What follows belongs to an exercise in optimizing a design on an open flow for small area, a short achievable clock period and few clock cycles; a production flow would make more cautious choices.
In this exercise RTL edits were held to simulation tests only and were not proved equivalent to the original.
Some runs may be left out. An edit can pass the tests and still lose a function that they never use.

**flow/config.mk**
```make
export PLATFORM = sky130hd
export DESIGN_NAME = pipeline
export DESIGN_NICKNAME = pipeline
export VERILOG_FILES = /design/flow/design.v
export SDC_FILE = /design/flow/constraint.sdc
export NUM_CORES = 4
export LEC_CHECK = 0
export CAP_MARGIN = 30
export CORE_MARGIN = 2
export CORE_UTILIZATION = 40
export SLEW_MARGIN = 30
```
**flow/run.sh**
```bash
#!/bin/bash
# synth_recipe.tcl (not shown) runs the flow's synth.tcl, then flattens the netlist and writes it again
# the make line also repeats each setting of config.mk as NAME=value (left out here)
make -C /OpenROAD-flow-scripts/flow DESIGN_CONFIG=/design/flow/config.mk WORK_HOME=/design/flow/orfs CLKGATE_MAP_FILE= SYNTH_SCRIPT=/design/flow/synth_recipe.tcl finish
```
**flow/constraint.sdc**
```tcl
create_clock -name core_clock -period 17.0 [get_ports {clock}]
set_input_delay 3.4000 -clock core_clock [delete_from_list [all_inputs] [get_ports {clock}]]
set_output_delay 3.4000 -clock core_clock [all_outputs]
set_load 0.01 [all_outputs]
```
**flow/design.v**
```verilog
`timescale 1ns/100ps
module pipeline ( 
                 clock,
                 reset,
                 mem2proc_response,
                 mem2proc_data,
                 mem2proc_tag,
                 proc2mem_command,
                 proc2mem_addr,
                 proc2mem_data,
                 pipeline_completed_insts,
                 pipeline_error_status,
                 pipeline_commit_wr_data,
                 pipeline_commit_wr_idx,
                 pipeline_commit_wr_en,
                 pipeline_commit_NPC
                );
  input         clock;              
  input         reset;              
  input  [3:0]  mem2proc_response;  
  input  [63:0] mem2proc_data;      
  input  [3:0]  mem2proc_tag;       
  output [1:0]  proc2mem_command;   
  output [63:0] proc2mem_addr;      
  output [63:0] proc2mem_data;      
  output [3:0]  pipeline_completed_insts;
  output [3:0]  pipeline_error_status;
  output [4:0]  pipeline_commit_wr_idx;
  output [63:0] pipeline_commit_wr_data;
  output        pipeline_commit_wr_en;
  output [63:0] pipeline_commit_NPC;
  wire   if_id_enable, id_ex_enable, ex_mem_enable, mem_wb_enable;
  wire [63:0] if_NPC_out;
  wire [31:0] if_IR_out;
  wire        if_valid_inst_out;
  wire [63:0] proc2Imem_addr;
  reg  [63:0] if_id_NPC;
  reg  [31:0] if_id_IR;
  reg         if_id_valid_inst;
  wire [63:0] id_rega_out;
  wire [63:0] id_regb_out;
  wire  [1:0] id_opa_select_out;
  wire  [1:0] id_opb_select_out;
  wire  [4:0] id_dest_reg_idx_out;
  wire  [4:0] id_alu_func_out;
  wire        id_rd_mem_out;
  wire        id_wr_mem_out;
  wire        id_cond_branch_out;
  wire        id_uncond_branch_out;
  wire        id_halt_out;
  wire        id_illegal_out;
  wire        id_valid_inst_out;
	wire	[2:0]	id_raw_rega_out;
	wire	[2:0]	id_raw_regb_out;
	wire				id_raw_stall;
  reg  [63:0] id_ex_NPC;
  reg  [31:0] id_ex_IR;
  reg  [63:0] id_ex_rega;
  reg  [63:0] id_ex_regb;
  reg   [1:0] id_ex_opa_select;
  reg   [1:0] id_ex_opb_select;
  reg   [4:0] id_ex_dest_reg_idx;
  reg   [4:0] id_ex_alu_func;
  reg         id_ex_rd_mem;
  reg         id_ex_wr_mem;
  reg         id_ex_cond_branch;
  reg         id_ex_uncond_branch;
  reg         id_ex_halt;
  reg         id_ex_illegal;
  reg         id_ex_valid_inst;
 	reg		[2:0]	id_ex_raw_rega;
	reg		[2:0]	id_ex_raw_regb;
	reg	 [63:0]	id_ex_real_rega;
	reg	 [63:0] id_ex_real_regb;
  wire [63:0] ex_alu_result_out;
  wire        ex_take_branch_out;
  reg  [63:0] ex_mem_NPC;
  reg  [31:0] ex_mem_IR;
  reg   [4:0] ex_mem_dest_reg_idx;
  reg         ex_mem_rd_mem;
  reg         ex_mem_wr_mem;
  reg         ex_mem_halt;
  reg         ex_mem_illegal;
  reg         ex_mem_valid_inst;
  reg  [63:0] ex_mem_rega;
  reg  [63:0] ex_mem_alu_result;
  reg         ex_mem_take_branch;
  wire [63:0] mem_result_out;
  wire [63:0] proc2Dmem_addr;
  wire [1:0]  proc2Dmem_command;
  reg  [63:0] mem_wb_NPC;
  reg  [31:0] mem_wb_IR;
  reg         mem_wb_halt;
  reg         mem_wb_illegal;
  reg         mem_wb_valid_inst;
  reg   [4:0] mem_wb_dest_reg_idx;
  reg  [63:0] mem_wb_result;
  reg         mem_wb_take_branch;
  wire [63:0] wb_reg_wr_data_out;
  wire  [4:0] wb_reg_wr_idx_out;
  wire        wb_reg_wr_en_out;
  assign pipeline_completed_insts = {3'b0, mem_wb_valid_inst};
  assign pipeline_error_status = 
    mem_wb_illegal ? 4'h3
                   : mem_wb_halt ? 4'h2
                                 : (mem2proc_response==4'h0) 
                                   ? 4'h1 
                                   : 4'h0;
  assign pipeline_commit_wr_idx = wb_reg_wr_idx_out;
  assign pipeline_commit_wr_data = wb_reg_wr_data_out;
  assign pipeline_commit_wr_en = wb_reg_wr_en_out;
  assign pipeline_commit_NPC = mem_wb_NPC;
  assign proc2mem_command =
           (proc2Dmem_command==2'h0 || ~ex_mem_valid_inst)?2'h1:proc2Dmem_command;
  assign proc2mem_addr =
           (proc2Dmem_command==2'h0 || ~ex_mem_valid_inst)?proc2Imem_addr:proc2Dmem_addr;
  if_stage if_stage_0 ( 
                       .clock (clock),
                       .reset (reset),
                       .mem_wb_valid_inst(mem_wb_valid_inst),
                       .ex_mem_take_branch(ex_mem_take_branch),
                       .ex_mem_target_pc(ex_mem_alu_result),
                       .Imem2proc_data(mem2proc_data),
											 .id_raw_stall(id_raw_stall),
											 .ex_mem_rd_mem(ex_mem_rd_mem),
											 .ex_mem_wr_mem(ex_mem_wr_mem),
											 .ex_mem_valid_inst(ex_mem_valid_inst),
                       .if_NPC_out(if_NPC_out), 
                       .if_IR_out(if_IR_out),
                       .proc2Imem_addr(proc2Imem_addr),
                       .if_valid_inst_out(if_valid_inst_out)
                      );
  assign if_id_enable = 1'b1;  
  always @(posedge clock)
  begin
    if(reset || ex_mem_take_branch)
    begin
      if_id_NPC        <=  0;
      if_id_IR         <=  32'h47ff041f;
      if_id_valid_inst <=  1'h0;
    end  
    else if (if_id_enable && ~id_raw_stall)
      begin
        if_id_NPC        <=  if_NPC_out;
        if_id_IR         <=  if_IR_out;
        if_id_valid_inst <=  if_valid_inst_out;
      end  
  end  
  id_stage id_stage_0 ( 
                       .clock     (clock),
                       .reset   (reset),
                       .if_id_IR   (if_id_IR),
                       .if_id_valid_inst(if_id_valid_inst),
                       .wb_reg_wr_en_out   (wb_reg_wr_en_out),
                       .wb_reg_wr_idx_out  (wb_reg_wr_idx_out),
                       .wb_reg_wr_data_out (wb_reg_wr_data_out),
											 .id_ex_IR(id_ex_IR),
											 .id_ex_dest_reg_idx(id_ex_dest_reg_idx),
											 .ex_mem_dest_reg_idx(ex_mem_dest_reg_idx),
											 .id_ex_wr_mem(id_ex_wr_mem),
											 .ex_mem_wr_mem(ex_mem_wr_mem),
                       .id_ra_value_out(id_rega_out),
                       .id_rb_value_out(id_regb_out),
                       .id_opa_select_out(id_opa_select_out),
                       .id_opb_select_out(id_opb_select_out),
                       .id_dest_reg_idx_out(id_dest_reg_idx_out),
                       .id_alu_func_out(id_alu_func_out),
                       .id_rd_mem_out(id_rd_mem_out),
                       .id_wr_mem_out(id_wr_mem_out),
                       .id_cond_branch_out(id_cond_branch_out),
                       .id_uncond_branch_out(id_uncond_branch_out),
                       .id_halt_out(id_halt_out),
                       .id_illegal_out(id_illegal_out),
                       .id_valid_inst_out(id_valid_inst_out),
											 .id_raw_rega_out(id_raw_rega_out),
											 .id_raw_regb_out(id_raw_regb_out),
											 .id_raw_stall(id_raw_stall)
                      );
  assign id_ex_enable = 1'b1;  
  always @(posedge clock)
  begin
    if (reset || id_raw_stall || ex_mem_take_branch)
    begin
      id_ex_NPC           <=  0;
      id_ex_IR            <=  32'h47ff041f;
      id_ex_rega          <=  0;
      id_ex_regb          <=  0;
      id_ex_opa_select    <=  0;
      id_ex_opb_select    <=  0;
      id_ex_dest_reg_idx  <=  5'd31;
      id_ex_alu_func      <=  0;
      id_ex_rd_mem        <=  0;
      id_ex_wr_mem        <=  0;
      id_ex_cond_branch   <=  0;
      id_ex_uncond_branch <=  0;
      id_ex_halt          <=  0;
      id_ex_illegal       <=  0;
      id_ex_valid_inst    <=  0;
    end  
    else
    begin
      if (id_ex_enable)
      begin
        id_ex_NPC           <=  if_id_NPC;
        id_ex_IR            <=  if_id_IR;
        id_ex_rega          <=  id_rega_out;
        id_ex_regb          <=  id_regb_out;
        id_ex_opa_select    <=  id_opa_select_out;
        id_ex_opb_select    <=  id_opb_select_out;
        id_ex_dest_reg_idx  <=  id_dest_reg_idx_out;
        id_ex_alu_func      <=  id_alu_func_out;
        id_ex_rd_mem        <=  id_rd_mem_out;
        id_ex_wr_mem        <=  id_wr_mem_out;
        id_ex_cond_branch   <=  id_cond_branch_out;
        id_ex_uncond_branch <=  id_uncond_branch_out;
        id_ex_halt          <=  id_halt_out;
        id_ex_illegal       <=  id_illegal_out;
				id_ex_valid_inst		<=  id_valid_inst_out;
				id_ex_raw_rega			<=  id_raw_rega_out;
				id_ex_raw_regb			<=  id_raw_regb_out;
      end  
    end  
  end  
	always @*
	begin
		case (id_ex_raw_rega)
			3'h0: id_ex_real_rega = id_ex_rega;
			3'h1: id_ex_real_rega = ex_mem_alu_result;
			3'h3: id_ex_real_rega = mem_wb_result;
			default: id_ex_real_rega = id_ex_rega;
		endcase
		case (id_ex_raw_regb)
			3'h0: id_ex_real_regb = id_ex_regb;
			3'h1: id_ex_real_regb = ex_mem_alu_result;
			3'h3: id_ex_real_regb = mem_wb_result;
			default: id_ex_real_regb = id_ex_regb;
		endcase
	end
  ex_stage ex_stage_0 ( 
                       .clock(clock),
                       .reset(reset),
                       .id_ex_NPC(id_ex_NPC), 
                       .id_ex_IR(id_ex_IR),
                       .id_ex_rega(id_ex_real_rega),
                       .id_ex_regb(id_ex_real_regb),
                       .id_ex_opa_select(id_ex_opa_select),
                       .id_ex_opb_select(id_ex_opb_select),
                       .id_ex_alu_func(id_ex_alu_func),
                       .id_ex_cond_branch(id_ex_cond_branch),
                       .id_ex_uncond_branch(id_ex_uncond_branch),
                       .ex_alu_result_out(ex_alu_result_out),
                       .ex_take_branch_out(ex_take_branch_out)
                      );
  assign ex_mem_enable = 1'b1;  
  always @(posedge clock)
  begin
    if (reset || ex_mem_take_branch)  
    begin
      ex_mem_NPC          <=  0;
      ex_mem_IR           <=  32'h47ff041f;
      ex_mem_dest_reg_idx <=  5'd31;
      ex_mem_rd_mem       <=  0;
      ex_mem_wr_mem       <=  0;
      ex_mem_halt         <=  0;
      ex_mem_illegal      <=  0;
      ex_mem_valid_inst   <=  0;
      ex_mem_rega         <=  0;
      ex_mem_alu_result   <=  0; 
      ex_mem_take_branch  <=  0;
    end
    else
    begin
      if (ex_mem_enable)
      begin
        ex_mem_NPC          <=  id_ex_NPC;
        ex_mem_IR           <=  id_ex_IR;
        ex_mem_dest_reg_idx <=  id_ex_dest_reg_idx;
        ex_mem_rd_mem       <=  id_ex_rd_mem;
        ex_mem_wr_mem       <=  id_ex_wr_mem;
        ex_mem_halt         <=  id_ex_halt;
        ex_mem_illegal      <=  id_ex_illegal;
        ex_mem_valid_inst   <=  id_ex_valid_inst;
        ex_mem_rega         <=  id_ex_real_rega;
        ex_mem_alu_result   <=  ex_alu_result_out;
        ex_mem_take_branch  <=  ex_take_branch_out;
      end  
    end  
  end  
  mem_stage mem_stage_0 ( 
                         .clock(clock),
                         .reset(reset),
                         .ex_mem_rega(ex_mem_rega),
                         .ex_mem_alu_result(ex_mem_alu_result), 
                         .ex_mem_rd_mem(ex_mem_rd_mem),
                         .ex_mem_wr_mem(ex_mem_wr_mem),
                         .Dmem2proc_data(mem2proc_data),
                         .mem_result_out(mem_result_out),
                         .proc2Dmem_command(proc2Dmem_command),
                         .proc2Dmem_addr(proc2Dmem_addr),
                         .proc2Dmem_data(proc2mem_data)
                        );
  assign mem_wb_enable = 1'b1;  
  always @(posedge clock)
  begin
    if (reset || ~ex_mem_valid_inst)
    begin
      mem_wb_NPC          <=  0;
      mem_wb_IR           <=  32'h47ff041f;
      mem_wb_halt         <=  0;
      mem_wb_illegal      <=  0;
      mem_wb_valid_inst   <=  0;
      mem_wb_dest_reg_idx <=  5'd31;
      mem_wb_take_branch  <=  0;
      mem_wb_result       <=  0;
    end
    else
    begin
      if (mem_wb_enable)
      begin
        mem_wb_NPC          <=  ex_mem_NPC;
        mem_wb_IR           <=  ex_mem_IR;
        mem_wb_halt         <=  ex_mem_halt;
        mem_wb_illegal      <=  ex_mem_illegal;
        mem_wb_valid_inst   <=  ex_mem_valid_inst;
				mem_wb_dest_reg_idx <=  5'd31;
				mem_wb_dest_reg_idx <=  ex_mem_dest_reg_idx;
        mem_wb_take_branch  <=  ex_mem_take_branch;
        mem_wb_result       <=  mem_result_out;
      end  
    end  
  end  
  wb_stage wb_stage_0 ( 
                       .clock(clock),
                       .reset(reset),
                       .mem_wb_NPC(mem_wb_NPC),
                       .mem_wb_result(mem_wb_result),
                       .mem_wb_dest_reg_idx(mem_wb_dest_reg_idx),
                       .mem_wb_take_branch(mem_wb_take_branch),
                       .mem_wb_valid_inst(mem_wb_valid_inst),
                       .reg_wr_data_out(wb_reg_wr_data_out),
                       .reg_wr_idx_out(wb_reg_wr_idx_out),
                       .reg_wr_en_out(wb_reg_wr_en_out)
                      );
endmodule   
`timescale 1ns/100ps
module regfile(rda_idx, rda_out,                 
               rdb_idx, rdb_out,                 
               wr_idx, wr_data, wr_en, wr_clk);  
  input   [4:0] rda_idx, rdb_idx, wr_idx;
  input  [63:0] wr_data;
  input         wr_en, wr_clk;
  output [63:0] rda_out, rdb_out;
  reg    [63:0] rda_out, rdb_out;
  reg    [63:0] registers[31:0];    
  wire   [63:0] rda_reg = registers[rda_idx];
  wire   [63:0] rdb_reg = registers[rdb_idx];
  always @*
    if (rda_idx == 5'd31)
      rda_out = 0;
    else if (wr_en && (wr_idx == rda_idx))
      rda_out = wr_data;   
    else
      rda_out = rda_reg;
  always @*
    if (rdb_idx == 5'd31)
      rdb_out = 0;
    else if (wr_en && (wr_idx == rdb_idx))
      rdb_out = wr_data;   
    else
      rdb_out = rdb_reg;
  always @(posedge wr_clk)
    if (wr_en)
    begin
      registers[wr_idx] <=  wr_data;
    end
endmodule  
`timescale 1ns/100ps
module if_stage( 
                clock,
                reset,
                mem_wb_valid_inst,
                ex_mem_take_branch,
                ex_mem_target_pc,
                Imem2proc_data,
								id_raw_stall,
								ex_mem_rd_mem,
								ex_mem_wr_mem,
								ex_mem_valid_inst,
                if_NPC_out,         
                if_IR_out,          
                proc2Imem_addr,
                if_valid_inst_out   
               );
  input         clock;               
  input         reset;               
  input         mem_wb_valid_inst;   
  input         ex_mem_take_branch;  
  input  [63:0] ex_mem_target_pc;    
  input  [63:0] Imem2proc_data;      
  input			id_raw_stall;	 
	input			ex_mem_rd_mem;
	input			ex_mem_wr_mem;
	input			ex_mem_valid_inst;
  output [63:0] proc2Imem_addr;      
  output [63:0] if_NPC_out;          
  output [31:0] if_IR_out;           
  output        if_valid_inst_out;
  reg    [63:0] PC_reg;                
  wire   [63:0] PC_plus_4;
  wire   [63:0] next_PC;
  wire          PC_enable;
	wire					mem_struct_hazard;
  assign proc2Imem_addr = {PC_reg[63:3], 3'b0};
	assign if_IR_out = PC_reg[2] ? Imem2proc_data[63:32] : Imem2proc_data[31:0];
  assign PC_plus_4 = PC_reg + 4;
	assign mem_struct_hazard = (ex_mem_rd_mem || ex_mem_wr_mem);
	assign next_PC = ex_mem_take_branch ? ex_mem_target_pc : PC_plus_4;
  assign PC_enable= (if_valid_inst_out & ~id_raw_stall) 
										| ex_mem_take_branch;
  assign if_NPC_out = (if_valid_inst_out)? PC_plus_4 : 0;
  always @(posedge clock)
  begin
    if(reset)
      PC_reg <=  0;        
    else if(PC_enable)
      PC_reg <=  next_PC;  
  end   
	assign if_valid_inst_out = (~mem_struct_hazard || ~ex_mem_valid_inst) ? 1 : 0;
endmodule   
`timescale 1ns/100ps
module decoder( 
               inst,
               valid_inst_in,   
               opa_select,
               opb_select,
               alu_func,
               dest_reg,
               rd_mem,
               wr_mem,
               cond_branch,
               uncond_branch,
               halt,            
               illegal,         
               valid_inst       
              );
  input [31:0] inst;
  input valid_inst_in;
  output [1:0] opa_select, opb_select, dest_reg;  
  output [4:0] alu_func;
  output rd_mem, wr_mem, cond_branch, uncond_branch, halt, illegal, valid_inst;
  reg [1:0] opa_select, opb_select, dest_reg;  
  reg [4:0] alu_func;
  reg rd_mem, wr_mem, cond_branch, uncond_branch, halt, illegal;
  assign valid_inst = valid_inst_in & ~illegal;
  always @*
  begin
    opa_select = 0;
    opb_select = 0;
    alu_func = 0;
    dest_reg = 2'h2;
    rd_mem = 1'h0;
    wr_mem = 1'h0;
    cond_branch = 1'h0;
    uncond_branch = 1'h0;
    halt = 1'h0;
    illegal = 1'h0;
    if(valid_inst_in)
    begin
      case ({inst[31:29], 3'b0})
        6'h0:
          case (inst[31:26])
            6'h00:
               if (inst[25:0] == 26'h0555)
                 halt = 1'h1;
               else
                 illegal = 1'h1;
            default: illegal = 1'h1;
          endcase  
        6'h10:
          begin
            opa_select = 2'h0;
            opb_select = inst[12] ? 2'h1 : 2'h0;
            dest_reg = 2'h0;
            case (inst[31:26])
              6'h10:
                 case (inst[11:5])
                   7'h1d:  alu_func = 5'h0f;
                   7'h20:    alu_func = 5'h00;
                   7'h29:    alu_func = 5'h01;
                   7'h2d:   alu_func = 5'h0c;
                   7'h3d:  alu_func = 5'h10;
                   7'h4d:   alu_func = 5'h0d;
                   7'h6d:   alu_func = 5'h0e;
                    default:      illegal = 1'h1;
                  endcase  
              6'h11:
                case (inst[11:5])
                  7'h00:    alu_func = 5'h02;
                  7'h08:    alu_func = 5'h03;
                  7'h20:    alu_func = 5'h04;
                  7'h28:  alu_func = 5'h05;
                  7'h40:    alu_func = 5'h06;
                  7'h48:    alu_func = 5'h07;
                  default:      illegal = 1'h1;
                endcase  
              6'h12:
                case (inst[11:5])
                  7'h34:  alu_func = 5'h08;
                  7'h39:  alu_func = 5'h09;
                  7'h3c:  alu_func = 5'h0a;
                  default:    illegal = 1'h1;
                endcase  
              6'h13:
                case (inst[11:5])
                  7'h20:       alu_func = 5'h0b;
                  default:          illegal = 1'h1;
                endcase  
              6'h14:       illegal = 1'h1;        
              6'h15:       illegal = 1'h1;        
              6'h16:       illegal = 1'h1;        
              6'h17:       illegal = 1'h1;        
            endcase  
          end
        6'h18:
          case (inst[31:26])
            6'h18:       illegal = 1'h1;  
            6'h1a:
               begin
                 opa_select = 2'h3;
                 opb_select = 2'h0;
                 alu_func = 5'h02;  
                 dest_reg = 2'h1;
                 uncond_branch = 1'h1;
               end
            6'h1c:       illegal = 1'h1;        
           endcase  
        6'h08, 6'h20, 6'h28:
          begin
            opa_select = 2'h1;
            opb_select = 2'h0;
            alu_func = 5'h00;
            dest_reg = 2'h1;
            case (inst[31:26])
              6'h08:   ;
              6'h29:
                begin
                  rd_mem = 1'h1;
                  dest_reg = 2'h1;
                end  
              6'h2d:
                begin
                  wr_mem = 1'h1;
                  dest_reg = 2'h2;
                end  
              default:       illegal = 1'h1;
            endcase  
          end
        6'h30, 6'h38:
          begin
            opa_select = 2'h2;
            opb_select = 2'h2;
            alu_func = 5'h00;
            case (inst[31:26])
              6'h31, 6'h32, 6'h33,
              6'h35, 6'h36, 6'h37:
                begin
                  illegal = 1'h1;
                end
              6'h30, 6'h34:
                begin
                  dest_reg = 2'h1;
                  uncond_branch = 1'h1;
                end
              default:
                cond_branch = 1'h1;  
            endcase  
          end
      endcase  
    end  
  end  
endmodule  
module id_stage(
              clock,
              reset,
              if_id_IR,
              if_id_valid_inst,
              wb_reg_wr_en_out,
              wb_reg_wr_idx_out,
              wb_reg_wr_data_out,
							id_ex_IR,
			  			id_ex_dest_reg_idx,
			 				ex_mem_dest_reg_idx,
							id_ex_wr_mem,
							ex_mem_wr_mem,
              id_ra_value_out,
              id_rb_value_out,
              id_opa_select_out,
              id_opb_select_out,
              id_dest_reg_idx_out,
              id_alu_func_out,
              id_rd_mem_out,
              id_wr_mem_out,
              id_cond_branch_out,
              id_uncond_branch_out,
              id_halt_out,
              id_illegal_out,
              id_valid_inst_out,
							id_raw_rega_out,
							id_raw_regb_out,
							id_raw_stall
              );
  input         clock;                 
  input         reset;                 
  input  [31:0] if_id_IR;              
  input         wb_reg_wr_en_out;      
  input   [4:0] wb_reg_wr_idx_out;     
  input  [63:0] wb_reg_wr_data_out;    
  input         if_id_valid_inst;
	input	 [31:0]	id_ex_IR;
  input		[4:0]	id_ex_dest_reg_idx;		 
	input		[4:0]	ex_mem_dest_reg_idx;	 
	input					id_ex_wr_mem;
	input					ex_mem_wr_mem;
  output [63:0] id_ra_value_out;       
  output [63:0] id_rb_value_out;       
  output  [1:0] id_opa_select_out;     
  output  [1:0] id_opb_select_out;     
  output  [4:0] id_dest_reg_idx_out;   
  output  [4:0] id_alu_func_out;       
  output        id_rd_mem_out;         
  output        id_wr_mem_out;         
  output        id_cond_branch_out;    
  output        id_uncond_branch_out;  
  output        id_halt_out;
  output        id_illegal_out;
  output        id_valid_inst_out;     
	output				id_raw_stall;			 
	output	[2:0]	id_raw_rega_out;			 
	output	[2:0]	id_raw_regb_out;
  wire    [1:0] dest_reg_select;
  reg     [4:0] id_dest_reg_idx_out;      
  wire    [4:0] ra_idx = if_id_IR[25:21];    
  wire    [4:0] rb_idx = if_id_IR[20:16];    
  wire    [4:0] rc_idx = if_id_IR[4:0];      
	wire					id_ex_IR_is_lw;
	reg						id_raw_stall;
	reg			[2:0]	id_raw_rega_out;
	reg			[2:0]	id_raw_regb_out;
  regfile regf_0 (.rda_idx(ra_idx),
                  .rda_out(id_ra_value_out), 
                  .rdb_idx(rb_idx),
                  .rdb_out(id_rb_value_out),
                  .wr_clk(clock),
                  .wr_en(wb_reg_wr_en_out),
                  .wr_idx(wb_reg_wr_idx_out),
                  .wr_data(wb_reg_wr_data_out)
                 );
  decoder decoder_0 ( 
                     .inst(if_id_IR),
                     .valid_inst_in(if_id_valid_inst),
                     .opa_select(id_opa_select_out),
                     .opb_select(id_opb_select_out),
                     .alu_func(id_alu_func_out),
                     .dest_reg(dest_reg_select),
                     .rd_mem(id_rd_mem_out),
                     .wr_mem(id_wr_mem_out),
                     .cond_branch(id_cond_branch_out),
                     .uncond_branch(id_uncond_branch_out),
                     .halt(id_halt_out),
                     .illegal(id_illegal_out),
                     .valid_inst(id_valid_inst_out)
                    );
	assign id_ex_IR_is_lw = (id_ex_IR[31:26] == 6'h29) ? 1 : 0;
	always @*
	begin
		id_raw_stall = 1'b0;
		id_raw_rega_out = 3'h0;
		id_raw_regb_out = 3'h0;
		if (id_valid_inst_out) begin
		if ((id_cond_branch_out || id_opa_select_out == 2'h0 || 
								dest_reg_select == 2'h1 || if_id_IR[31:26] == 6'h2d) &&
								ra_idx != 5'd31) begin
			case (ra_idx)
				id_ex_dest_reg_idx: begin
						if (id_ex_IR_is_lw)
							id_raw_stall = 1'b1;
						else
							id_raw_rega_out = 3'h1;
				end
				ex_mem_dest_reg_idx: begin
						id_raw_rega_out = 3'h3;
					end
			endcase
		end
		if (id_opb_select_out == 2'h0 && rb_idx != 5'd31) begin
			case (rb_idx)
				id_ex_dest_reg_idx: begin
						if (id_ex_IR_is_lw)
							id_raw_stall = 1'b1;
						else
							id_raw_regb_out = 3'h1;
				end
				ex_mem_dest_reg_idx: begin
						id_raw_regb_out = 3'h3;
				end
			endcase
		end
		end
	end
  always @*
    begin
      case (dest_reg_select)
        2'h0: id_dest_reg_idx_out = rc_idx;
        2'h1: id_dest_reg_idx_out = ra_idx;
        2'h2:    id_dest_reg_idx_out = 5'd31;
        default:       id_dest_reg_idx_out = 5'd31; 
      endcase
    end
endmodule  
`timescale 1ns/100ps
module alu( 
           opa,
           opb,
           func,
           result
          );
  input  [63:0] opa;
  input  [63:0] opb;
  input   [4:0] func;
  output [63:0] result;
  reg    [63:0] result;
  function signed_lt;
    input [63:0] a, b;
    if (a[63] == b[63]) 
      signed_lt = (a < b);  
    else
      signed_lt = a[63];    
  endfunction
  always @*
  begin
    case (func)
      5'h00:   result = opa + opb;
      5'h01:   result = opa - opb;
      5'h02:    result = opa & opb;
      5'h03:    result = opa & ~opb;
      5'h04:    result = opa | opb;
      5'h05:  result = opa | ~opb;
      5'h06:    result = opa ^ opb;
      5'h07:    result = opa ^ ~opb;
      5'h08:    result = opa >> opb[5:0];
      5'h09:    result = opa << opb[5:0];
      5'h0a:    result = (opa >> opb[5:0]) | ({64{opa[63]}} << (64 -
                             opb[5:0]));  
      5'h0b:   result = opa * opb;
      5'h0f: result = { 63'd0, (opa < opb) };
      5'h0c:  result = { 63'd0, (opa == opb) };
      5'h10: result = { 63'd0, (opa <= opb) };
      5'h0d:  result = { 63'd0, signed_lt(opa, opb) };
      5'h0e:  result = { 63'd0, (signed_lt(opa, opb) || (opa == opb)) };
      default:     result = 64'hdeadbeefbaadbeef;  
    endcase
  end
endmodule  
module brcond( 
              opa,         
              func,        
              cond         
             );
  input   [2:0] func;
  input  [63:0] opa;
  output        cond;
  reg           cond;
  always @*
  begin
    case (func[1:0])  
      2'b00: cond = (opa[0] == 0);   
      2'b01: cond = (opa == 0);      
      2'b10: cond = (opa[63] == 1);  
      2'b11: cond = (opa[63] == 1) || (opa == 0);  
    endcase
    if (func[2])
      cond = ~cond;
  end
endmodule  
module ex_stage( 
                clock,
                reset,
                id_ex_NPC,
                id_ex_IR,
                id_ex_rega,
                id_ex_regb,
                id_ex_opa_select,
                id_ex_opb_select,
                id_ex_alu_func,
                id_ex_cond_branch,
                id_ex_uncond_branch,
                ex_alu_result_out,
                ex_take_branch_out
               );
  input         clock;                
  input         reset;                
  input  [63:0] id_ex_NPC;            
  input  [31:0] id_ex_IR;             
  input  [63:0] id_ex_rega;           
  input  [63:0] id_ex_regb;           
  input   [1:0] id_ex_opa_select;     
  input   [1:0] id_ex_opb_select;     
  input   [4:0] id_ex_alu_func;       
  input         id_ex_cond_branch;    
  input         id_ex_uncond_branch;  
  output [63:0] ex_alu_result_out;    
  output        ex_take_branch_out;   
  reg    [63:0] opa_mux_out, opb_mux_out;
  wire          brcond_result;
  wire [63:0] mem_disp = { {48{id_ex_IR[15]}}, id_ex_IR[15:0] };
  wire [63:0] br_disp  = { {41{id_ex_IR[20]}}, id_ex_IR[20:0], 2'b00 };
  wire [63:0] alu_imm  = { 56'b0, id_ex_IR[20:13] };
  always @*
  begin
    case (id_ex_opa_select)
      2'h0:     opa_mux_out = id_ex_rega;
      2'h1: opa_mux_out = mem_disp;
      2'h2:      opa_mux_out = id_ex_NPC;
      2'h3:     opa_mux_out = ~64'h3;
    endcase
  end
  always @*
  begin
    opb_mux_out = 64'hbaadbeefdeadbeef;
    case (id_ex_opb_select)
      2'h0:    opb_mux_out = id_ex_regb;
      2'h1: opb_mux_out = alu_imm;
      2'h2: opb_mux_out = br_disp;
    endcase 
  end
  alu alu_0 ( 
             .opa(opa_mux_out),
             .opb(opb_mux_out),
             .func(id_ex_alu_func),
             .result(ex_alu_result_out)
            );
  brcond brcond ( 
                .opa(id_ex_rega),        
                .func(id_ex_IR[28:26]),  
                .cond(brcond_result)
               );
  assign ex_take_branch_out = id_ex_uncond_branch
                          | (id_ex_cond_branch & brcond_result);
endmodule  
`timescale 1ns/100ps
module mem_stage( 
                 clock,
                 reset,
                 ex_mem_rega,
                 ex_mem_alu_result,
                 ex_mem_rd_mem,
                 ex_mem_wr_mem,
                 Dmem2proc_data,
                 mem_result_out,
                 proc2Dmem_command,
                 proc2Dmem_addr,
                 proc2Dmem_data
                );
  input         clock;              
  input         reset;              
  input  [63:0] ex_mem_rega;        
  input  [63:0] ex_mem_alu_result;  
  input         ex_mem_rd_mem;      
  input         ex_mem_wr_mem;      
  input  [63:0] Dmem2proc_data;
  output [63:0] mem_result_out;     
  output [1:0]  proc2Dmem_command;
  output [63:0] proc2Dmem_addr;      
  output [63:0] proc2Dmem_data;      
  assign proc2Dmem_command =
    ex_mem_wr_mem ? 2'h2 
                  : ex_mem_rd_mem ? 2'h1
                                  : 2'h0;
  assign proc2Dmem_data = ex_mem_rega;
  assign proc2Dmem_addr = ex_mem_alu_result;
  assign mem_result_out = (ex_mem_rd_mem) ? Dmem2proc_data : ex_mem_alu_result;
endmodule  
`timescale 1ns/100ps
module wb_stage( 
                clock,
                reset,
                mem_wb_NPC,
                mem_wb_result,
                mem_wb_take_branch,
                mem_wb_dest_reg_idx,
                mem_wb_valid_inst,
                reg_wr_data_out,
                reg_wr_idx_out,
                reg_wr_en_out
               );
  input         clock;                
  input         reset;                
  input  [63:0] mem_wb_NPC;           
  input  [63:0] mem_wb_result;        
  input         mem_wb_take_branch; 
  input   [4:0] mem_wb_dest_reg_idx;  
  input         mem_wb_valid_inst;
  output [63:0] reg_wr_data_out;      
  output  [4:0] reg_wr_idx_out;       
  output        reg_wr_en_out;        
  wire   [63:0] result_mux;
  assign result_mux = (mem_wb_take_branch) ? mem_wb_NPC : mem_wb_result;
  assign reg_wr_en_out  = mem_wb_dest_reg_idx!=5'd31;
  assign reg_wr_idx_out = mem_wb_dest_reg_idx;
  assign reg_wr_data_out = result_mux;
endmodule  
```
Fig. 1: run 1, clock wiring as the flow saved it
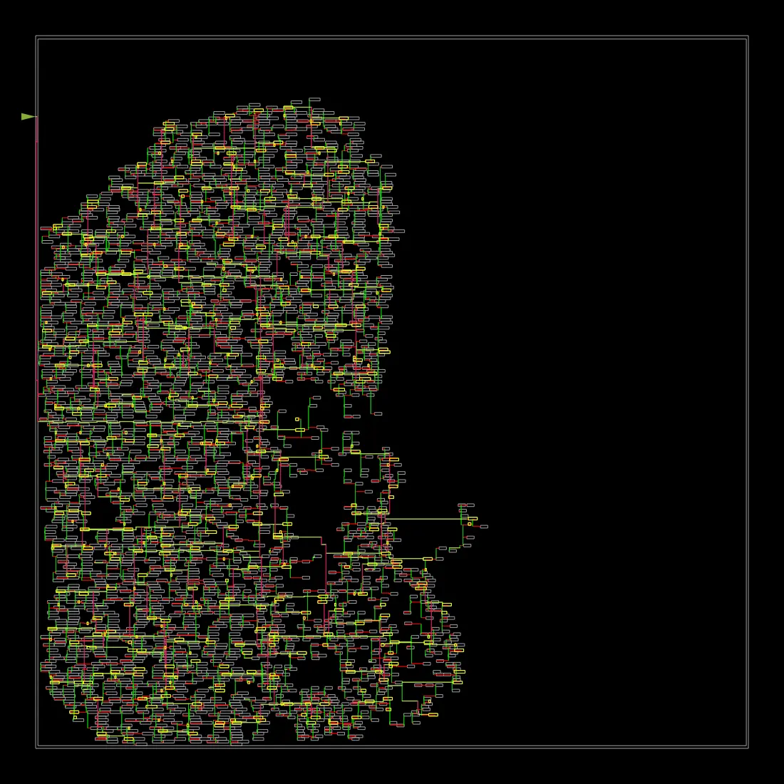
FF+latch count: 2793
clock skew: 0.0860 ns

Fig. 2: run 1, pin placement
Pins as bars across the die edge, other pins in grey.
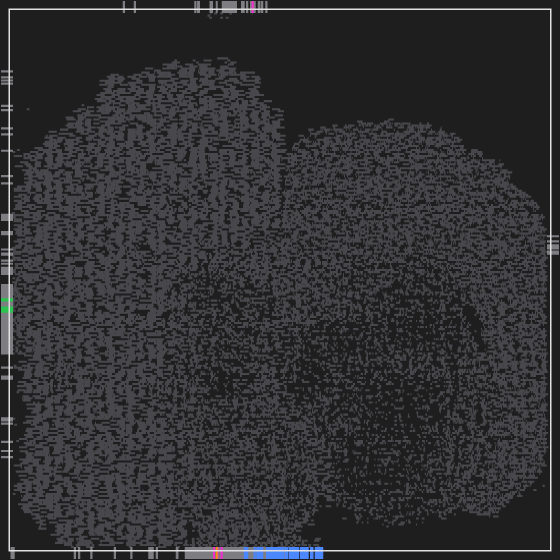
`proc2mem_addr` -> blue  # pins 64, direction output, edge south
`pipeline_commit_wr_idx` -> green  # pins 5, direction output, edge west
`reset` -> orange  # pins 1, direction input, edge south
`pipeline_completed_insts` -> magenta  # pins 4, direction output, edge 3 south, 1 north
die height: 722 µm
port bufs: 336
width of the chip: 722 µm

Fig. 3: run 1, routed metal, one colour a layer
Scale bar: 200 µm. Two of the layers only.
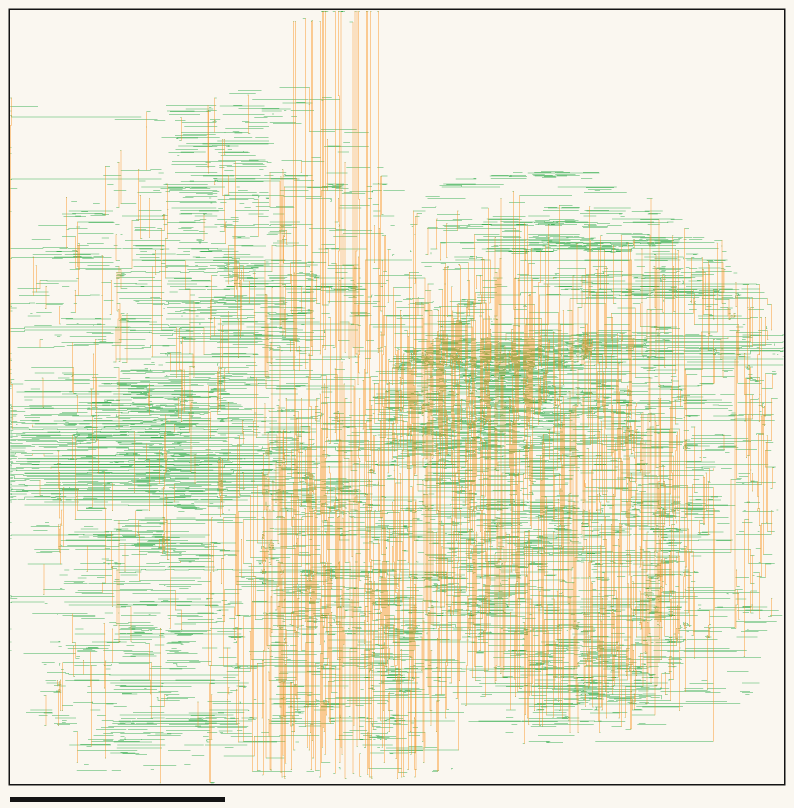
metal 3 -> green  # wire length 113 mm
metal 4 -> orange  # wire length 91.1 mm
DR vias: 156000
WL final: 918 mm
GRT Overall Usage: 34.9%
Routed wire per std cell: 36.9 µm

==> reports/metrics.yaml, run 1 <==
finish:
  final_cells: 24900
  regMostFlops: "id_stage_0.regf_0.registers"
  design_area_mm2: 0.228
  final_cell_mix: "inv_1 (2149), edfxtp_1 (2052), nand2_1 (1980)"
  largest_reg_flops: 2048
  drive_gt1_share_pct: 15.0
  area_growth_pct: 10.9
  nets: 20200
  final_common_cell: "inv_1"
global_routing:
  use_met3_pct: 11.0
  antenna_found_initial: 92
  grt_max_degree: 142
  grt_pass1_wl_mm: 1260
  grt_pass1_vias: 156000
  met1_usage_pct: 42.1
  grt_remaining_overflow: 0
  grt_busiest_layer: "met2"
  met2_usage_pct: 51.6
worst_setup_path:
  arrival_ns: 14.55
  crit_slowest_cell: "mux2i_1"
  path_depth: 36
  reg2reg_slack_ns: 3.23
  crit_path_end: "ex_mem_alu_result[57]"
  reg2reg_from: "id_ex_raw_rega[1]"
  crit_family: "adder cells"
  crit_buf_inv: 9
  reg2reg_depth: 36
  crit_path_end_kind: "register"
  critPathKind: "reg -> reg"
  critPathRequiredTime_ns: 17.78
  path_common_cell: "fa_1"
  crit_fanout: 42
  crit_path_start_kind: "register"
  setup.worst_path.start: "id_ex_raw_rega[1]"
  r2r_end: "ex_mem_alu_result[57]"
  cpPeakStageDelay_ns: 0.80
synthesis:
  synth_area_per_cell_um2: 11.6
  synthMuxAreaShare_pct: 16.9
  yosysWarnings: 8
  synth_adder_area_share_pct: 20.5
  synth_top_family_by_area: "adder cells"
  yosysSeqAreaShare_pct: 37.1
  synth-compound-area-share_pct: 7.04
  synthTopCellsByArea: "edfxtp_1 (30%), fa_1 (18%), mux4_2 (14%), dfxtp_1 (7.2%), inv_1 (4.0%)"
  synth_xor_area_share_pct: 1.99
  netlist.area_leader.share_pct: 29.9
  synth_edf_count: 2052
  async_flop_share_pct: 0
  yosys.area.top_type: "edfxtp_1"
  synth_ff_type: "edfxtp_1"
  ys_ff_latch: 2793
  synthSimpleGateAreaFrac_pct: 9.74
  synthCells: 17800
  synth_area_mm2: 0.206
  synth_cell_types: 112
clock_tree:
  cts_setup_buffers: 0
  htree_levels: 5
  clkLatencyLatePin_ns: 0.91
  tritoncts: "yes"
  clockRootBuffer: "clkbuf_16"
  cts-buffers-inserted: 283
  cts_sinks: 2793
  cts_resized: 0
  clkTransAtPathRegs_ns: 0.07
  hold_buffers: 0
  cts_buffer_depth: 4
timing:
  layout_setup_ws_ns: 3.23
  setup_tns_ns: 0
  finalCritPeriodShare_pct: 81.0
  setup_viol: 0
  max_freq_mhz: 72.6
  slew_violations: 0
  hold_viol: 0
  rsz0062_at_grt: "no"
  finalCriticalPeriod_ns: 13.77
  slew-limit-headroom_pct: 15.2
  worstMarginPinSlew_ns: 1.26
floorplanning:
  io_pins: 346
  die-area_mm2: 0.521
  initial_core_util_pct: 40.1
  core_area_mm2: 0.513
  placementRows: 263
detailed_routing:
  viasPerCell: 6.29
  drtPass1Iterations: 9
  m1WireLength_mm: 319
  highest_layer: "met5"
  drc: 0
  routed-wl-met2_mm: 395
  met3_length_mm: 113
  ant_nets: 0
  drtIter0Drc: 21600
worst_hold_path:
  worst_hold_path_type: "reg -> reg"
  min_to: "ex_mem_rd_mem"
  holdPathStages: 1
  min_from: "id_ex_rd_mem"
placed_design:
  dp_hpwl_mm: 664
  gp_congestion: 1.08
  pre_cts_slack_ns: 3.72
  dp_cells: 24300
  place_area_mm2: 0.219
job:
  drv_cap: 0
outcome:
  status: "finished clean"
Testbench counts for the RTL of run 1, summed over its fixed seeds: cycles 195,660.
==> run 1: final cells by class <==
| cell class | instances | area (µm²) |
|---|---|---|
| fill | 47400 | 285000 |
| multi-input combinational | 11600 | 117000 |
| sequential | 2793 | 76500 |
| timing repair buffer | 974 | 8520 |
| tap | 6757 | 8450 |
| inverter | 2227 | 8380 |
| clock buffer | 380 | 8040 |
| clock inverter | 123 | 1180 |
| antenna | 49 | 123 |
==> run 1: cells in the mapped netlist, drive strengths merged, types with 416 or more instances <==
master,n
a211oi,416
a21oi,595
clkbuf,902
dfxtp,741
edfxtp,2052
fa,1833
ha,441
inv,2206
mux2i,528
mux4,1280
nand2,1988
nor2,1608
o21ai,434
==> run 1: through the flow <==
| step | utilization (%) | hold WS, ns |
|---|---|---|
| floorplan | - | 0.406 |
| global placement | 42.6 | 0.407 |
| detailed placement | 42.7 | 0.410 |
| CTS | 44.5 | 0.381 |
| global route | 44.5 | 0.409 |
| finish | 44.5 | 0.377 |
Fig. 4: run 1, signal wires on met3
Scale bar: 200 µm. Cells faint in the background.
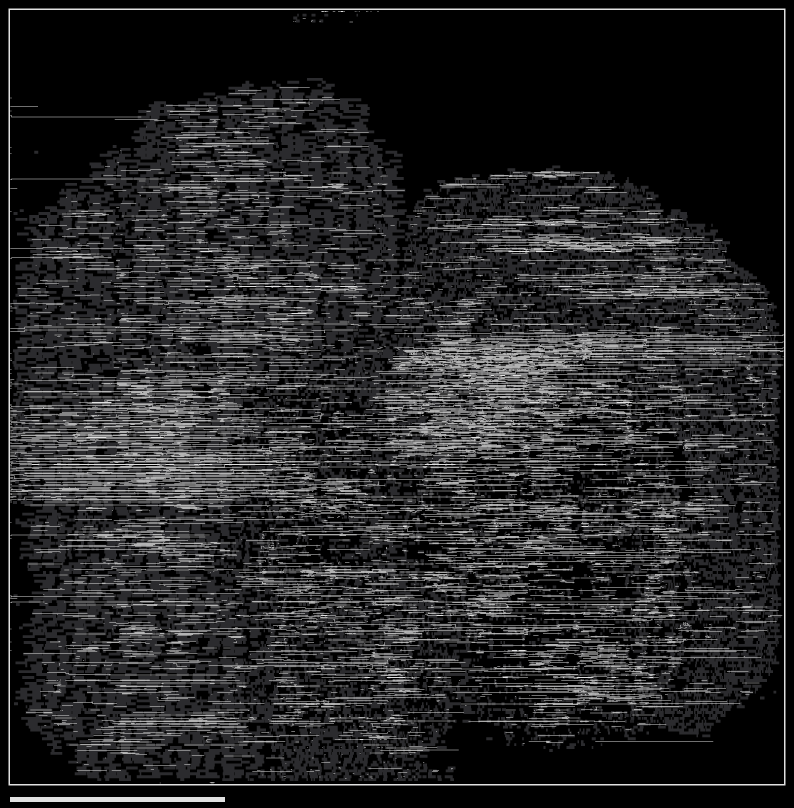

## Run 2: files that changed since run 1, shown whole
removed: flow/run.sh
==> flow/design.v <==
`timescale 1ns/100ps
module pipeline ( 
                 clock,
                 reset,
                 mem2proc_response,
                 mem2proc_data,
                 mem2proc_tag,
                 proc2mem_command,
                 proc2mem_addr,
                 proc2mem_data,
                 pipeline_completed_insts,
                 pipeline_error_status,
                 pipeline_commit_wr_data,
                 pipeline_commit_wr_idx,
                 pipeline_commit_wr_en,
                 pipeline_commit_NPC
                );
  input         clock;
  input         reset;
  input  [3:0]  mem2proc_response;
  input  [63:0] mem2proc_data;
  input  [3:0]  mem2proc_tag;
  output [1:0]  proc2mem_command;
  output [63:0] proc2mem_addr;
  output [63:0] proc2mem_data;
  output [3:0]  pipeline_completed_insts;
  output [3:0]  pipeline_error_status;
  output [4:0]  pipeline_commit_wr_idx;
  output [63:0] pipeline_commit_wr_data;
  output        pipeline_commit_wr_en;
  output [63:0] pipeline_commit_NPC;
  reg  [16:2] f_pc;
  reg  [63:0] f_s;
  reg         f_vc;         
  reg         f_halted;
  reg  [16:2] ras0, ras1;
  reg         rv0, rv1;
  reg         d_v;
  reg  [31:0] d_ir;
  reg  [16:2] d_npc;
  reg  [16:2] d_tgt;        
  reg         x_v;
  reg  [63:0] x_a, x_b;
  reg  [15:0] x_imm;
  reg  [16:2] x_npc;
  reg  [16:2] x_tgt;
  reg   [4:0] x_dst;
  reg         x_we;
  reg         x_ld, x_st, x_lda, x_bc, x_pt, x_jmp, x_link, x_halt, x_mul;
  reg         x_sub, x_cmp, x_logic, x_shift;
  reg   [2:0] x_cf;      
  reg   [1:0] x_lf;      
  reg         x_linv;    
  reg         x_sll, x_sra;
  reg         m_prev;
  reg         m_first;
  reg         w_v;
  reg         w_we;
  reg         w_halt;
  reg   [4:0] w_idx;
  reg  [63:0] w_data;
  reg  [16:2] w_npc;
  wire  [5:0] d_op   = d_ir[31:26];
  wire  [4:0] d_ra   = d_ir[25:21];
  wire  [4:0] d_rb   = d_ir[20:16];
  wire  [4:0] d_rc   = d_ir[4:0];
  wire  [6:0] d_fn   = d_ir[11:5];
  wire        d_lit  = d_ir[12];
  wire d_opr   = (d_op[5:2] == 4'b0100);          
  wire d_inta  = d_opr & (d_op[1:0] == 2'b00);
  wire d_intl  = d_opr & (d_op[1:0] == 2'b01);
  wire d_ints  = d_opr & (d_op[1:0] == 2'b10);
  wire d_intm  = d_opr & (d_op[1:0] == 2'b11);
  wire d_lda   = (d_op == 6'h08);
  wire d_ldq   = (d_op == 6'h29);
  wire d_stq   = (d_op == 6'h2d);
  wire d_jsr   = (d_op == 6'h1a);
  wire d_brs   = (d_op == 6'h30) | (d_op == 6'h34);
  wire d_bcnd  = (d_op[5:3] == 3'b111);
  wire d_halt  = (d_ir == 32'h0000_0555);
  wire d_isub  = d_inta & (d_fn[3:0] != 4'h0);    
  wire d_icmp  = d_inta & (d_fn[3:0] == 4'hd);
  wire  [4:0] d_dst  = d_opr ? d_rc :
                       (d_lda | d_ldq | d_jsr | d_brs) ? d_ra : 5'd31;
  wire        d_pt   = d_bcnd & d_ir[20] & ~d_tgt[16];    
  wire        d_call = (d_op == 6'h34) | (d_jsr & d_ir[14]);
  wire        d_ret  = d_jsr & (d_ir[15:14] == 2'b10);
  wire        d_rp   = d_ret & rv0 & ~ras0[16];           
  wire [63:0] rf_a, rf_b;
  wire [63:0] x_result;
  wire        rf_we;
  regfile regf_0 (.clock(clock),
                  .rda_idx(d_ra), .rda_out(rf_a),
                  .rdb_idx(d_rb), .rdb_out(rf_b),
                  .wr_en(rf_we), .wr_idx(x_dst), .wr_data(x_result));
  wire [63:0] d_a = (x_v & x_we & (x_dst == d_ra)) ? x_result : rf_a;
  wire [63:0] d_b = d_lit & d_opr ? {56'd0, d_ir[20:13]} :
                    (x_v & x_we & (x_dst == d_rb)) ? x_result : rf_b;
  wire [2:0] bd0 = {x_b[1], x_b[0], m_prev};
  wire [2:0] bd1 = {x_b[3], x_b[2], x_b[1]};
  wire b0_one = bd0[1] ^ bd0[0];
  wire b0_two = (bd0 == 3'b011) | (bd0 == 3'b100);
  wire b0_neg = bd0[2] & ~(bd0[1] & bd0[0]);
  wire b1_one = bd1[1] ^ bd1[0];
  wire b1_two = (bd1 == 3'b011) | (bd1 == 3'b100);
  wire b1_neg = bd1[2] & ~(bd1[1] & bd1[0]);
  wire [63:0] pp0 = (({64{b0_one}} & x_a) | ({64{b0_two}} & {x_a[62:0], 1'b0})) ^ {64{b0_neg}};
  wire [63:0] pp1 = ({({62{b1_one}} & x_a[61:0]) | ({62{b1_two}} & {x_a[60:0], 1'b0}), 2'b00})
                    ^ {64{b1_neg}};
  wire [63:0] acc   = w_data & {64{~m_first}};
  wire [63:0] csa_s = acc ^ pp0 ^ pp1;
  wire [63:0] csa_c = {(acc[62:0] & pp0[62:0]) | (acc[62:0] & pp1[62:0]) |
                       (pp0[62:0] & pp1[62:0]), b0_neg};
  wire m_last = (x_b[63:3] == 61'd0) | (x_b[63:3] == {61{1'b1}});
  wire x_busy = x_v & x_mul & ~m_last;
  wire [63:0] ad_a  = x_mul ? csa_s : x_a;
  wire [63:0] ad_b  = x_mul ? csa_c : (x_b ^ {64{x_sub}});
  wire        ad_ci = x_mul ? b1_neg : x_sub;
  wire [64:0] ad_s  = {1'b0, ad_a} + {1'b0, ad_b} + {64'd0, ad_ci};
  wire [63:0] sum   = ad_s[63:0];
  wire        eq  = (sum == 64'd0);
  wire        ult = ~ad_s[64];
  wire        slt = (x_a[63] ^ x_b[63]) ? x_a[63] : ult;
  wire        cmp = (x_cf[0] & eq) | (x_cf[1] & (x_cf[2] ? slt : ult));
  wire [63:0] lb   = x_b ^ {64{x_linv}};
  wire [63:0] lres = (x_lf == 2'd0) ? (x_a & lb) :
                     (x_lf == 2'd1) ? (x_a | lb) : (x_a ^ lb);
  wire        sh_fill = x_sra & x_a[63];
  reg  [63:0] sh_v, sres;
  integer k;
  always @* begin
    for (k = 0; k < 64; k = k + 1) sh_v[k] = x_sll ? x_a[63-k] : x_a[k];
    if (x_b[0]) sh_v = {{ 1{sh_fill}}, sh_v[63: 1]};
    if (x_b[1]) sh_v = {{ 2{sh_fill}}, sh_v[63: 2]};
    if (x_b[2]) sh_v = {{ 4{sh_fill}}, sh_v[63: 4]};
    if (x_b[3]) sh_v = {{ 8{sh_fill}}, sh_v[63: 8]};
    if (x_b[4]) sh_v = {{16{sh_fill}}, sh_v[63:16]};
    if (x_b[5]) sh_v = {{32{sh_fill}}, sh_v[63:32]};
    for (k = 0; k < 64; k = k + 1) sres[k] = x_sll ? sh_v[63-k] : sh_v[k];
  end
  wire [63:0] maddr = x_b + {{48{x_imm[15]}}, x_imm};
  wire [63:0] alu_out = x_logic ? lres :
                        x_shift ? sres :
                        x_cmp   ? {63'd0, cmp} : sum;
  assign x_result = x_ld   ? mem2proc_data :
                    x_lda  ? maddr :
                    x_link ? {47'd0, x_npc, 2'b00} : alu_out;
  assign rf_we = x_v & x_we & ~x_busy;
  wire a_zero = (x_a == 64'd0);
  reg  bcond;
  always @* begin
    case (x_cf[1:0])
      2'b00: bcond = ~x_a[0];
      2'b01: bcond = a_zero;
      2'b10: bcond = x_a[63];
      2'b11: bcond = x_a[63] | a_zero;
    endcase
    if (x_cf[2]) bcond = ~bcond;
  end
  wire        x_mem   = x_v & (x_ld | x_st);
  wire        j_hit   = x_pt & (x_b[15:2] == x_tgt[15:2]) & (x_b[63:16] == 48'd0);
  wire        x_redir = x_v & ((x_bc & (bcond != x_pt)) | (x_jmp & ~j_hit));
  wire [16:2] x_rtgt  = x_jmp ? {(x_b[63:16] != 48'd0), x_b[15:2]} :
                        bcond ? x_tgt : x_npc;
  wire        d_adv    = ~x_busy;
  wire        d_redir  = d_v & (d_brs | d_pt | d_rp) & ~x_redir & d_adv;
  wire        redir    = x_redir | d_redir;
  wire [16:2] d_ptgt   = d_ret ? ras0 : d_tgt;
  wire [16:2] fa       = x_redir ? x_rtgt : d_redir ? d_ptgt : f_pc;
  wire        hit      = ~redir & f_vc;
  wire        f_allow  = x_redir | ~((d_v & d_halt) | f_halted);
  wire        want     = d_adv & f_allow;
  wire        dem      = want & ~hit & ~x_mem;
  wire        deliver  = want & (hit | ~x_mem);
  wire        pref     = (~want & f_allow & ~f_vc | want & hit & fa[2]) & ~x_mem;
  wire [16:3] pcw      = f_pc[16:3];
  wire [16:3] fword    = redir ? fa[16:3] : f_vc ? pcw + 14'd1 : pcw;
  wire        f_bus    = dem | pref;
  wire [63:0] f_slot   = f_s;
  wire [31:0] f_inst   = hit ? (fa[2] ? f_slot[63:32] : f_slot[31:0]) :
                               (fa[2] ? mem2proc_data[63:32] : mem2proc_data[31:0]);
  wire [16:2] fa_inc   = fa + 15'd1;
  wire [21:0] f_t22    = {7'b0, fa_inc} + {f_inst[20], f_inst[20:0]};
  wire [16:2] f_tgt    = {(f_t22[21:14] != 8'd0), f_t22[13:0]};
  wire [16:3] st_w     = {(maddr[63:16] != 48'd0), maddr[15:3]};
  wire [16:3] faw      = fa[16:3];
  wire        st_c     = x_v & x_st & (st_w == faw);
  wire        st_n     = x_v & x_st & (st_w == faw + 14'd1);
  wire        cvalid   = ((~redir & f_vc & ~pref) | dem | (pref & ~f_vc)) & ~st_c;
  wire        nvalid   = (pref & f_vc) & ~st_n;
  wire        f_next_w = deliver & fa[2];
  assign proc2mem_command = x_mem ? (x_st ? 2'h2 : 2'h1) : 2'h1;
  assign proc2mem_addr    = x_mem ? maddr : {47'd0, fword, 3'b000};
  assign proc2mem_data    = x_a;
  assign pipeline_completed_insts = {3'b0, w_v};
  assign pipeline_error_status = (w_v & w_halt) ? 4'h2 :
                                 (mem2proc_response == 4'h0) ? 4'h1 :
                                 4'h0;
  assign pipeline_commit_wr_idx  = w_idx;
  assign pipeline_commit_wr_data = w_data;
  assign pipeline_commit_wr_en   = w_we;
  assign pipeline_commit_NPC     = {47'd0, w_npc, 2'b00};
  always @(posedge clock) begin
    if (reset) begin
      f_pc     <= 15'd0;
      f_vc     <= 1'b0;
      f_halted <= 1'b0;
      rv0      <= 1'b0;
      rv1      <= 1'b0;
      d_v      <= 1'b0;
      x_v      <= 1'b0;
      w_v      <= 1'b0;
    end else begin
      f_pc <= deliver ? fa_inc : fa;
      f_vc <= f_next_w ? nvalid : cvalid;
      if (d_adv & d_v & ~x_redir) begin
        if (d_call) begin
          rv0 <= 1'b1; rv1 <= rv0;
        end else if (d_ret) begin
          rv0 <= rv1; rv1 <= 1'b0;
        end
      end
      if (d_adv) begin
        d_v <= deliver;
        x_v <= d_v & ~x_redir;
        if (d_v & d_halt & ~x_redir)
          f_halted <= 1'b1;
      end
      w_v <= x_v & ~x_busy;
    end
  end
  always @(posedge clock) begin
    if (f_bus) f_s <= mem2proc_data;
    if (deliver) begin
      d_ir  <= f_inst;
      d_npc <= fa_inc;
      d_tgt <= f_tgt;
    end
    if (d_adv & d_v & ~x_redir) begin
      if (d_call) begin
        ras0 <= d_npc; ras1 <= ras0;
      end else if (d_ret) begin
        ras0 <= ras1;
      end
    end
    m_first <= d_adv;
    if (d_adv) begin
      x_a     <= d_a;
      x_b     <= d_b;
      x_imm   <= d_ir[15:0];
      x_npc   <= d_npc;
      x_tgt   <= d_ptgt;
      x_dst   <= d_dst;
      x_we    <= (d_dst != 5'd31);
      x_ld    <= d_ldq;
      x_st    <= d_stq;
      x_lda   <= d_lda;
      x_bc    <= d_bcnd;
      x_pt    <= d_pt | d_rp;
      x_jmp   <= d_jsr;
      x_link  <= d_jsr | d_brs;
      x_halt  <= d_halt;
      x_mul   <= d_intm;
      x_sub   <= d_isub;
      x_cmp   <= d_icmp;
      x_logic <= d_intl;
      x_shift <= d_ints;
      x_cf    <= d_bcnd ? d_ir[28:26] : {d_fn[6], d_fn[6] | d_fn[4], d_fn[5]};
      x_lf    <= d_fn[6] ? 2'd2 : d_fn[5] ? 2'd1 : 2'd0;
      x_linv  <= d_fn[3];
      x_sll   <= (d_fn[3:0] == 4'h9);
      x_sra   <= (d_fn[3:0] == 4'hc);
      m_prev  <= 1'b0;
    end else begin
      x_a    <= {x_a[59:0], 4'b0};
      x_b    <= {{4{x_b[63]}}, x_b[63:4]};
      m_prev <= x_b[3];
    end
    w_we   <= x_we;
    w_idx  <= x_dst;
    w_data <= x_result;
    w_npc  <= x_npc;
    w_halt <= x_halt;
  end
endmodule
`timescale 1ns/100ps
module regfile(clock, rda_idx, rda_out, rdb_idx, rdb_out, wr_en, wr_idx, wr_data);
  input         clock;
  input   [4:0] rda_idx, rdb_idx, wr_idx;
  input         wr_en;
  input  [63:0] wr_data;
  output [63:0] rda_out, rdb_out;
  reg    [63:0] registers [0:30];
  reg    [63:0] rda_out, rdb_out;
  integer i;
  always @* begin
    rda_out = 64'd0;
    rdb_out = 64'd0;
    for (i = 0; i < 31; i = i + 1) begin
      rda_out = rda_out | ({64{rda_idx == i}} & registers[i]);
      rdb_out = rdb_out | ({64{rdb_idx == i}} & registers[i]);
    end
  end
  always @(posedge clock)
    if (wr_en && wr_idx != 5'd31)
      registers[wr_idx] <= wr_data;
endmodule
==> flow/flow/run.sh <==
#!/bin/bash
# The standard layout (standard.sh: standard synthesis, floorplan, placement, CTS,
# routing) with two changes to how ORFS optimises it:
#  - repair_timing is asked for a setup slack margin of 9.6 ns, so that it sizes and
#    buffers the logic for a shorter achieved period;
#  - the port buffers that global placement inserts on every input and output are
#    sky130_fd_sc_hd__buf_4 instead of the default delay buffer.
# The SDC, the clock period and every other setting are the standard flow's. The full make output goes
# to standard.log here; ORFS keeps each step's own log under orfs/logs.
set -euo pipefail
bash standard.sh SETUP_SLACK_MARGIN=9.6 "BUFFER_PORTS_ARGS=-buffer_cell sky130_fd_sc_hd__buf_4" finish > standard.log 2>&1
==> flow/standard.sh <==
#!/bin/bash
# synth_recipe.tcl (not shown) runs the flow's synth.tcl, then flattens the netlist and writes it again
# the make line also repeats each setting of config.mk as NAME=value (left out here)
make -C /OpenROAD-flow-scripts/flow DESIGN_CONFIG=/design/flow/config.mk WORK_HOME=/design/flow/orfs CLKGATE_MAP_FILE= SYNTH_SCRIPT=/design/flow/synth_recipe.tcl "${@:-finish}"
==> flow/config.mk <==
export PLATFORM = sky130hd
export DESIGN_NAME = pipeline
export DESIGN_NICKNAME = pipeline
export VERILOG_FILES = /design/flow/design.v
export SDC_FILE = /design/flow/constraint.sdc
export NUM_CORES = 4
export LEC_CHECK = 0
export CAP_MARGIN = 20
export CORE_MARGIN = 2
export CORE_UTILIZATION = 45
export CTS_CLUSTER_DIAMETER = 180
export CTS_CLUSTER_SIZE = 18
export SLEW_MARGIN = 20
Fig. 5: run 2, signal wires on met3
Scale bar: 200 µm. Cells faint in the background.
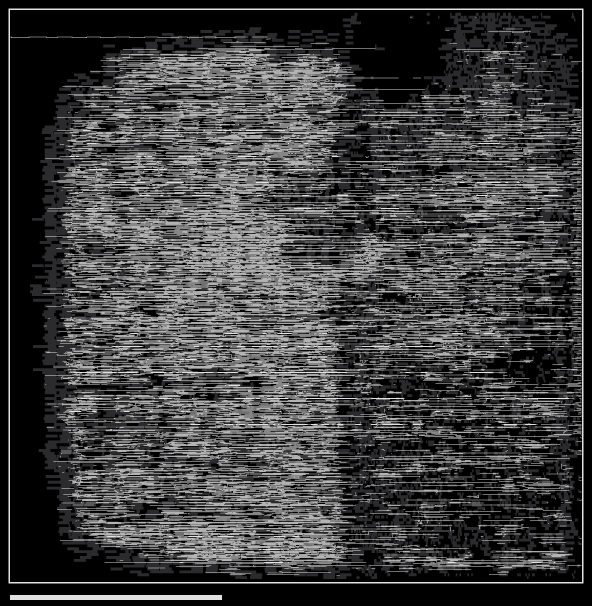
share of all routed wire = 19%
longest straight run = 289 µm
nets with wire on the layer = 2603
main direction = horizontal

Fig. 6: run 2, wires at chosen ports, followed through buffers
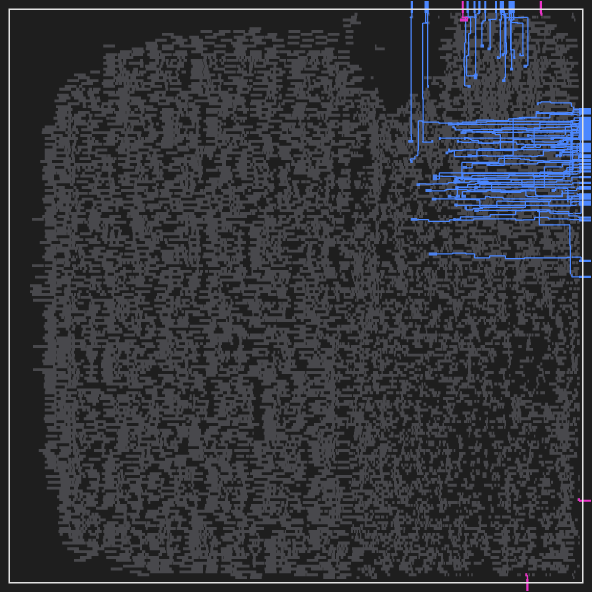
`proc2mem_addr` -> blue  # direction output, end cells 64, wire 6510 µm
`pipeline_completed_insts` -> magenta  # direction output, end cells 4, wire 28.8 µm
top-level port count: 346
port bufs: 287

Fig. 7: run 2, pin placement
Pins as bars across the die edge, other pins in grey.
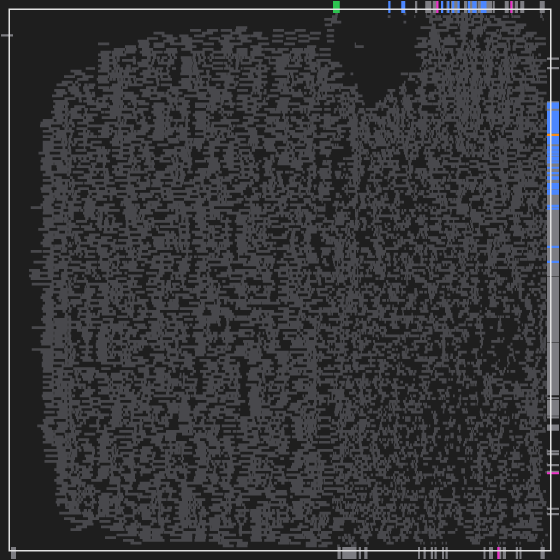
`pipeline_commit_wr_idx` -> green  # pins 5, direction output, edge north
`pipeline_completed_insts` -> magenta  # pins 4, direction output, edge 2 north, 1 south, 1 east
`reset` -> orange  # pins 1, direction input, edge east
`proc2mem_addr` -> blue  # pins 64, direction output, edge 49 east, 15 north
all pins by edge = 239 east, 64 north, 42 south, 1 west
width of the chip: 538 µm
die height: 538 µm

==> run 2 against run 1 <==
Compared with the run above: clock-buffer cell count is 158 lower; critical path depth is 22 lower; setup slack better by 5.8 ns; die area is 44% lower; synthesized area is 38% lower; register-to-register slack better by 6.1 ns; flip-flop and latch count is 343 lower; critical endpoint is now proc2mem_addr[35].
==> reports/metrics.yaml, run 2 <==
worst_setup_path:
  setup.worst_path.start: "x_imm[15]"  # was id_ex_raw_rega[1]
  critPathKind: "reg -> out"  # was reg -> reg
  crit_family: "simple AND/OR/NAND/NOR gates"  # was adder cells
  crit_fanout: 7  # was 42
  reg2reg_from: "x_b[1]"  # was id_ex_raw_rega[1]
  cpPeakStageDelay_ns: 0.42  # was 0.80 ns
  path_common_cell: "buf_4"  # was fa_1
  critPathRequiredTime_ns: 13.60  # was 17.78 ns
detailed_routing:
  m1WireLength_mm: 233  # was 319 mm
  drc: 0  # unchanged
  routed-wl-met2_mm: 286  # was 395 mm
  ant_nets: 0  # unchanged
global_routing:
  grt_pass1_vias: 110000  # was 156000
  grt_remaining_overflow: 0  # unchanged
  grt_busiest_layer: "met2"  # unchanged
  grt_max_degree: 185  # was 142
  grt_pass1_wl_mm: 970  # was 1260 mm
  met1_usage_pct: 57.0  # was 42.1%
placed_design:
  gp_congestion: 1.08  # about the same
  pre_cts_slack_ns: 7.50  # was 3.72 ns
clock_tree:
  cts_setup_buffers: 169  # was 0
  cts_sinks: 2450  # was 2793
  cts-buffers-inserted: 162  # was 283
  clockRootBuffer: "clkbuf_16"  # unchanged
  htree_levels: 4  # was 5
  hold_buffers: 0  # unchanged
  cts_buffer_depth: 4  # unchanged
synthesis:
  synthCells: 10800  # was 17800
  synth_area_mm2: 0.129  # was 0.206 mm²
  ys_ff_latch: 2450  # was 2793
  netlist_top_cells_count: "edfxtp_1 (2213), a22oi_1 (804), clkbuf_1 (712)"  # was inv_1 (2170), edfxtp_1 (2052), nand2_1 (1984)
  synth_cell_types: 113  # was 112
  synth_ff_type: "edfxtp_1"  # unchanged
  synthTopCellsByArea: "edfxtp_1 (52%), a22oi_1 (4.7%), a221oi_1 (4.2%), a22o_1 (3.9%), dfxtp_1 (3.7%)"  # was edfxtp_1 (30%), fa_1 (18%), mux4_2 (14%), dfxtp_1 (7.2%), inv_1 (4.0%)
  synth_edf_count: 2213  # was 2052
  async_flop_share_pct: 0  # unchanged
  synth_area_per_cell_um2: 11.9  # was 11.6 µm²
  yosysWarnings: 2  # was 8
finish:
  regMostFlops: "regf_0.registers"  # was id_stage_0.regf_0.registers
  nets: 11500  # was 20200
  final-clk-cell-share_pct: 3.01  # was 4.04%
  largest_reg_flops: 1984  # was 2048
  multi_input_area_share_pct: 38.5  # was 51.3%
  nFillCells: 24400  # was 47400
  final_core_util_pct: 51.8  # was 44.5%
  nFlopsAndLatches: 2450  # was 2793
  largestClassByArea: "flip-flops and latches"  # was multi-input combinational cells
  final_common_cell: "edfxtp_1"  # was inv_1
timing:
  setup_tns_ns: 0  # unchanged
  max_freq_mhz: 126  # was 72.6 MHz
  hold_viol: 0  # unchanged
  whs_ns: 0.352  # was 0.377 ns
  worstMarginPinSlew_ns: 1.36  # was 1.26 ns
worst_hold_path:
  min_from: "x_halt"  # was id_ex_rd_mem
floorplanning:
  placementRows: 196  # was 263
  initial_core_util_pct: 45.1  # was 40.1%
  core_area_mm2: 0.285  # was 0.513 mm²
  n_tap_cell: 3762  # was 6757
outcome:
  status: "finished clean"  # unchanged
Testbench counts for the RTL of run 2, summed over its fixed seeds: cycles 130,316.
==> run 2: changes by cell type in the layout (fill, tap and decap cells not counted), sizes merged, moves of 574 or more <==
cell    change
inv      -1978
a22oi     +792
fa       -1766
a221oi    +574
mux4     -1183
nor2      -982
nand2    -1383
==> run 2: cell families (layout without fill, tap and decap cells) <==
| logic type | Yosys count | count (layout) | share of synthesized area [%] |
|---|---|---|---|
| AO/OA/AOI/OAI | 3604 | 3607 | 21.1 |
| flip-flops | 2450 | 2450 | 55.4 |
| AND/OR/NAND/NOR | 2385 | 2386 | 8.94 |
| buffers and inverters | 1174 | 1475 | 3.72 |
| XOR/XNOR | 453 | 453 | 3.09 |
| multiplexers | 380 | 380 | 4.04 |
| adder cells (fa/ha/maj) | 344 | 344 | 3.74 |
| other | 1 | 120 | 0.00292 |
==> run 2: path summary, 6_finish.rpt <==
kind,slack (ns),endpoint,cells after the start
setup / recovery,9.07,proc2mem_addr[35],14
hold / removal,0.35,w_halt,0
setup reg to reg,9.30,x_a[37],23
hold reg to reg,0.35,w_halt,0
Fig. 8: run 2, routed metal, one colour a layer
Scale bar: 200 µm. Two of the layers only.
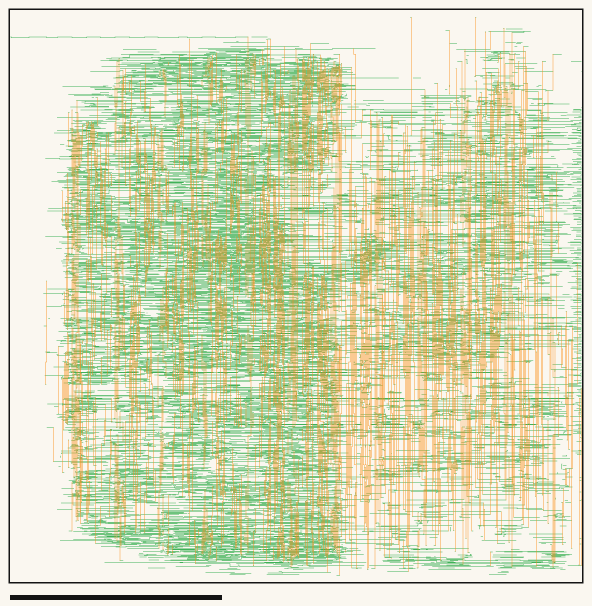

==> run 3: changes to the inputs <==
--- a/flow/design.v
+++ b/flow/design.v
@@ -139,5 +139,9 @@
     for (k = 0; k < 64; k = k + 1) sres[k] = x_sll ? sh_v[63-k] : sh_v[k];
   end
-  wire [63:0] maddr = x_b + {{48{x_imm[15]}}, x_imm};
+  wire [16:0] ma_lo = {1'b0, x_b[15:0]} + {1'b0, x_imm};
+  wire [47:0] ma_up = x_b[63:16] + 48'd1;
+  wire [47:0] ma_dn = x_b[63:16] - 48'd1;
+  wire [63:0] maddr = {(ma_lo[16] & ~x_imm[15]) ? ma_up :
+                       (~ma_lo[16] & x_imm[15]) ? ma_dn : x_b[63:16], ma_lo[15:0]};
   wire [63:0] alu_out = x_logic ? lres :
                         x_shift ? sres :
--- a/flow/config.mk
+++ b/flow/config.mk
@@ -8,5 +8,5 @@
 export CAP_MARGIN = 20
 export CORE_MARGIN = 2
-export CORE_UTILIZATION = 45
+export CORE_UTILIZATION = 50
 export CTS_CLUSTER_DIAMETER = 180
 export CTS_CLUSTER_SIZE = 18
Fig. 9: run 3, routed metal, one colour a layer
Scale bar: 200 µm. Two of the layers only.
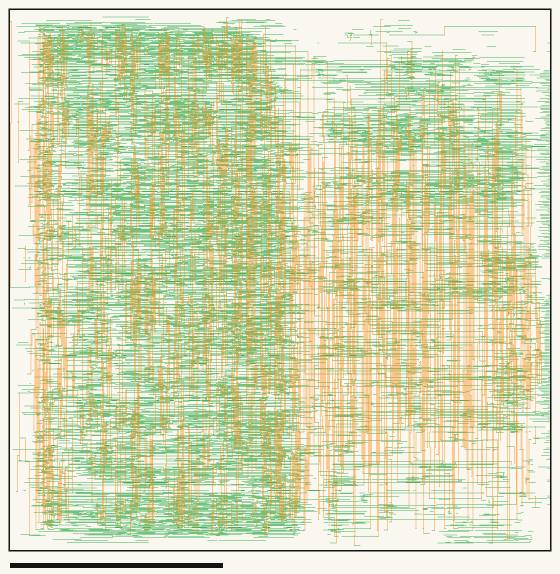
metal 4 -> orange  # wire length 85.5 mm
metal 3 -> green  # wire length 141 mm

Fig. 10: run 3, pin placement
Pins as bars across the die edge, other pins in grey.
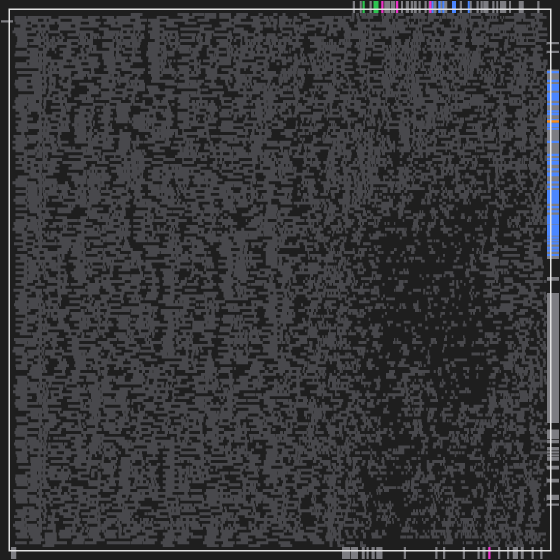
`proc2mem_addr` -> blue  # pins 64, direction output, edge 58 east, 6 north
`reset` -> orange  # pins 1, direction input, edge east
`pipeline_completed_insts` -> magenta  # pins 4, direction output, edge 3 north, 1 south
`pipeline_commit_wr_idx` -> green  # pins 5, direction output, edge north
width of the chip: 506 µm
die height: 506 µm

Fig. 11: run 3, wires at chosen ports, followed through buffers
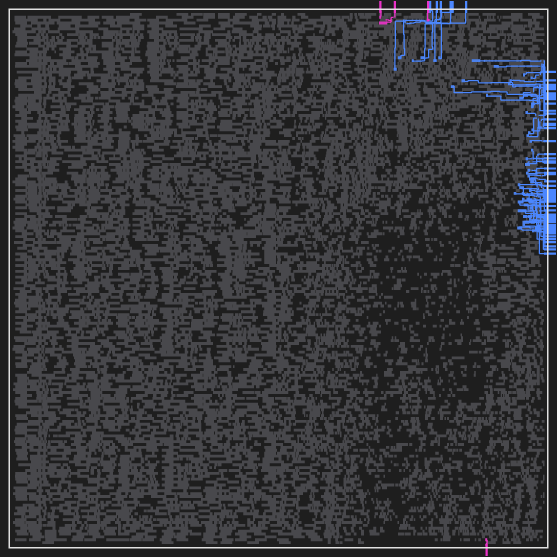
`proc2mem_addr` -> blue  # direction output, end cells 64, wire 2420 µm
`pipeline_completed_insts` -> magenta  # direction output, end cells 4, wire 48.5 µm

==> run 3 against run 2 <==
Compared with the run above: the layout now fails its checks (max-capacitance violations, max-slew violations); wire length rose by 1.9%; setup slack improved by 0.083 ns; global-route usage up 7.6 points; largest cell class unchanged; highest routed layer unchanged.
==> reports/metrics.yaml, run 3 <==
outcome:
  status: "finished with violations"  # was finished clean
  check.faults: "max-capacitance violations, max-slew violations"
floorplanning:
  io_pins: 346  # unchanged
  n_tap_cell: 3348  # was 3762
  die-area_mm2: 0.256  # was 0.290 mm²
  placementRows: 184  # was 196
global_routing:
  antenna_found_initial: 110  # was 83
  grt_remaining_overflow: 0  # unchanged
  grt_pass1_wl_mm: 973  # was 970 mm
  grt_pass1_vias: 107000  # was 110000
  grt_max_degree: 150  # was 185
  grt_usage_pct: 56.4  # was 48.8%
finish:
  bufAreaShareNonClock_pct: 6.41  # was 6.15%
  clock_buffers: 195  # was 222
  multi_input_area_share_pct: 37.4  # was 38.5%
  area_growth_pct: 14.5  # was 14.8%
  final_common_cell: "edfxtp_1"  # unchanged
  final_core_util_pct: 57.5  # was 51.8%
  largestClassByArea: "flip-flops and latches"  # unchanged
  multiInputGateArea_mm2: 0.0539  # was 0.0568 mm²
  sh_seq_area_pct: 49.4  # was 48.3%
  regArea_mm2: 0.0713  # about the same
  nets: 11200  # was 11500
  multi_input_comb_cells: 6907  # was 7224
  largest_reg_flops: 1984  # unchanged
  final-clk-cell-share_pct: 3.10  # was 3.01%
  num_antenna_cells: 83  # was 66
  drive_gt1_share_pct: 17.8  # was 18.3%
  design_area_mm2: 0.144  # was 0.148 mm²
worst_setup_path:
  crit_fanout: 11  # was 7
  reg2reg_depth: 24  # was 23
  crit_path_start_kind: "register"  # unchanged
  critPathRequiredTime_ns: 13.60  # about the same
  cpPeakStageDelay_ns: 0.46  # was 0.42 ns
  crit_path_end_kind: "primary output"  # unchanged
  path_depth: 13  # was 14
  path_common_cell: "buf_4"  # unchanged
  arrival_ns: 4.45  # was 4.53 ns
worst_hold_path:
  worst_hold_path_type: "reg -> reg"  # unchanged
  holdPathStages: 0  # unchanged
synthesis:
  netlist_top_cells_count: "edfxtp_1 (2213), a22oi_1 (837), clkbuf_1 (707)"  # was edfxtp_1 (2213), a22oi_1 (804), clkbuf_1 (712)
  yosysWarnings: 2  # unchanged
  synth_ff_type: "edfxtp_1"  # unchanged
  yosys.area.top_type: "edfxtp_1"  # unchanged
  yosysSeqAreaShare_pct: 56.5  # was 55.4%
  synth_edf_count: 2213  # unchanged
  netlist.area_leader.share_pct: 52.7  # was 51.7%
  synth_most_common_cell: "edfxtp_1"  # unchanged
  synth_area_per_cell_um2: 12.0  # was 11.9 µm²
  synthMuxAreaShare_pct: 3.84  # was 4.04%
timing:
  finalCriticalPeriod_ns: 7.85  # was 7.93 ns
  slew-limit-headroom_pct: -5.87  # was 8.56%
  setup_viol: 0  # unchanged
  finalCritPeriodShare_pct: 46.2  # was 46.7%
  rsz0062_at_grt: "yes"  # unchanged
  setup_tns_ns: 0  # unchanged
  whs_ns: 0.357  # was 0.352 ns
  skew_ns: 0.123  # was 0.0842 ns
  layout_setup_ws_ns: 9.15  # was 9.07 ns
  slew_violations: 3  # was 0
  max_freq_mhz: 127  # was 126 MHz
  hold_viol: 0  # unchanged
clock_tree:
  clkLatencyLatePin_ns: 0.92  # about the same
  cts_buffer_depth: 3  # was 4
  tritoncts: "yes"  # unchanged
  hold_buffers: 0  # unchanged
  cts_sinks: 2450  # unchanged
  clkTransAtPathRegs_ns: 0.08  # was 0.09 ns
  htree_levels: 4  # unchanged
  clockRootBuffer: "clkbuf_16"  # unchanged
placed_design:
  gp_congestion: 1.08  # about the same
  dp_cells: 13700  # was 14400
  place_area_mm2: 0.134  # was 0.137 mm²
  pre_cts_slack_ns: 7.67  # was 7.50 ns
detailed_routing:
  drtPass1Iterations: 14  # was 13
  ant_nets: 0  # unchanged
  drc: 0  # unchanged
  drtIter0Drc: 30400  # was 28400
  wl_mm: 753  # was 739 mm
  routedWlPerCell_um: 52.8  # was 49.4 µm
job:
  drv_cap: 1  # was 0
Testbench counts for the RTL of run 3, summed over its fixed seeds: cycles 130,316.
[run 3: changes by cell type in the layout (fill, tap and decap cells not counted), sizes merged, moves of 23 or more]
cell / change
clkbuf: -27
nand2: -54
nand4: -38
buf: +35
a21oi: -23
o21ai: -29
a22oi: +33
a221oi: -40
mux2: -54
nand3: +25
a21o: -31
ha: -45
[run 3: worst paths after layout]
kind / start / to / slack, ns
setup reg to reg: x_b[2] / x_a[53] / 9.19
setup / recovery: x_b[19] / proc2mem_addr[11] / 9.15
hold reg to reg: x_halt / w_halt / 0.36
hold / removal: x_halt / w_halt / 0.36
[run 3: routing by layer]
| layer | GRT usage, % | part of all wire (%) |
|---|---|---|
| met1 | 66.8 | 31 |
| met2 | 75.5 | 38 |
| met3 | 29.2 | 19 |
| met4 | 46.2 | 11 |
| met5 | 2.17 | 0.19 |
Fig. 12: run 3, signal wires on met3
Scale bar: 200 µm. Cells faint in the background.
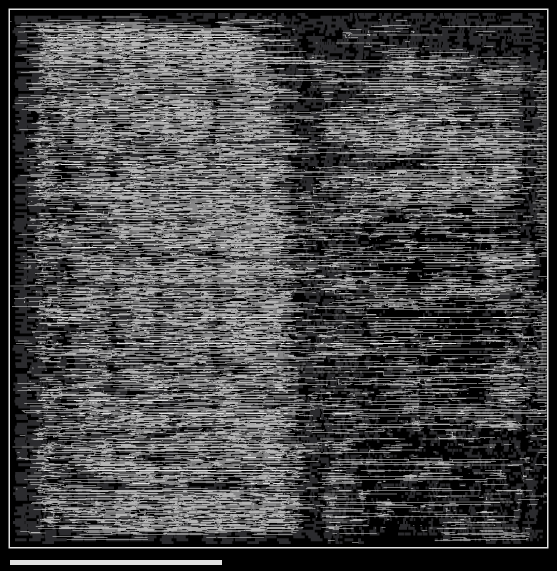

==> run 4: changes to the inputs <==
==> flow/config.mk (replaced) <==
export PLATFORM = sky130hd
export DESIGN_NAME = pipeline
export DESIGN_NICKNAME = pipeline
export VERILOG_FILES = /design/flow/design.v
export SDC_FILE = /design/flow/constraint.sdc
export NUM_CORES = 4
export LEC_CHECK = 0
export CAP_MARGIN = 30
export CORE_MARGIN = 2
export CORE_UTILIZATION = 40
export SLEW_MARGIN = 30
Fig. 13: run 4, signal wires on met3
Scale bar: 200 µm. Cells faint in the background.
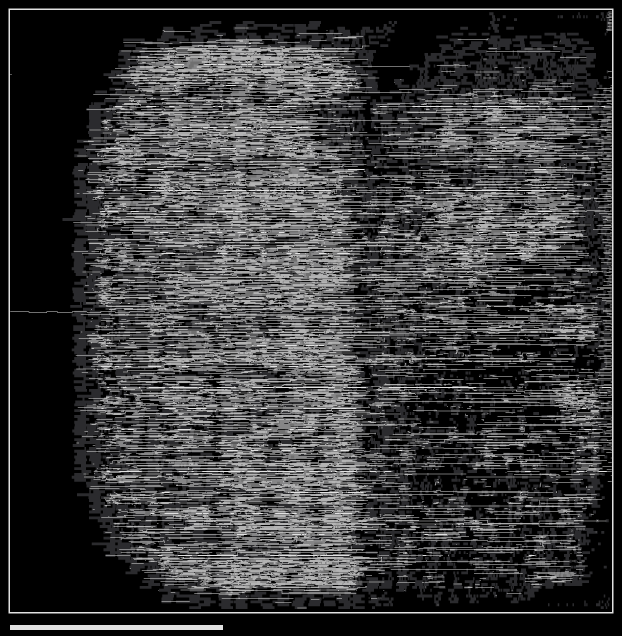
main direction = horizontal
longest straight run = 246 µm
WL final: 766 mm
DR vias: 121000
met3 GRT Util: 23.6%

Fig. 14: run 4, pin placement
Pins as bars across the die edge, other pins in grey.
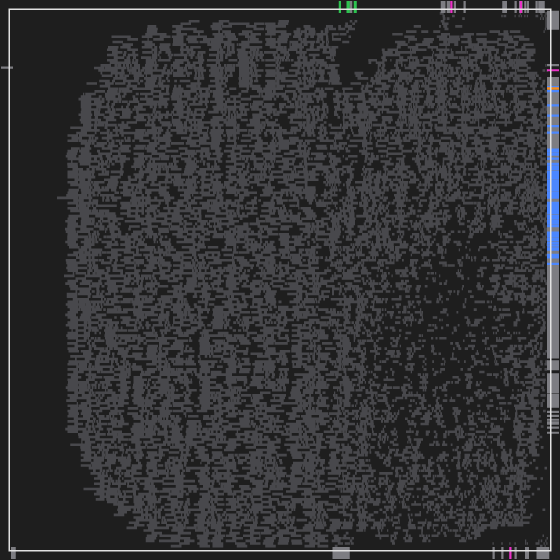
`pipeline_commit_wr_idx` -> green  # pins 5, direction output, edge north
`proc2mem_addr` -> blue  # pins 64, direction output, edge east
`pipeline_completed_insts` -> magenta  # pins 4, direction output, edge 2 north, 1 south, 1 east
`reset` -> orange  # pins 1, direction input, edge east
all pins by edge = 271 east, 42 south, 32 north, 1 west

Fig. 15: run 4, routed metal, one colour a layer
Scale bar: 200 µm. Two of the layers only.
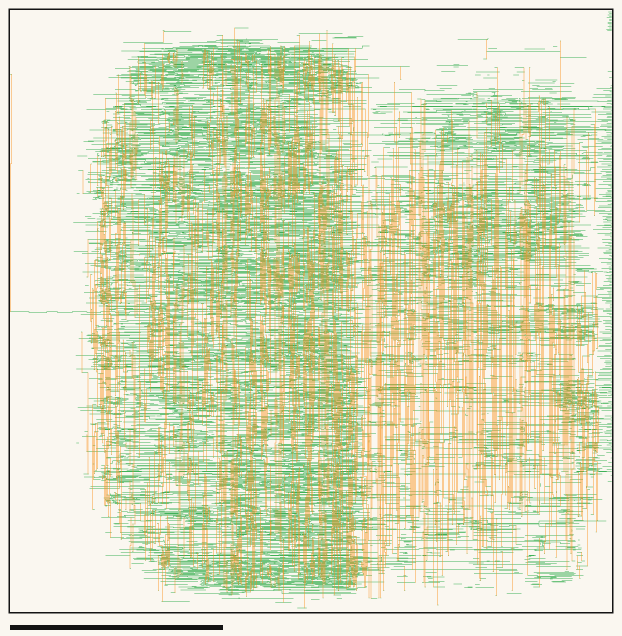
metal 3 -> green  # wire length 140 mm
metal 4 -> orange  # wire length 87.2 mm
GRT Overall Usage: 46.0%
Routed wire per std cell: 49.9 µm

==> run 4 against run 3 <==
Compared with the run above: now clean on timing, DRC and antenna; non-clock buffer count fell by 3; synthesized cell count is the same; fmax down 0.11%; setup slack got worse by 0.0089 ns; via count increased by 0.64%; wire length is 1.7% higher; final area rose by 3.8%; hold slack worse by 0.0060 ns; die area is 25% higher; global-route usage fell by 10 points.
==> reports/metrics.yaml, run 4 <==
timing:
  skew_ns: 0.0706  # was 0.123 ns
  whs_ns: 0.351  # was 0.357 ns
  slew_violations: 0  # was 3
  max_freq_mhz: 127  # about the same
  hold_viol: 0  # unchanged
  worstMarginPinSlew_ns: 1.31  # was 1.57 ns
  rsz0062_at_grt: "yes"  # unchanged
  setup_viol: 0  # unchanged
  finalCritPeriodShare_pct: 46.2  # about the same
  setup_tns_ns: 0  # unchanged
  finalCriticalPeriod_ns: 7.86  # was 7.85 ns
global_routing:
  grt_remaining_overflow: 0  # unchanged
  grt_max_degree: 140  # was 150
detailed_routing:
  viasPerCell: 7.89  # was 8.43
  ant_nets: 0  # unchanged
  drc: 0  # unchanged
  drtIter0Drc: 29400  # was 30400
floorplanning:
  core_area_mm2: 0.314  # was 0.251 mm²
  die-area_mm2: 0.320  # was 0.256 mm²
  initial_core_util_pct: 40.1  # was 50.2%
  io_pins: 346  # unchanged
  placementRows: 206  # was 184
clock_tree:
  cts_buffer_depth: 4  # was 3
  htree_levels: 5  # was 4
  clkLatencyLatePin_ns: 0.90  # was 0.92 ns
  clockRootBuffer: "clkbuf_16"  # unchanged
  cts-buffers-inserted: 267  # was 155
  tritoncts: "yes"  # unchanged
  clkTransAtPathRegs_ns: 0.06  # was 0.08 ns
finish:
  bufAreaShareNonClock_pct: 6.35  # was 6.41%
  final_common_cell: "edfxtp_1"  # unchanged
  regMostFlops: "regf_0.registers"  # unchanged
  nets: 11300  # was 11200
  regArea_mm2: 0.0712  # was 0.0713 mm²
  num_antenna_cells: 79  # was 83
  final_cell_mix: "edfxtp_1 (2213), a22oi_1 (834), buf_4 (821)"  # was edfxtp_1 (2213), buf_4 (861), a22oi_1 (834)
  largest_reg_flops: 1984  # unchanged
  design_area_mm2: 0.150  # was 0.144 mm²
  clock_buffers: 330  # was 195
  nFlopsAndLatches: 2450  # unchanged
  n_all_inverters: 237  # was 238
  area_growth_pct: 18.8  # was 14.5%
  multiInputGateArea_mm2: 0.0540  # was 0.0539 mm²
  largestClassByArea: "flip-flops and latches"  # unchanged
  multi_input_area_share_pct: 36.1  # was 37.4%
  sh_seq_area_pct: 47.6  # was 49.4%
synthesis:
  yosysSeqAreaShare_pct: 56.5  # unchanged
  yosysWarnings: 2  # unchanged
  synth_area_per_cell_um2: 12.0  # unchanged
  netlist.area_leader.share_pct: 52.7  # unchanged
  synth_cell_types: 106  # unchanged
  synthSimpleGateAreaFrac_pct: 9.04  # unchanged
  synth_xor_area_share_pct: 3.05  # unchanged
  synth_most_common_cell: "edfxtp_1"  # unchanged
  synth_area_mm2: 0.126  # unchanged
  yosys.area.top_type: "edfxtp_1"  # unchanged
  synthMuxAreaShare_pct: 3.84  # unchanged
  ys_ff_latch: 2450  # unchanged
  synth_ff_type: "edfxtp_1"  # unchanged
worst_setup_path:
  cpPeakStageDelay_ns: 0.61  # was 0.46 ns
  path_depth: 11  # was 13
  crit_path_end_kind: "primary output"  # unchanged
  crit_fanout: 7  # was 11
  r2r_end: "x_a[41]"  # was x_a[53]
  crit_slowest_cell: "or4_4"  # was buf_4
  critPathRequiredTime_ns: 13.60  # about the same
  reg2reg_depth: 24  # unchanged
  crit_buf_inv: 2  # was 3
  crit_family: "simple AND/OR/NAND/NOR gates"  # unchanged
  reg2reg_from: "x_b[1]"  # was x_b[2]
  critPathKind: "reg -> out"  # unchanged
worst_hold_path:
  holdPathStages: 0  # unchanged
  min_from: "x_halt"  # unchanged
  worst_hold_path_type: "reg -> reg"  # unchanged
placed_design:
  place_area_mm2: 0.135  # was 0.134 mm²
  portBuffers: 287  # unchanged
  dp_hpwl_mm: 450  # was 447 mm
outcome:
  status: "finished clean"  # was finished with violations
-- run 4: what timing repair did --
action	4_1_cts	5_1_grt
hold buffers	0	0
gates cloned	17	6
setup buffers	145	72
pin swaps	91	87
setup endpoints to repair	1841	573
gates resized for setup	413	247
-- run 4: per-stage QoR --
stage | cells | setup WS, ns | util (%)
5_1_grt | 15300 | 9.15 | 47.6
6_report | 15300 | 9.14 | 47.6
3_5_place_dp | 14500 | 6.57 | 43.1
4_1_cts | 15200 | 9.28 | 46.9
2_1_floorplan | 10500 | 9.54 | -
3_3_place_gp | 14500 | 6.73 | 43.0
-- run 4: layer usage --
metal,global-route usage [%],wire length (µm)
met5,1.09,907
met4,38.8,87200
met3,23.6,140000
met2,62.4,295000
met1,53.3,243000

## Gallery

Clock wiring as the flow saved it.
Plate I
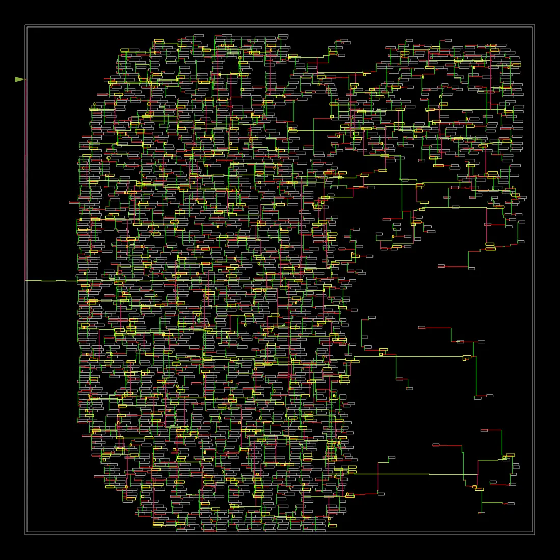
Plate II
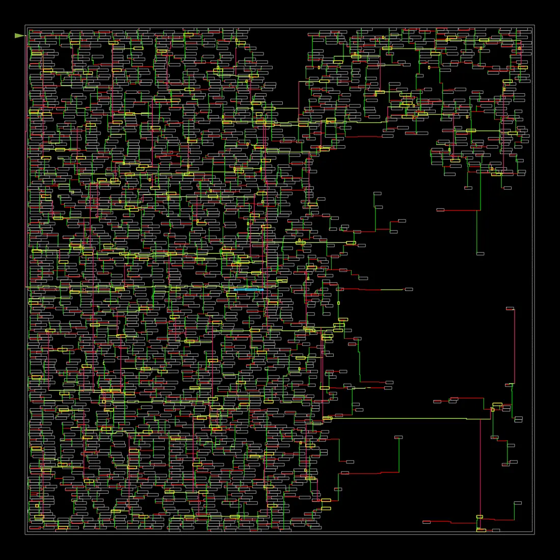
| from | picture |
|---|---|
| run 4 | Plate I |
| run 3 | Plate II |
- most clock buffers: Plate I


==> gallery <==
Track usage over the die.
panel A
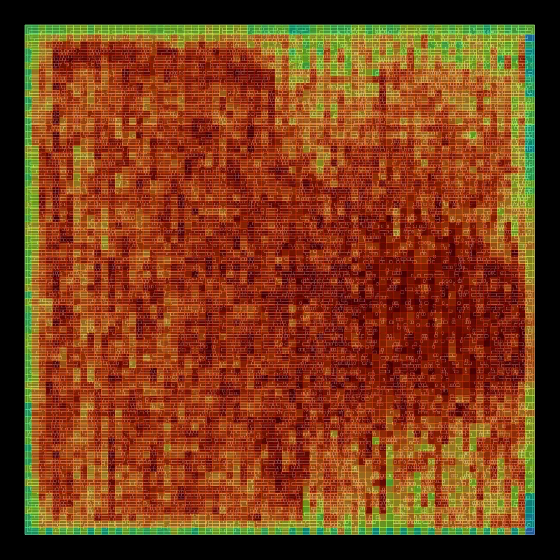
panel B
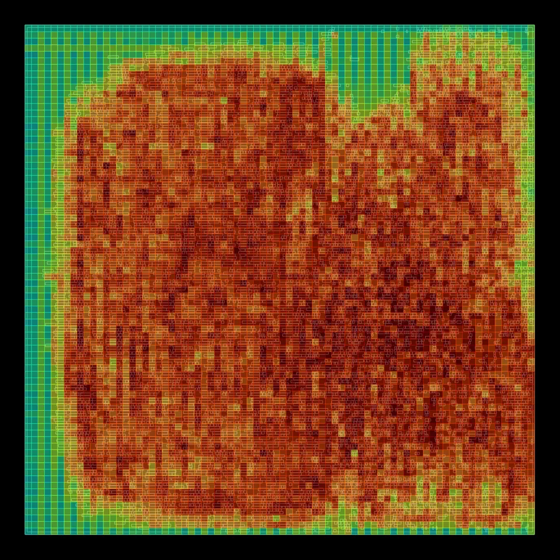
panel C
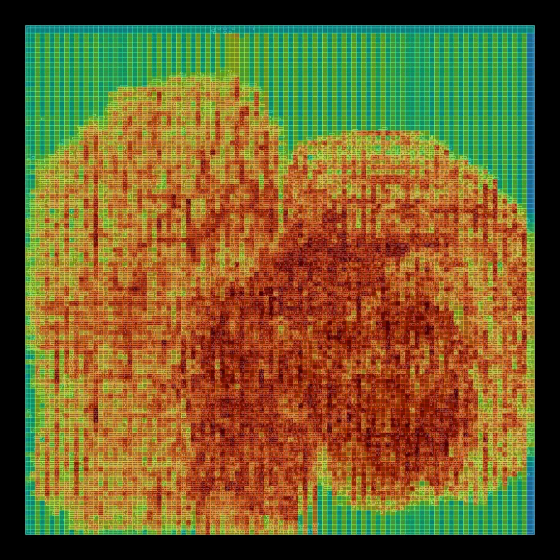
panel B: run 2
panel C: run 1
panel A: run 3
- lowest utilization: panel C
- highest track usage: panel A

==> re-timing with driven ports <==
In the flow no input, the clock included, has a driving cell. The finished layouts below were timed again as built, in two steps. Step 1 assumes that a clkbuf_16 drives the clock port and a buf_2 every other input. Step 2, shift: input delay + t, output delay - t, t = (earliest + latest rising clock arrival at the registers) / 2. This alone moves slack from input paths to output paths. Slacks: no drivers / after step 1 / after step 2; pairs: no drivers / after step 1.
| run | t, ns | setup WS [ns] | worst setup path after step 2 | worst slew at a driven data input, ns | cell pins on the clock port's net |
|---|---|---|---|---|---|
| run 1 | 0.973 | 3.230 / 3.230 / 3.230 | register to register | 0.05 | 1 |
| run 2 | 0.987 | 9.069 / 8.957 / 9.260 | input to register | 0.05 | 1 |
| run 3 | 0.964 | 9.152 / 9.051 / 9.190 | register to register | 0.10 | 1 |
| run 4 | 0.967 | 9.143 / 9.043 / 9.349 | input to output | 0.08 | 1 |
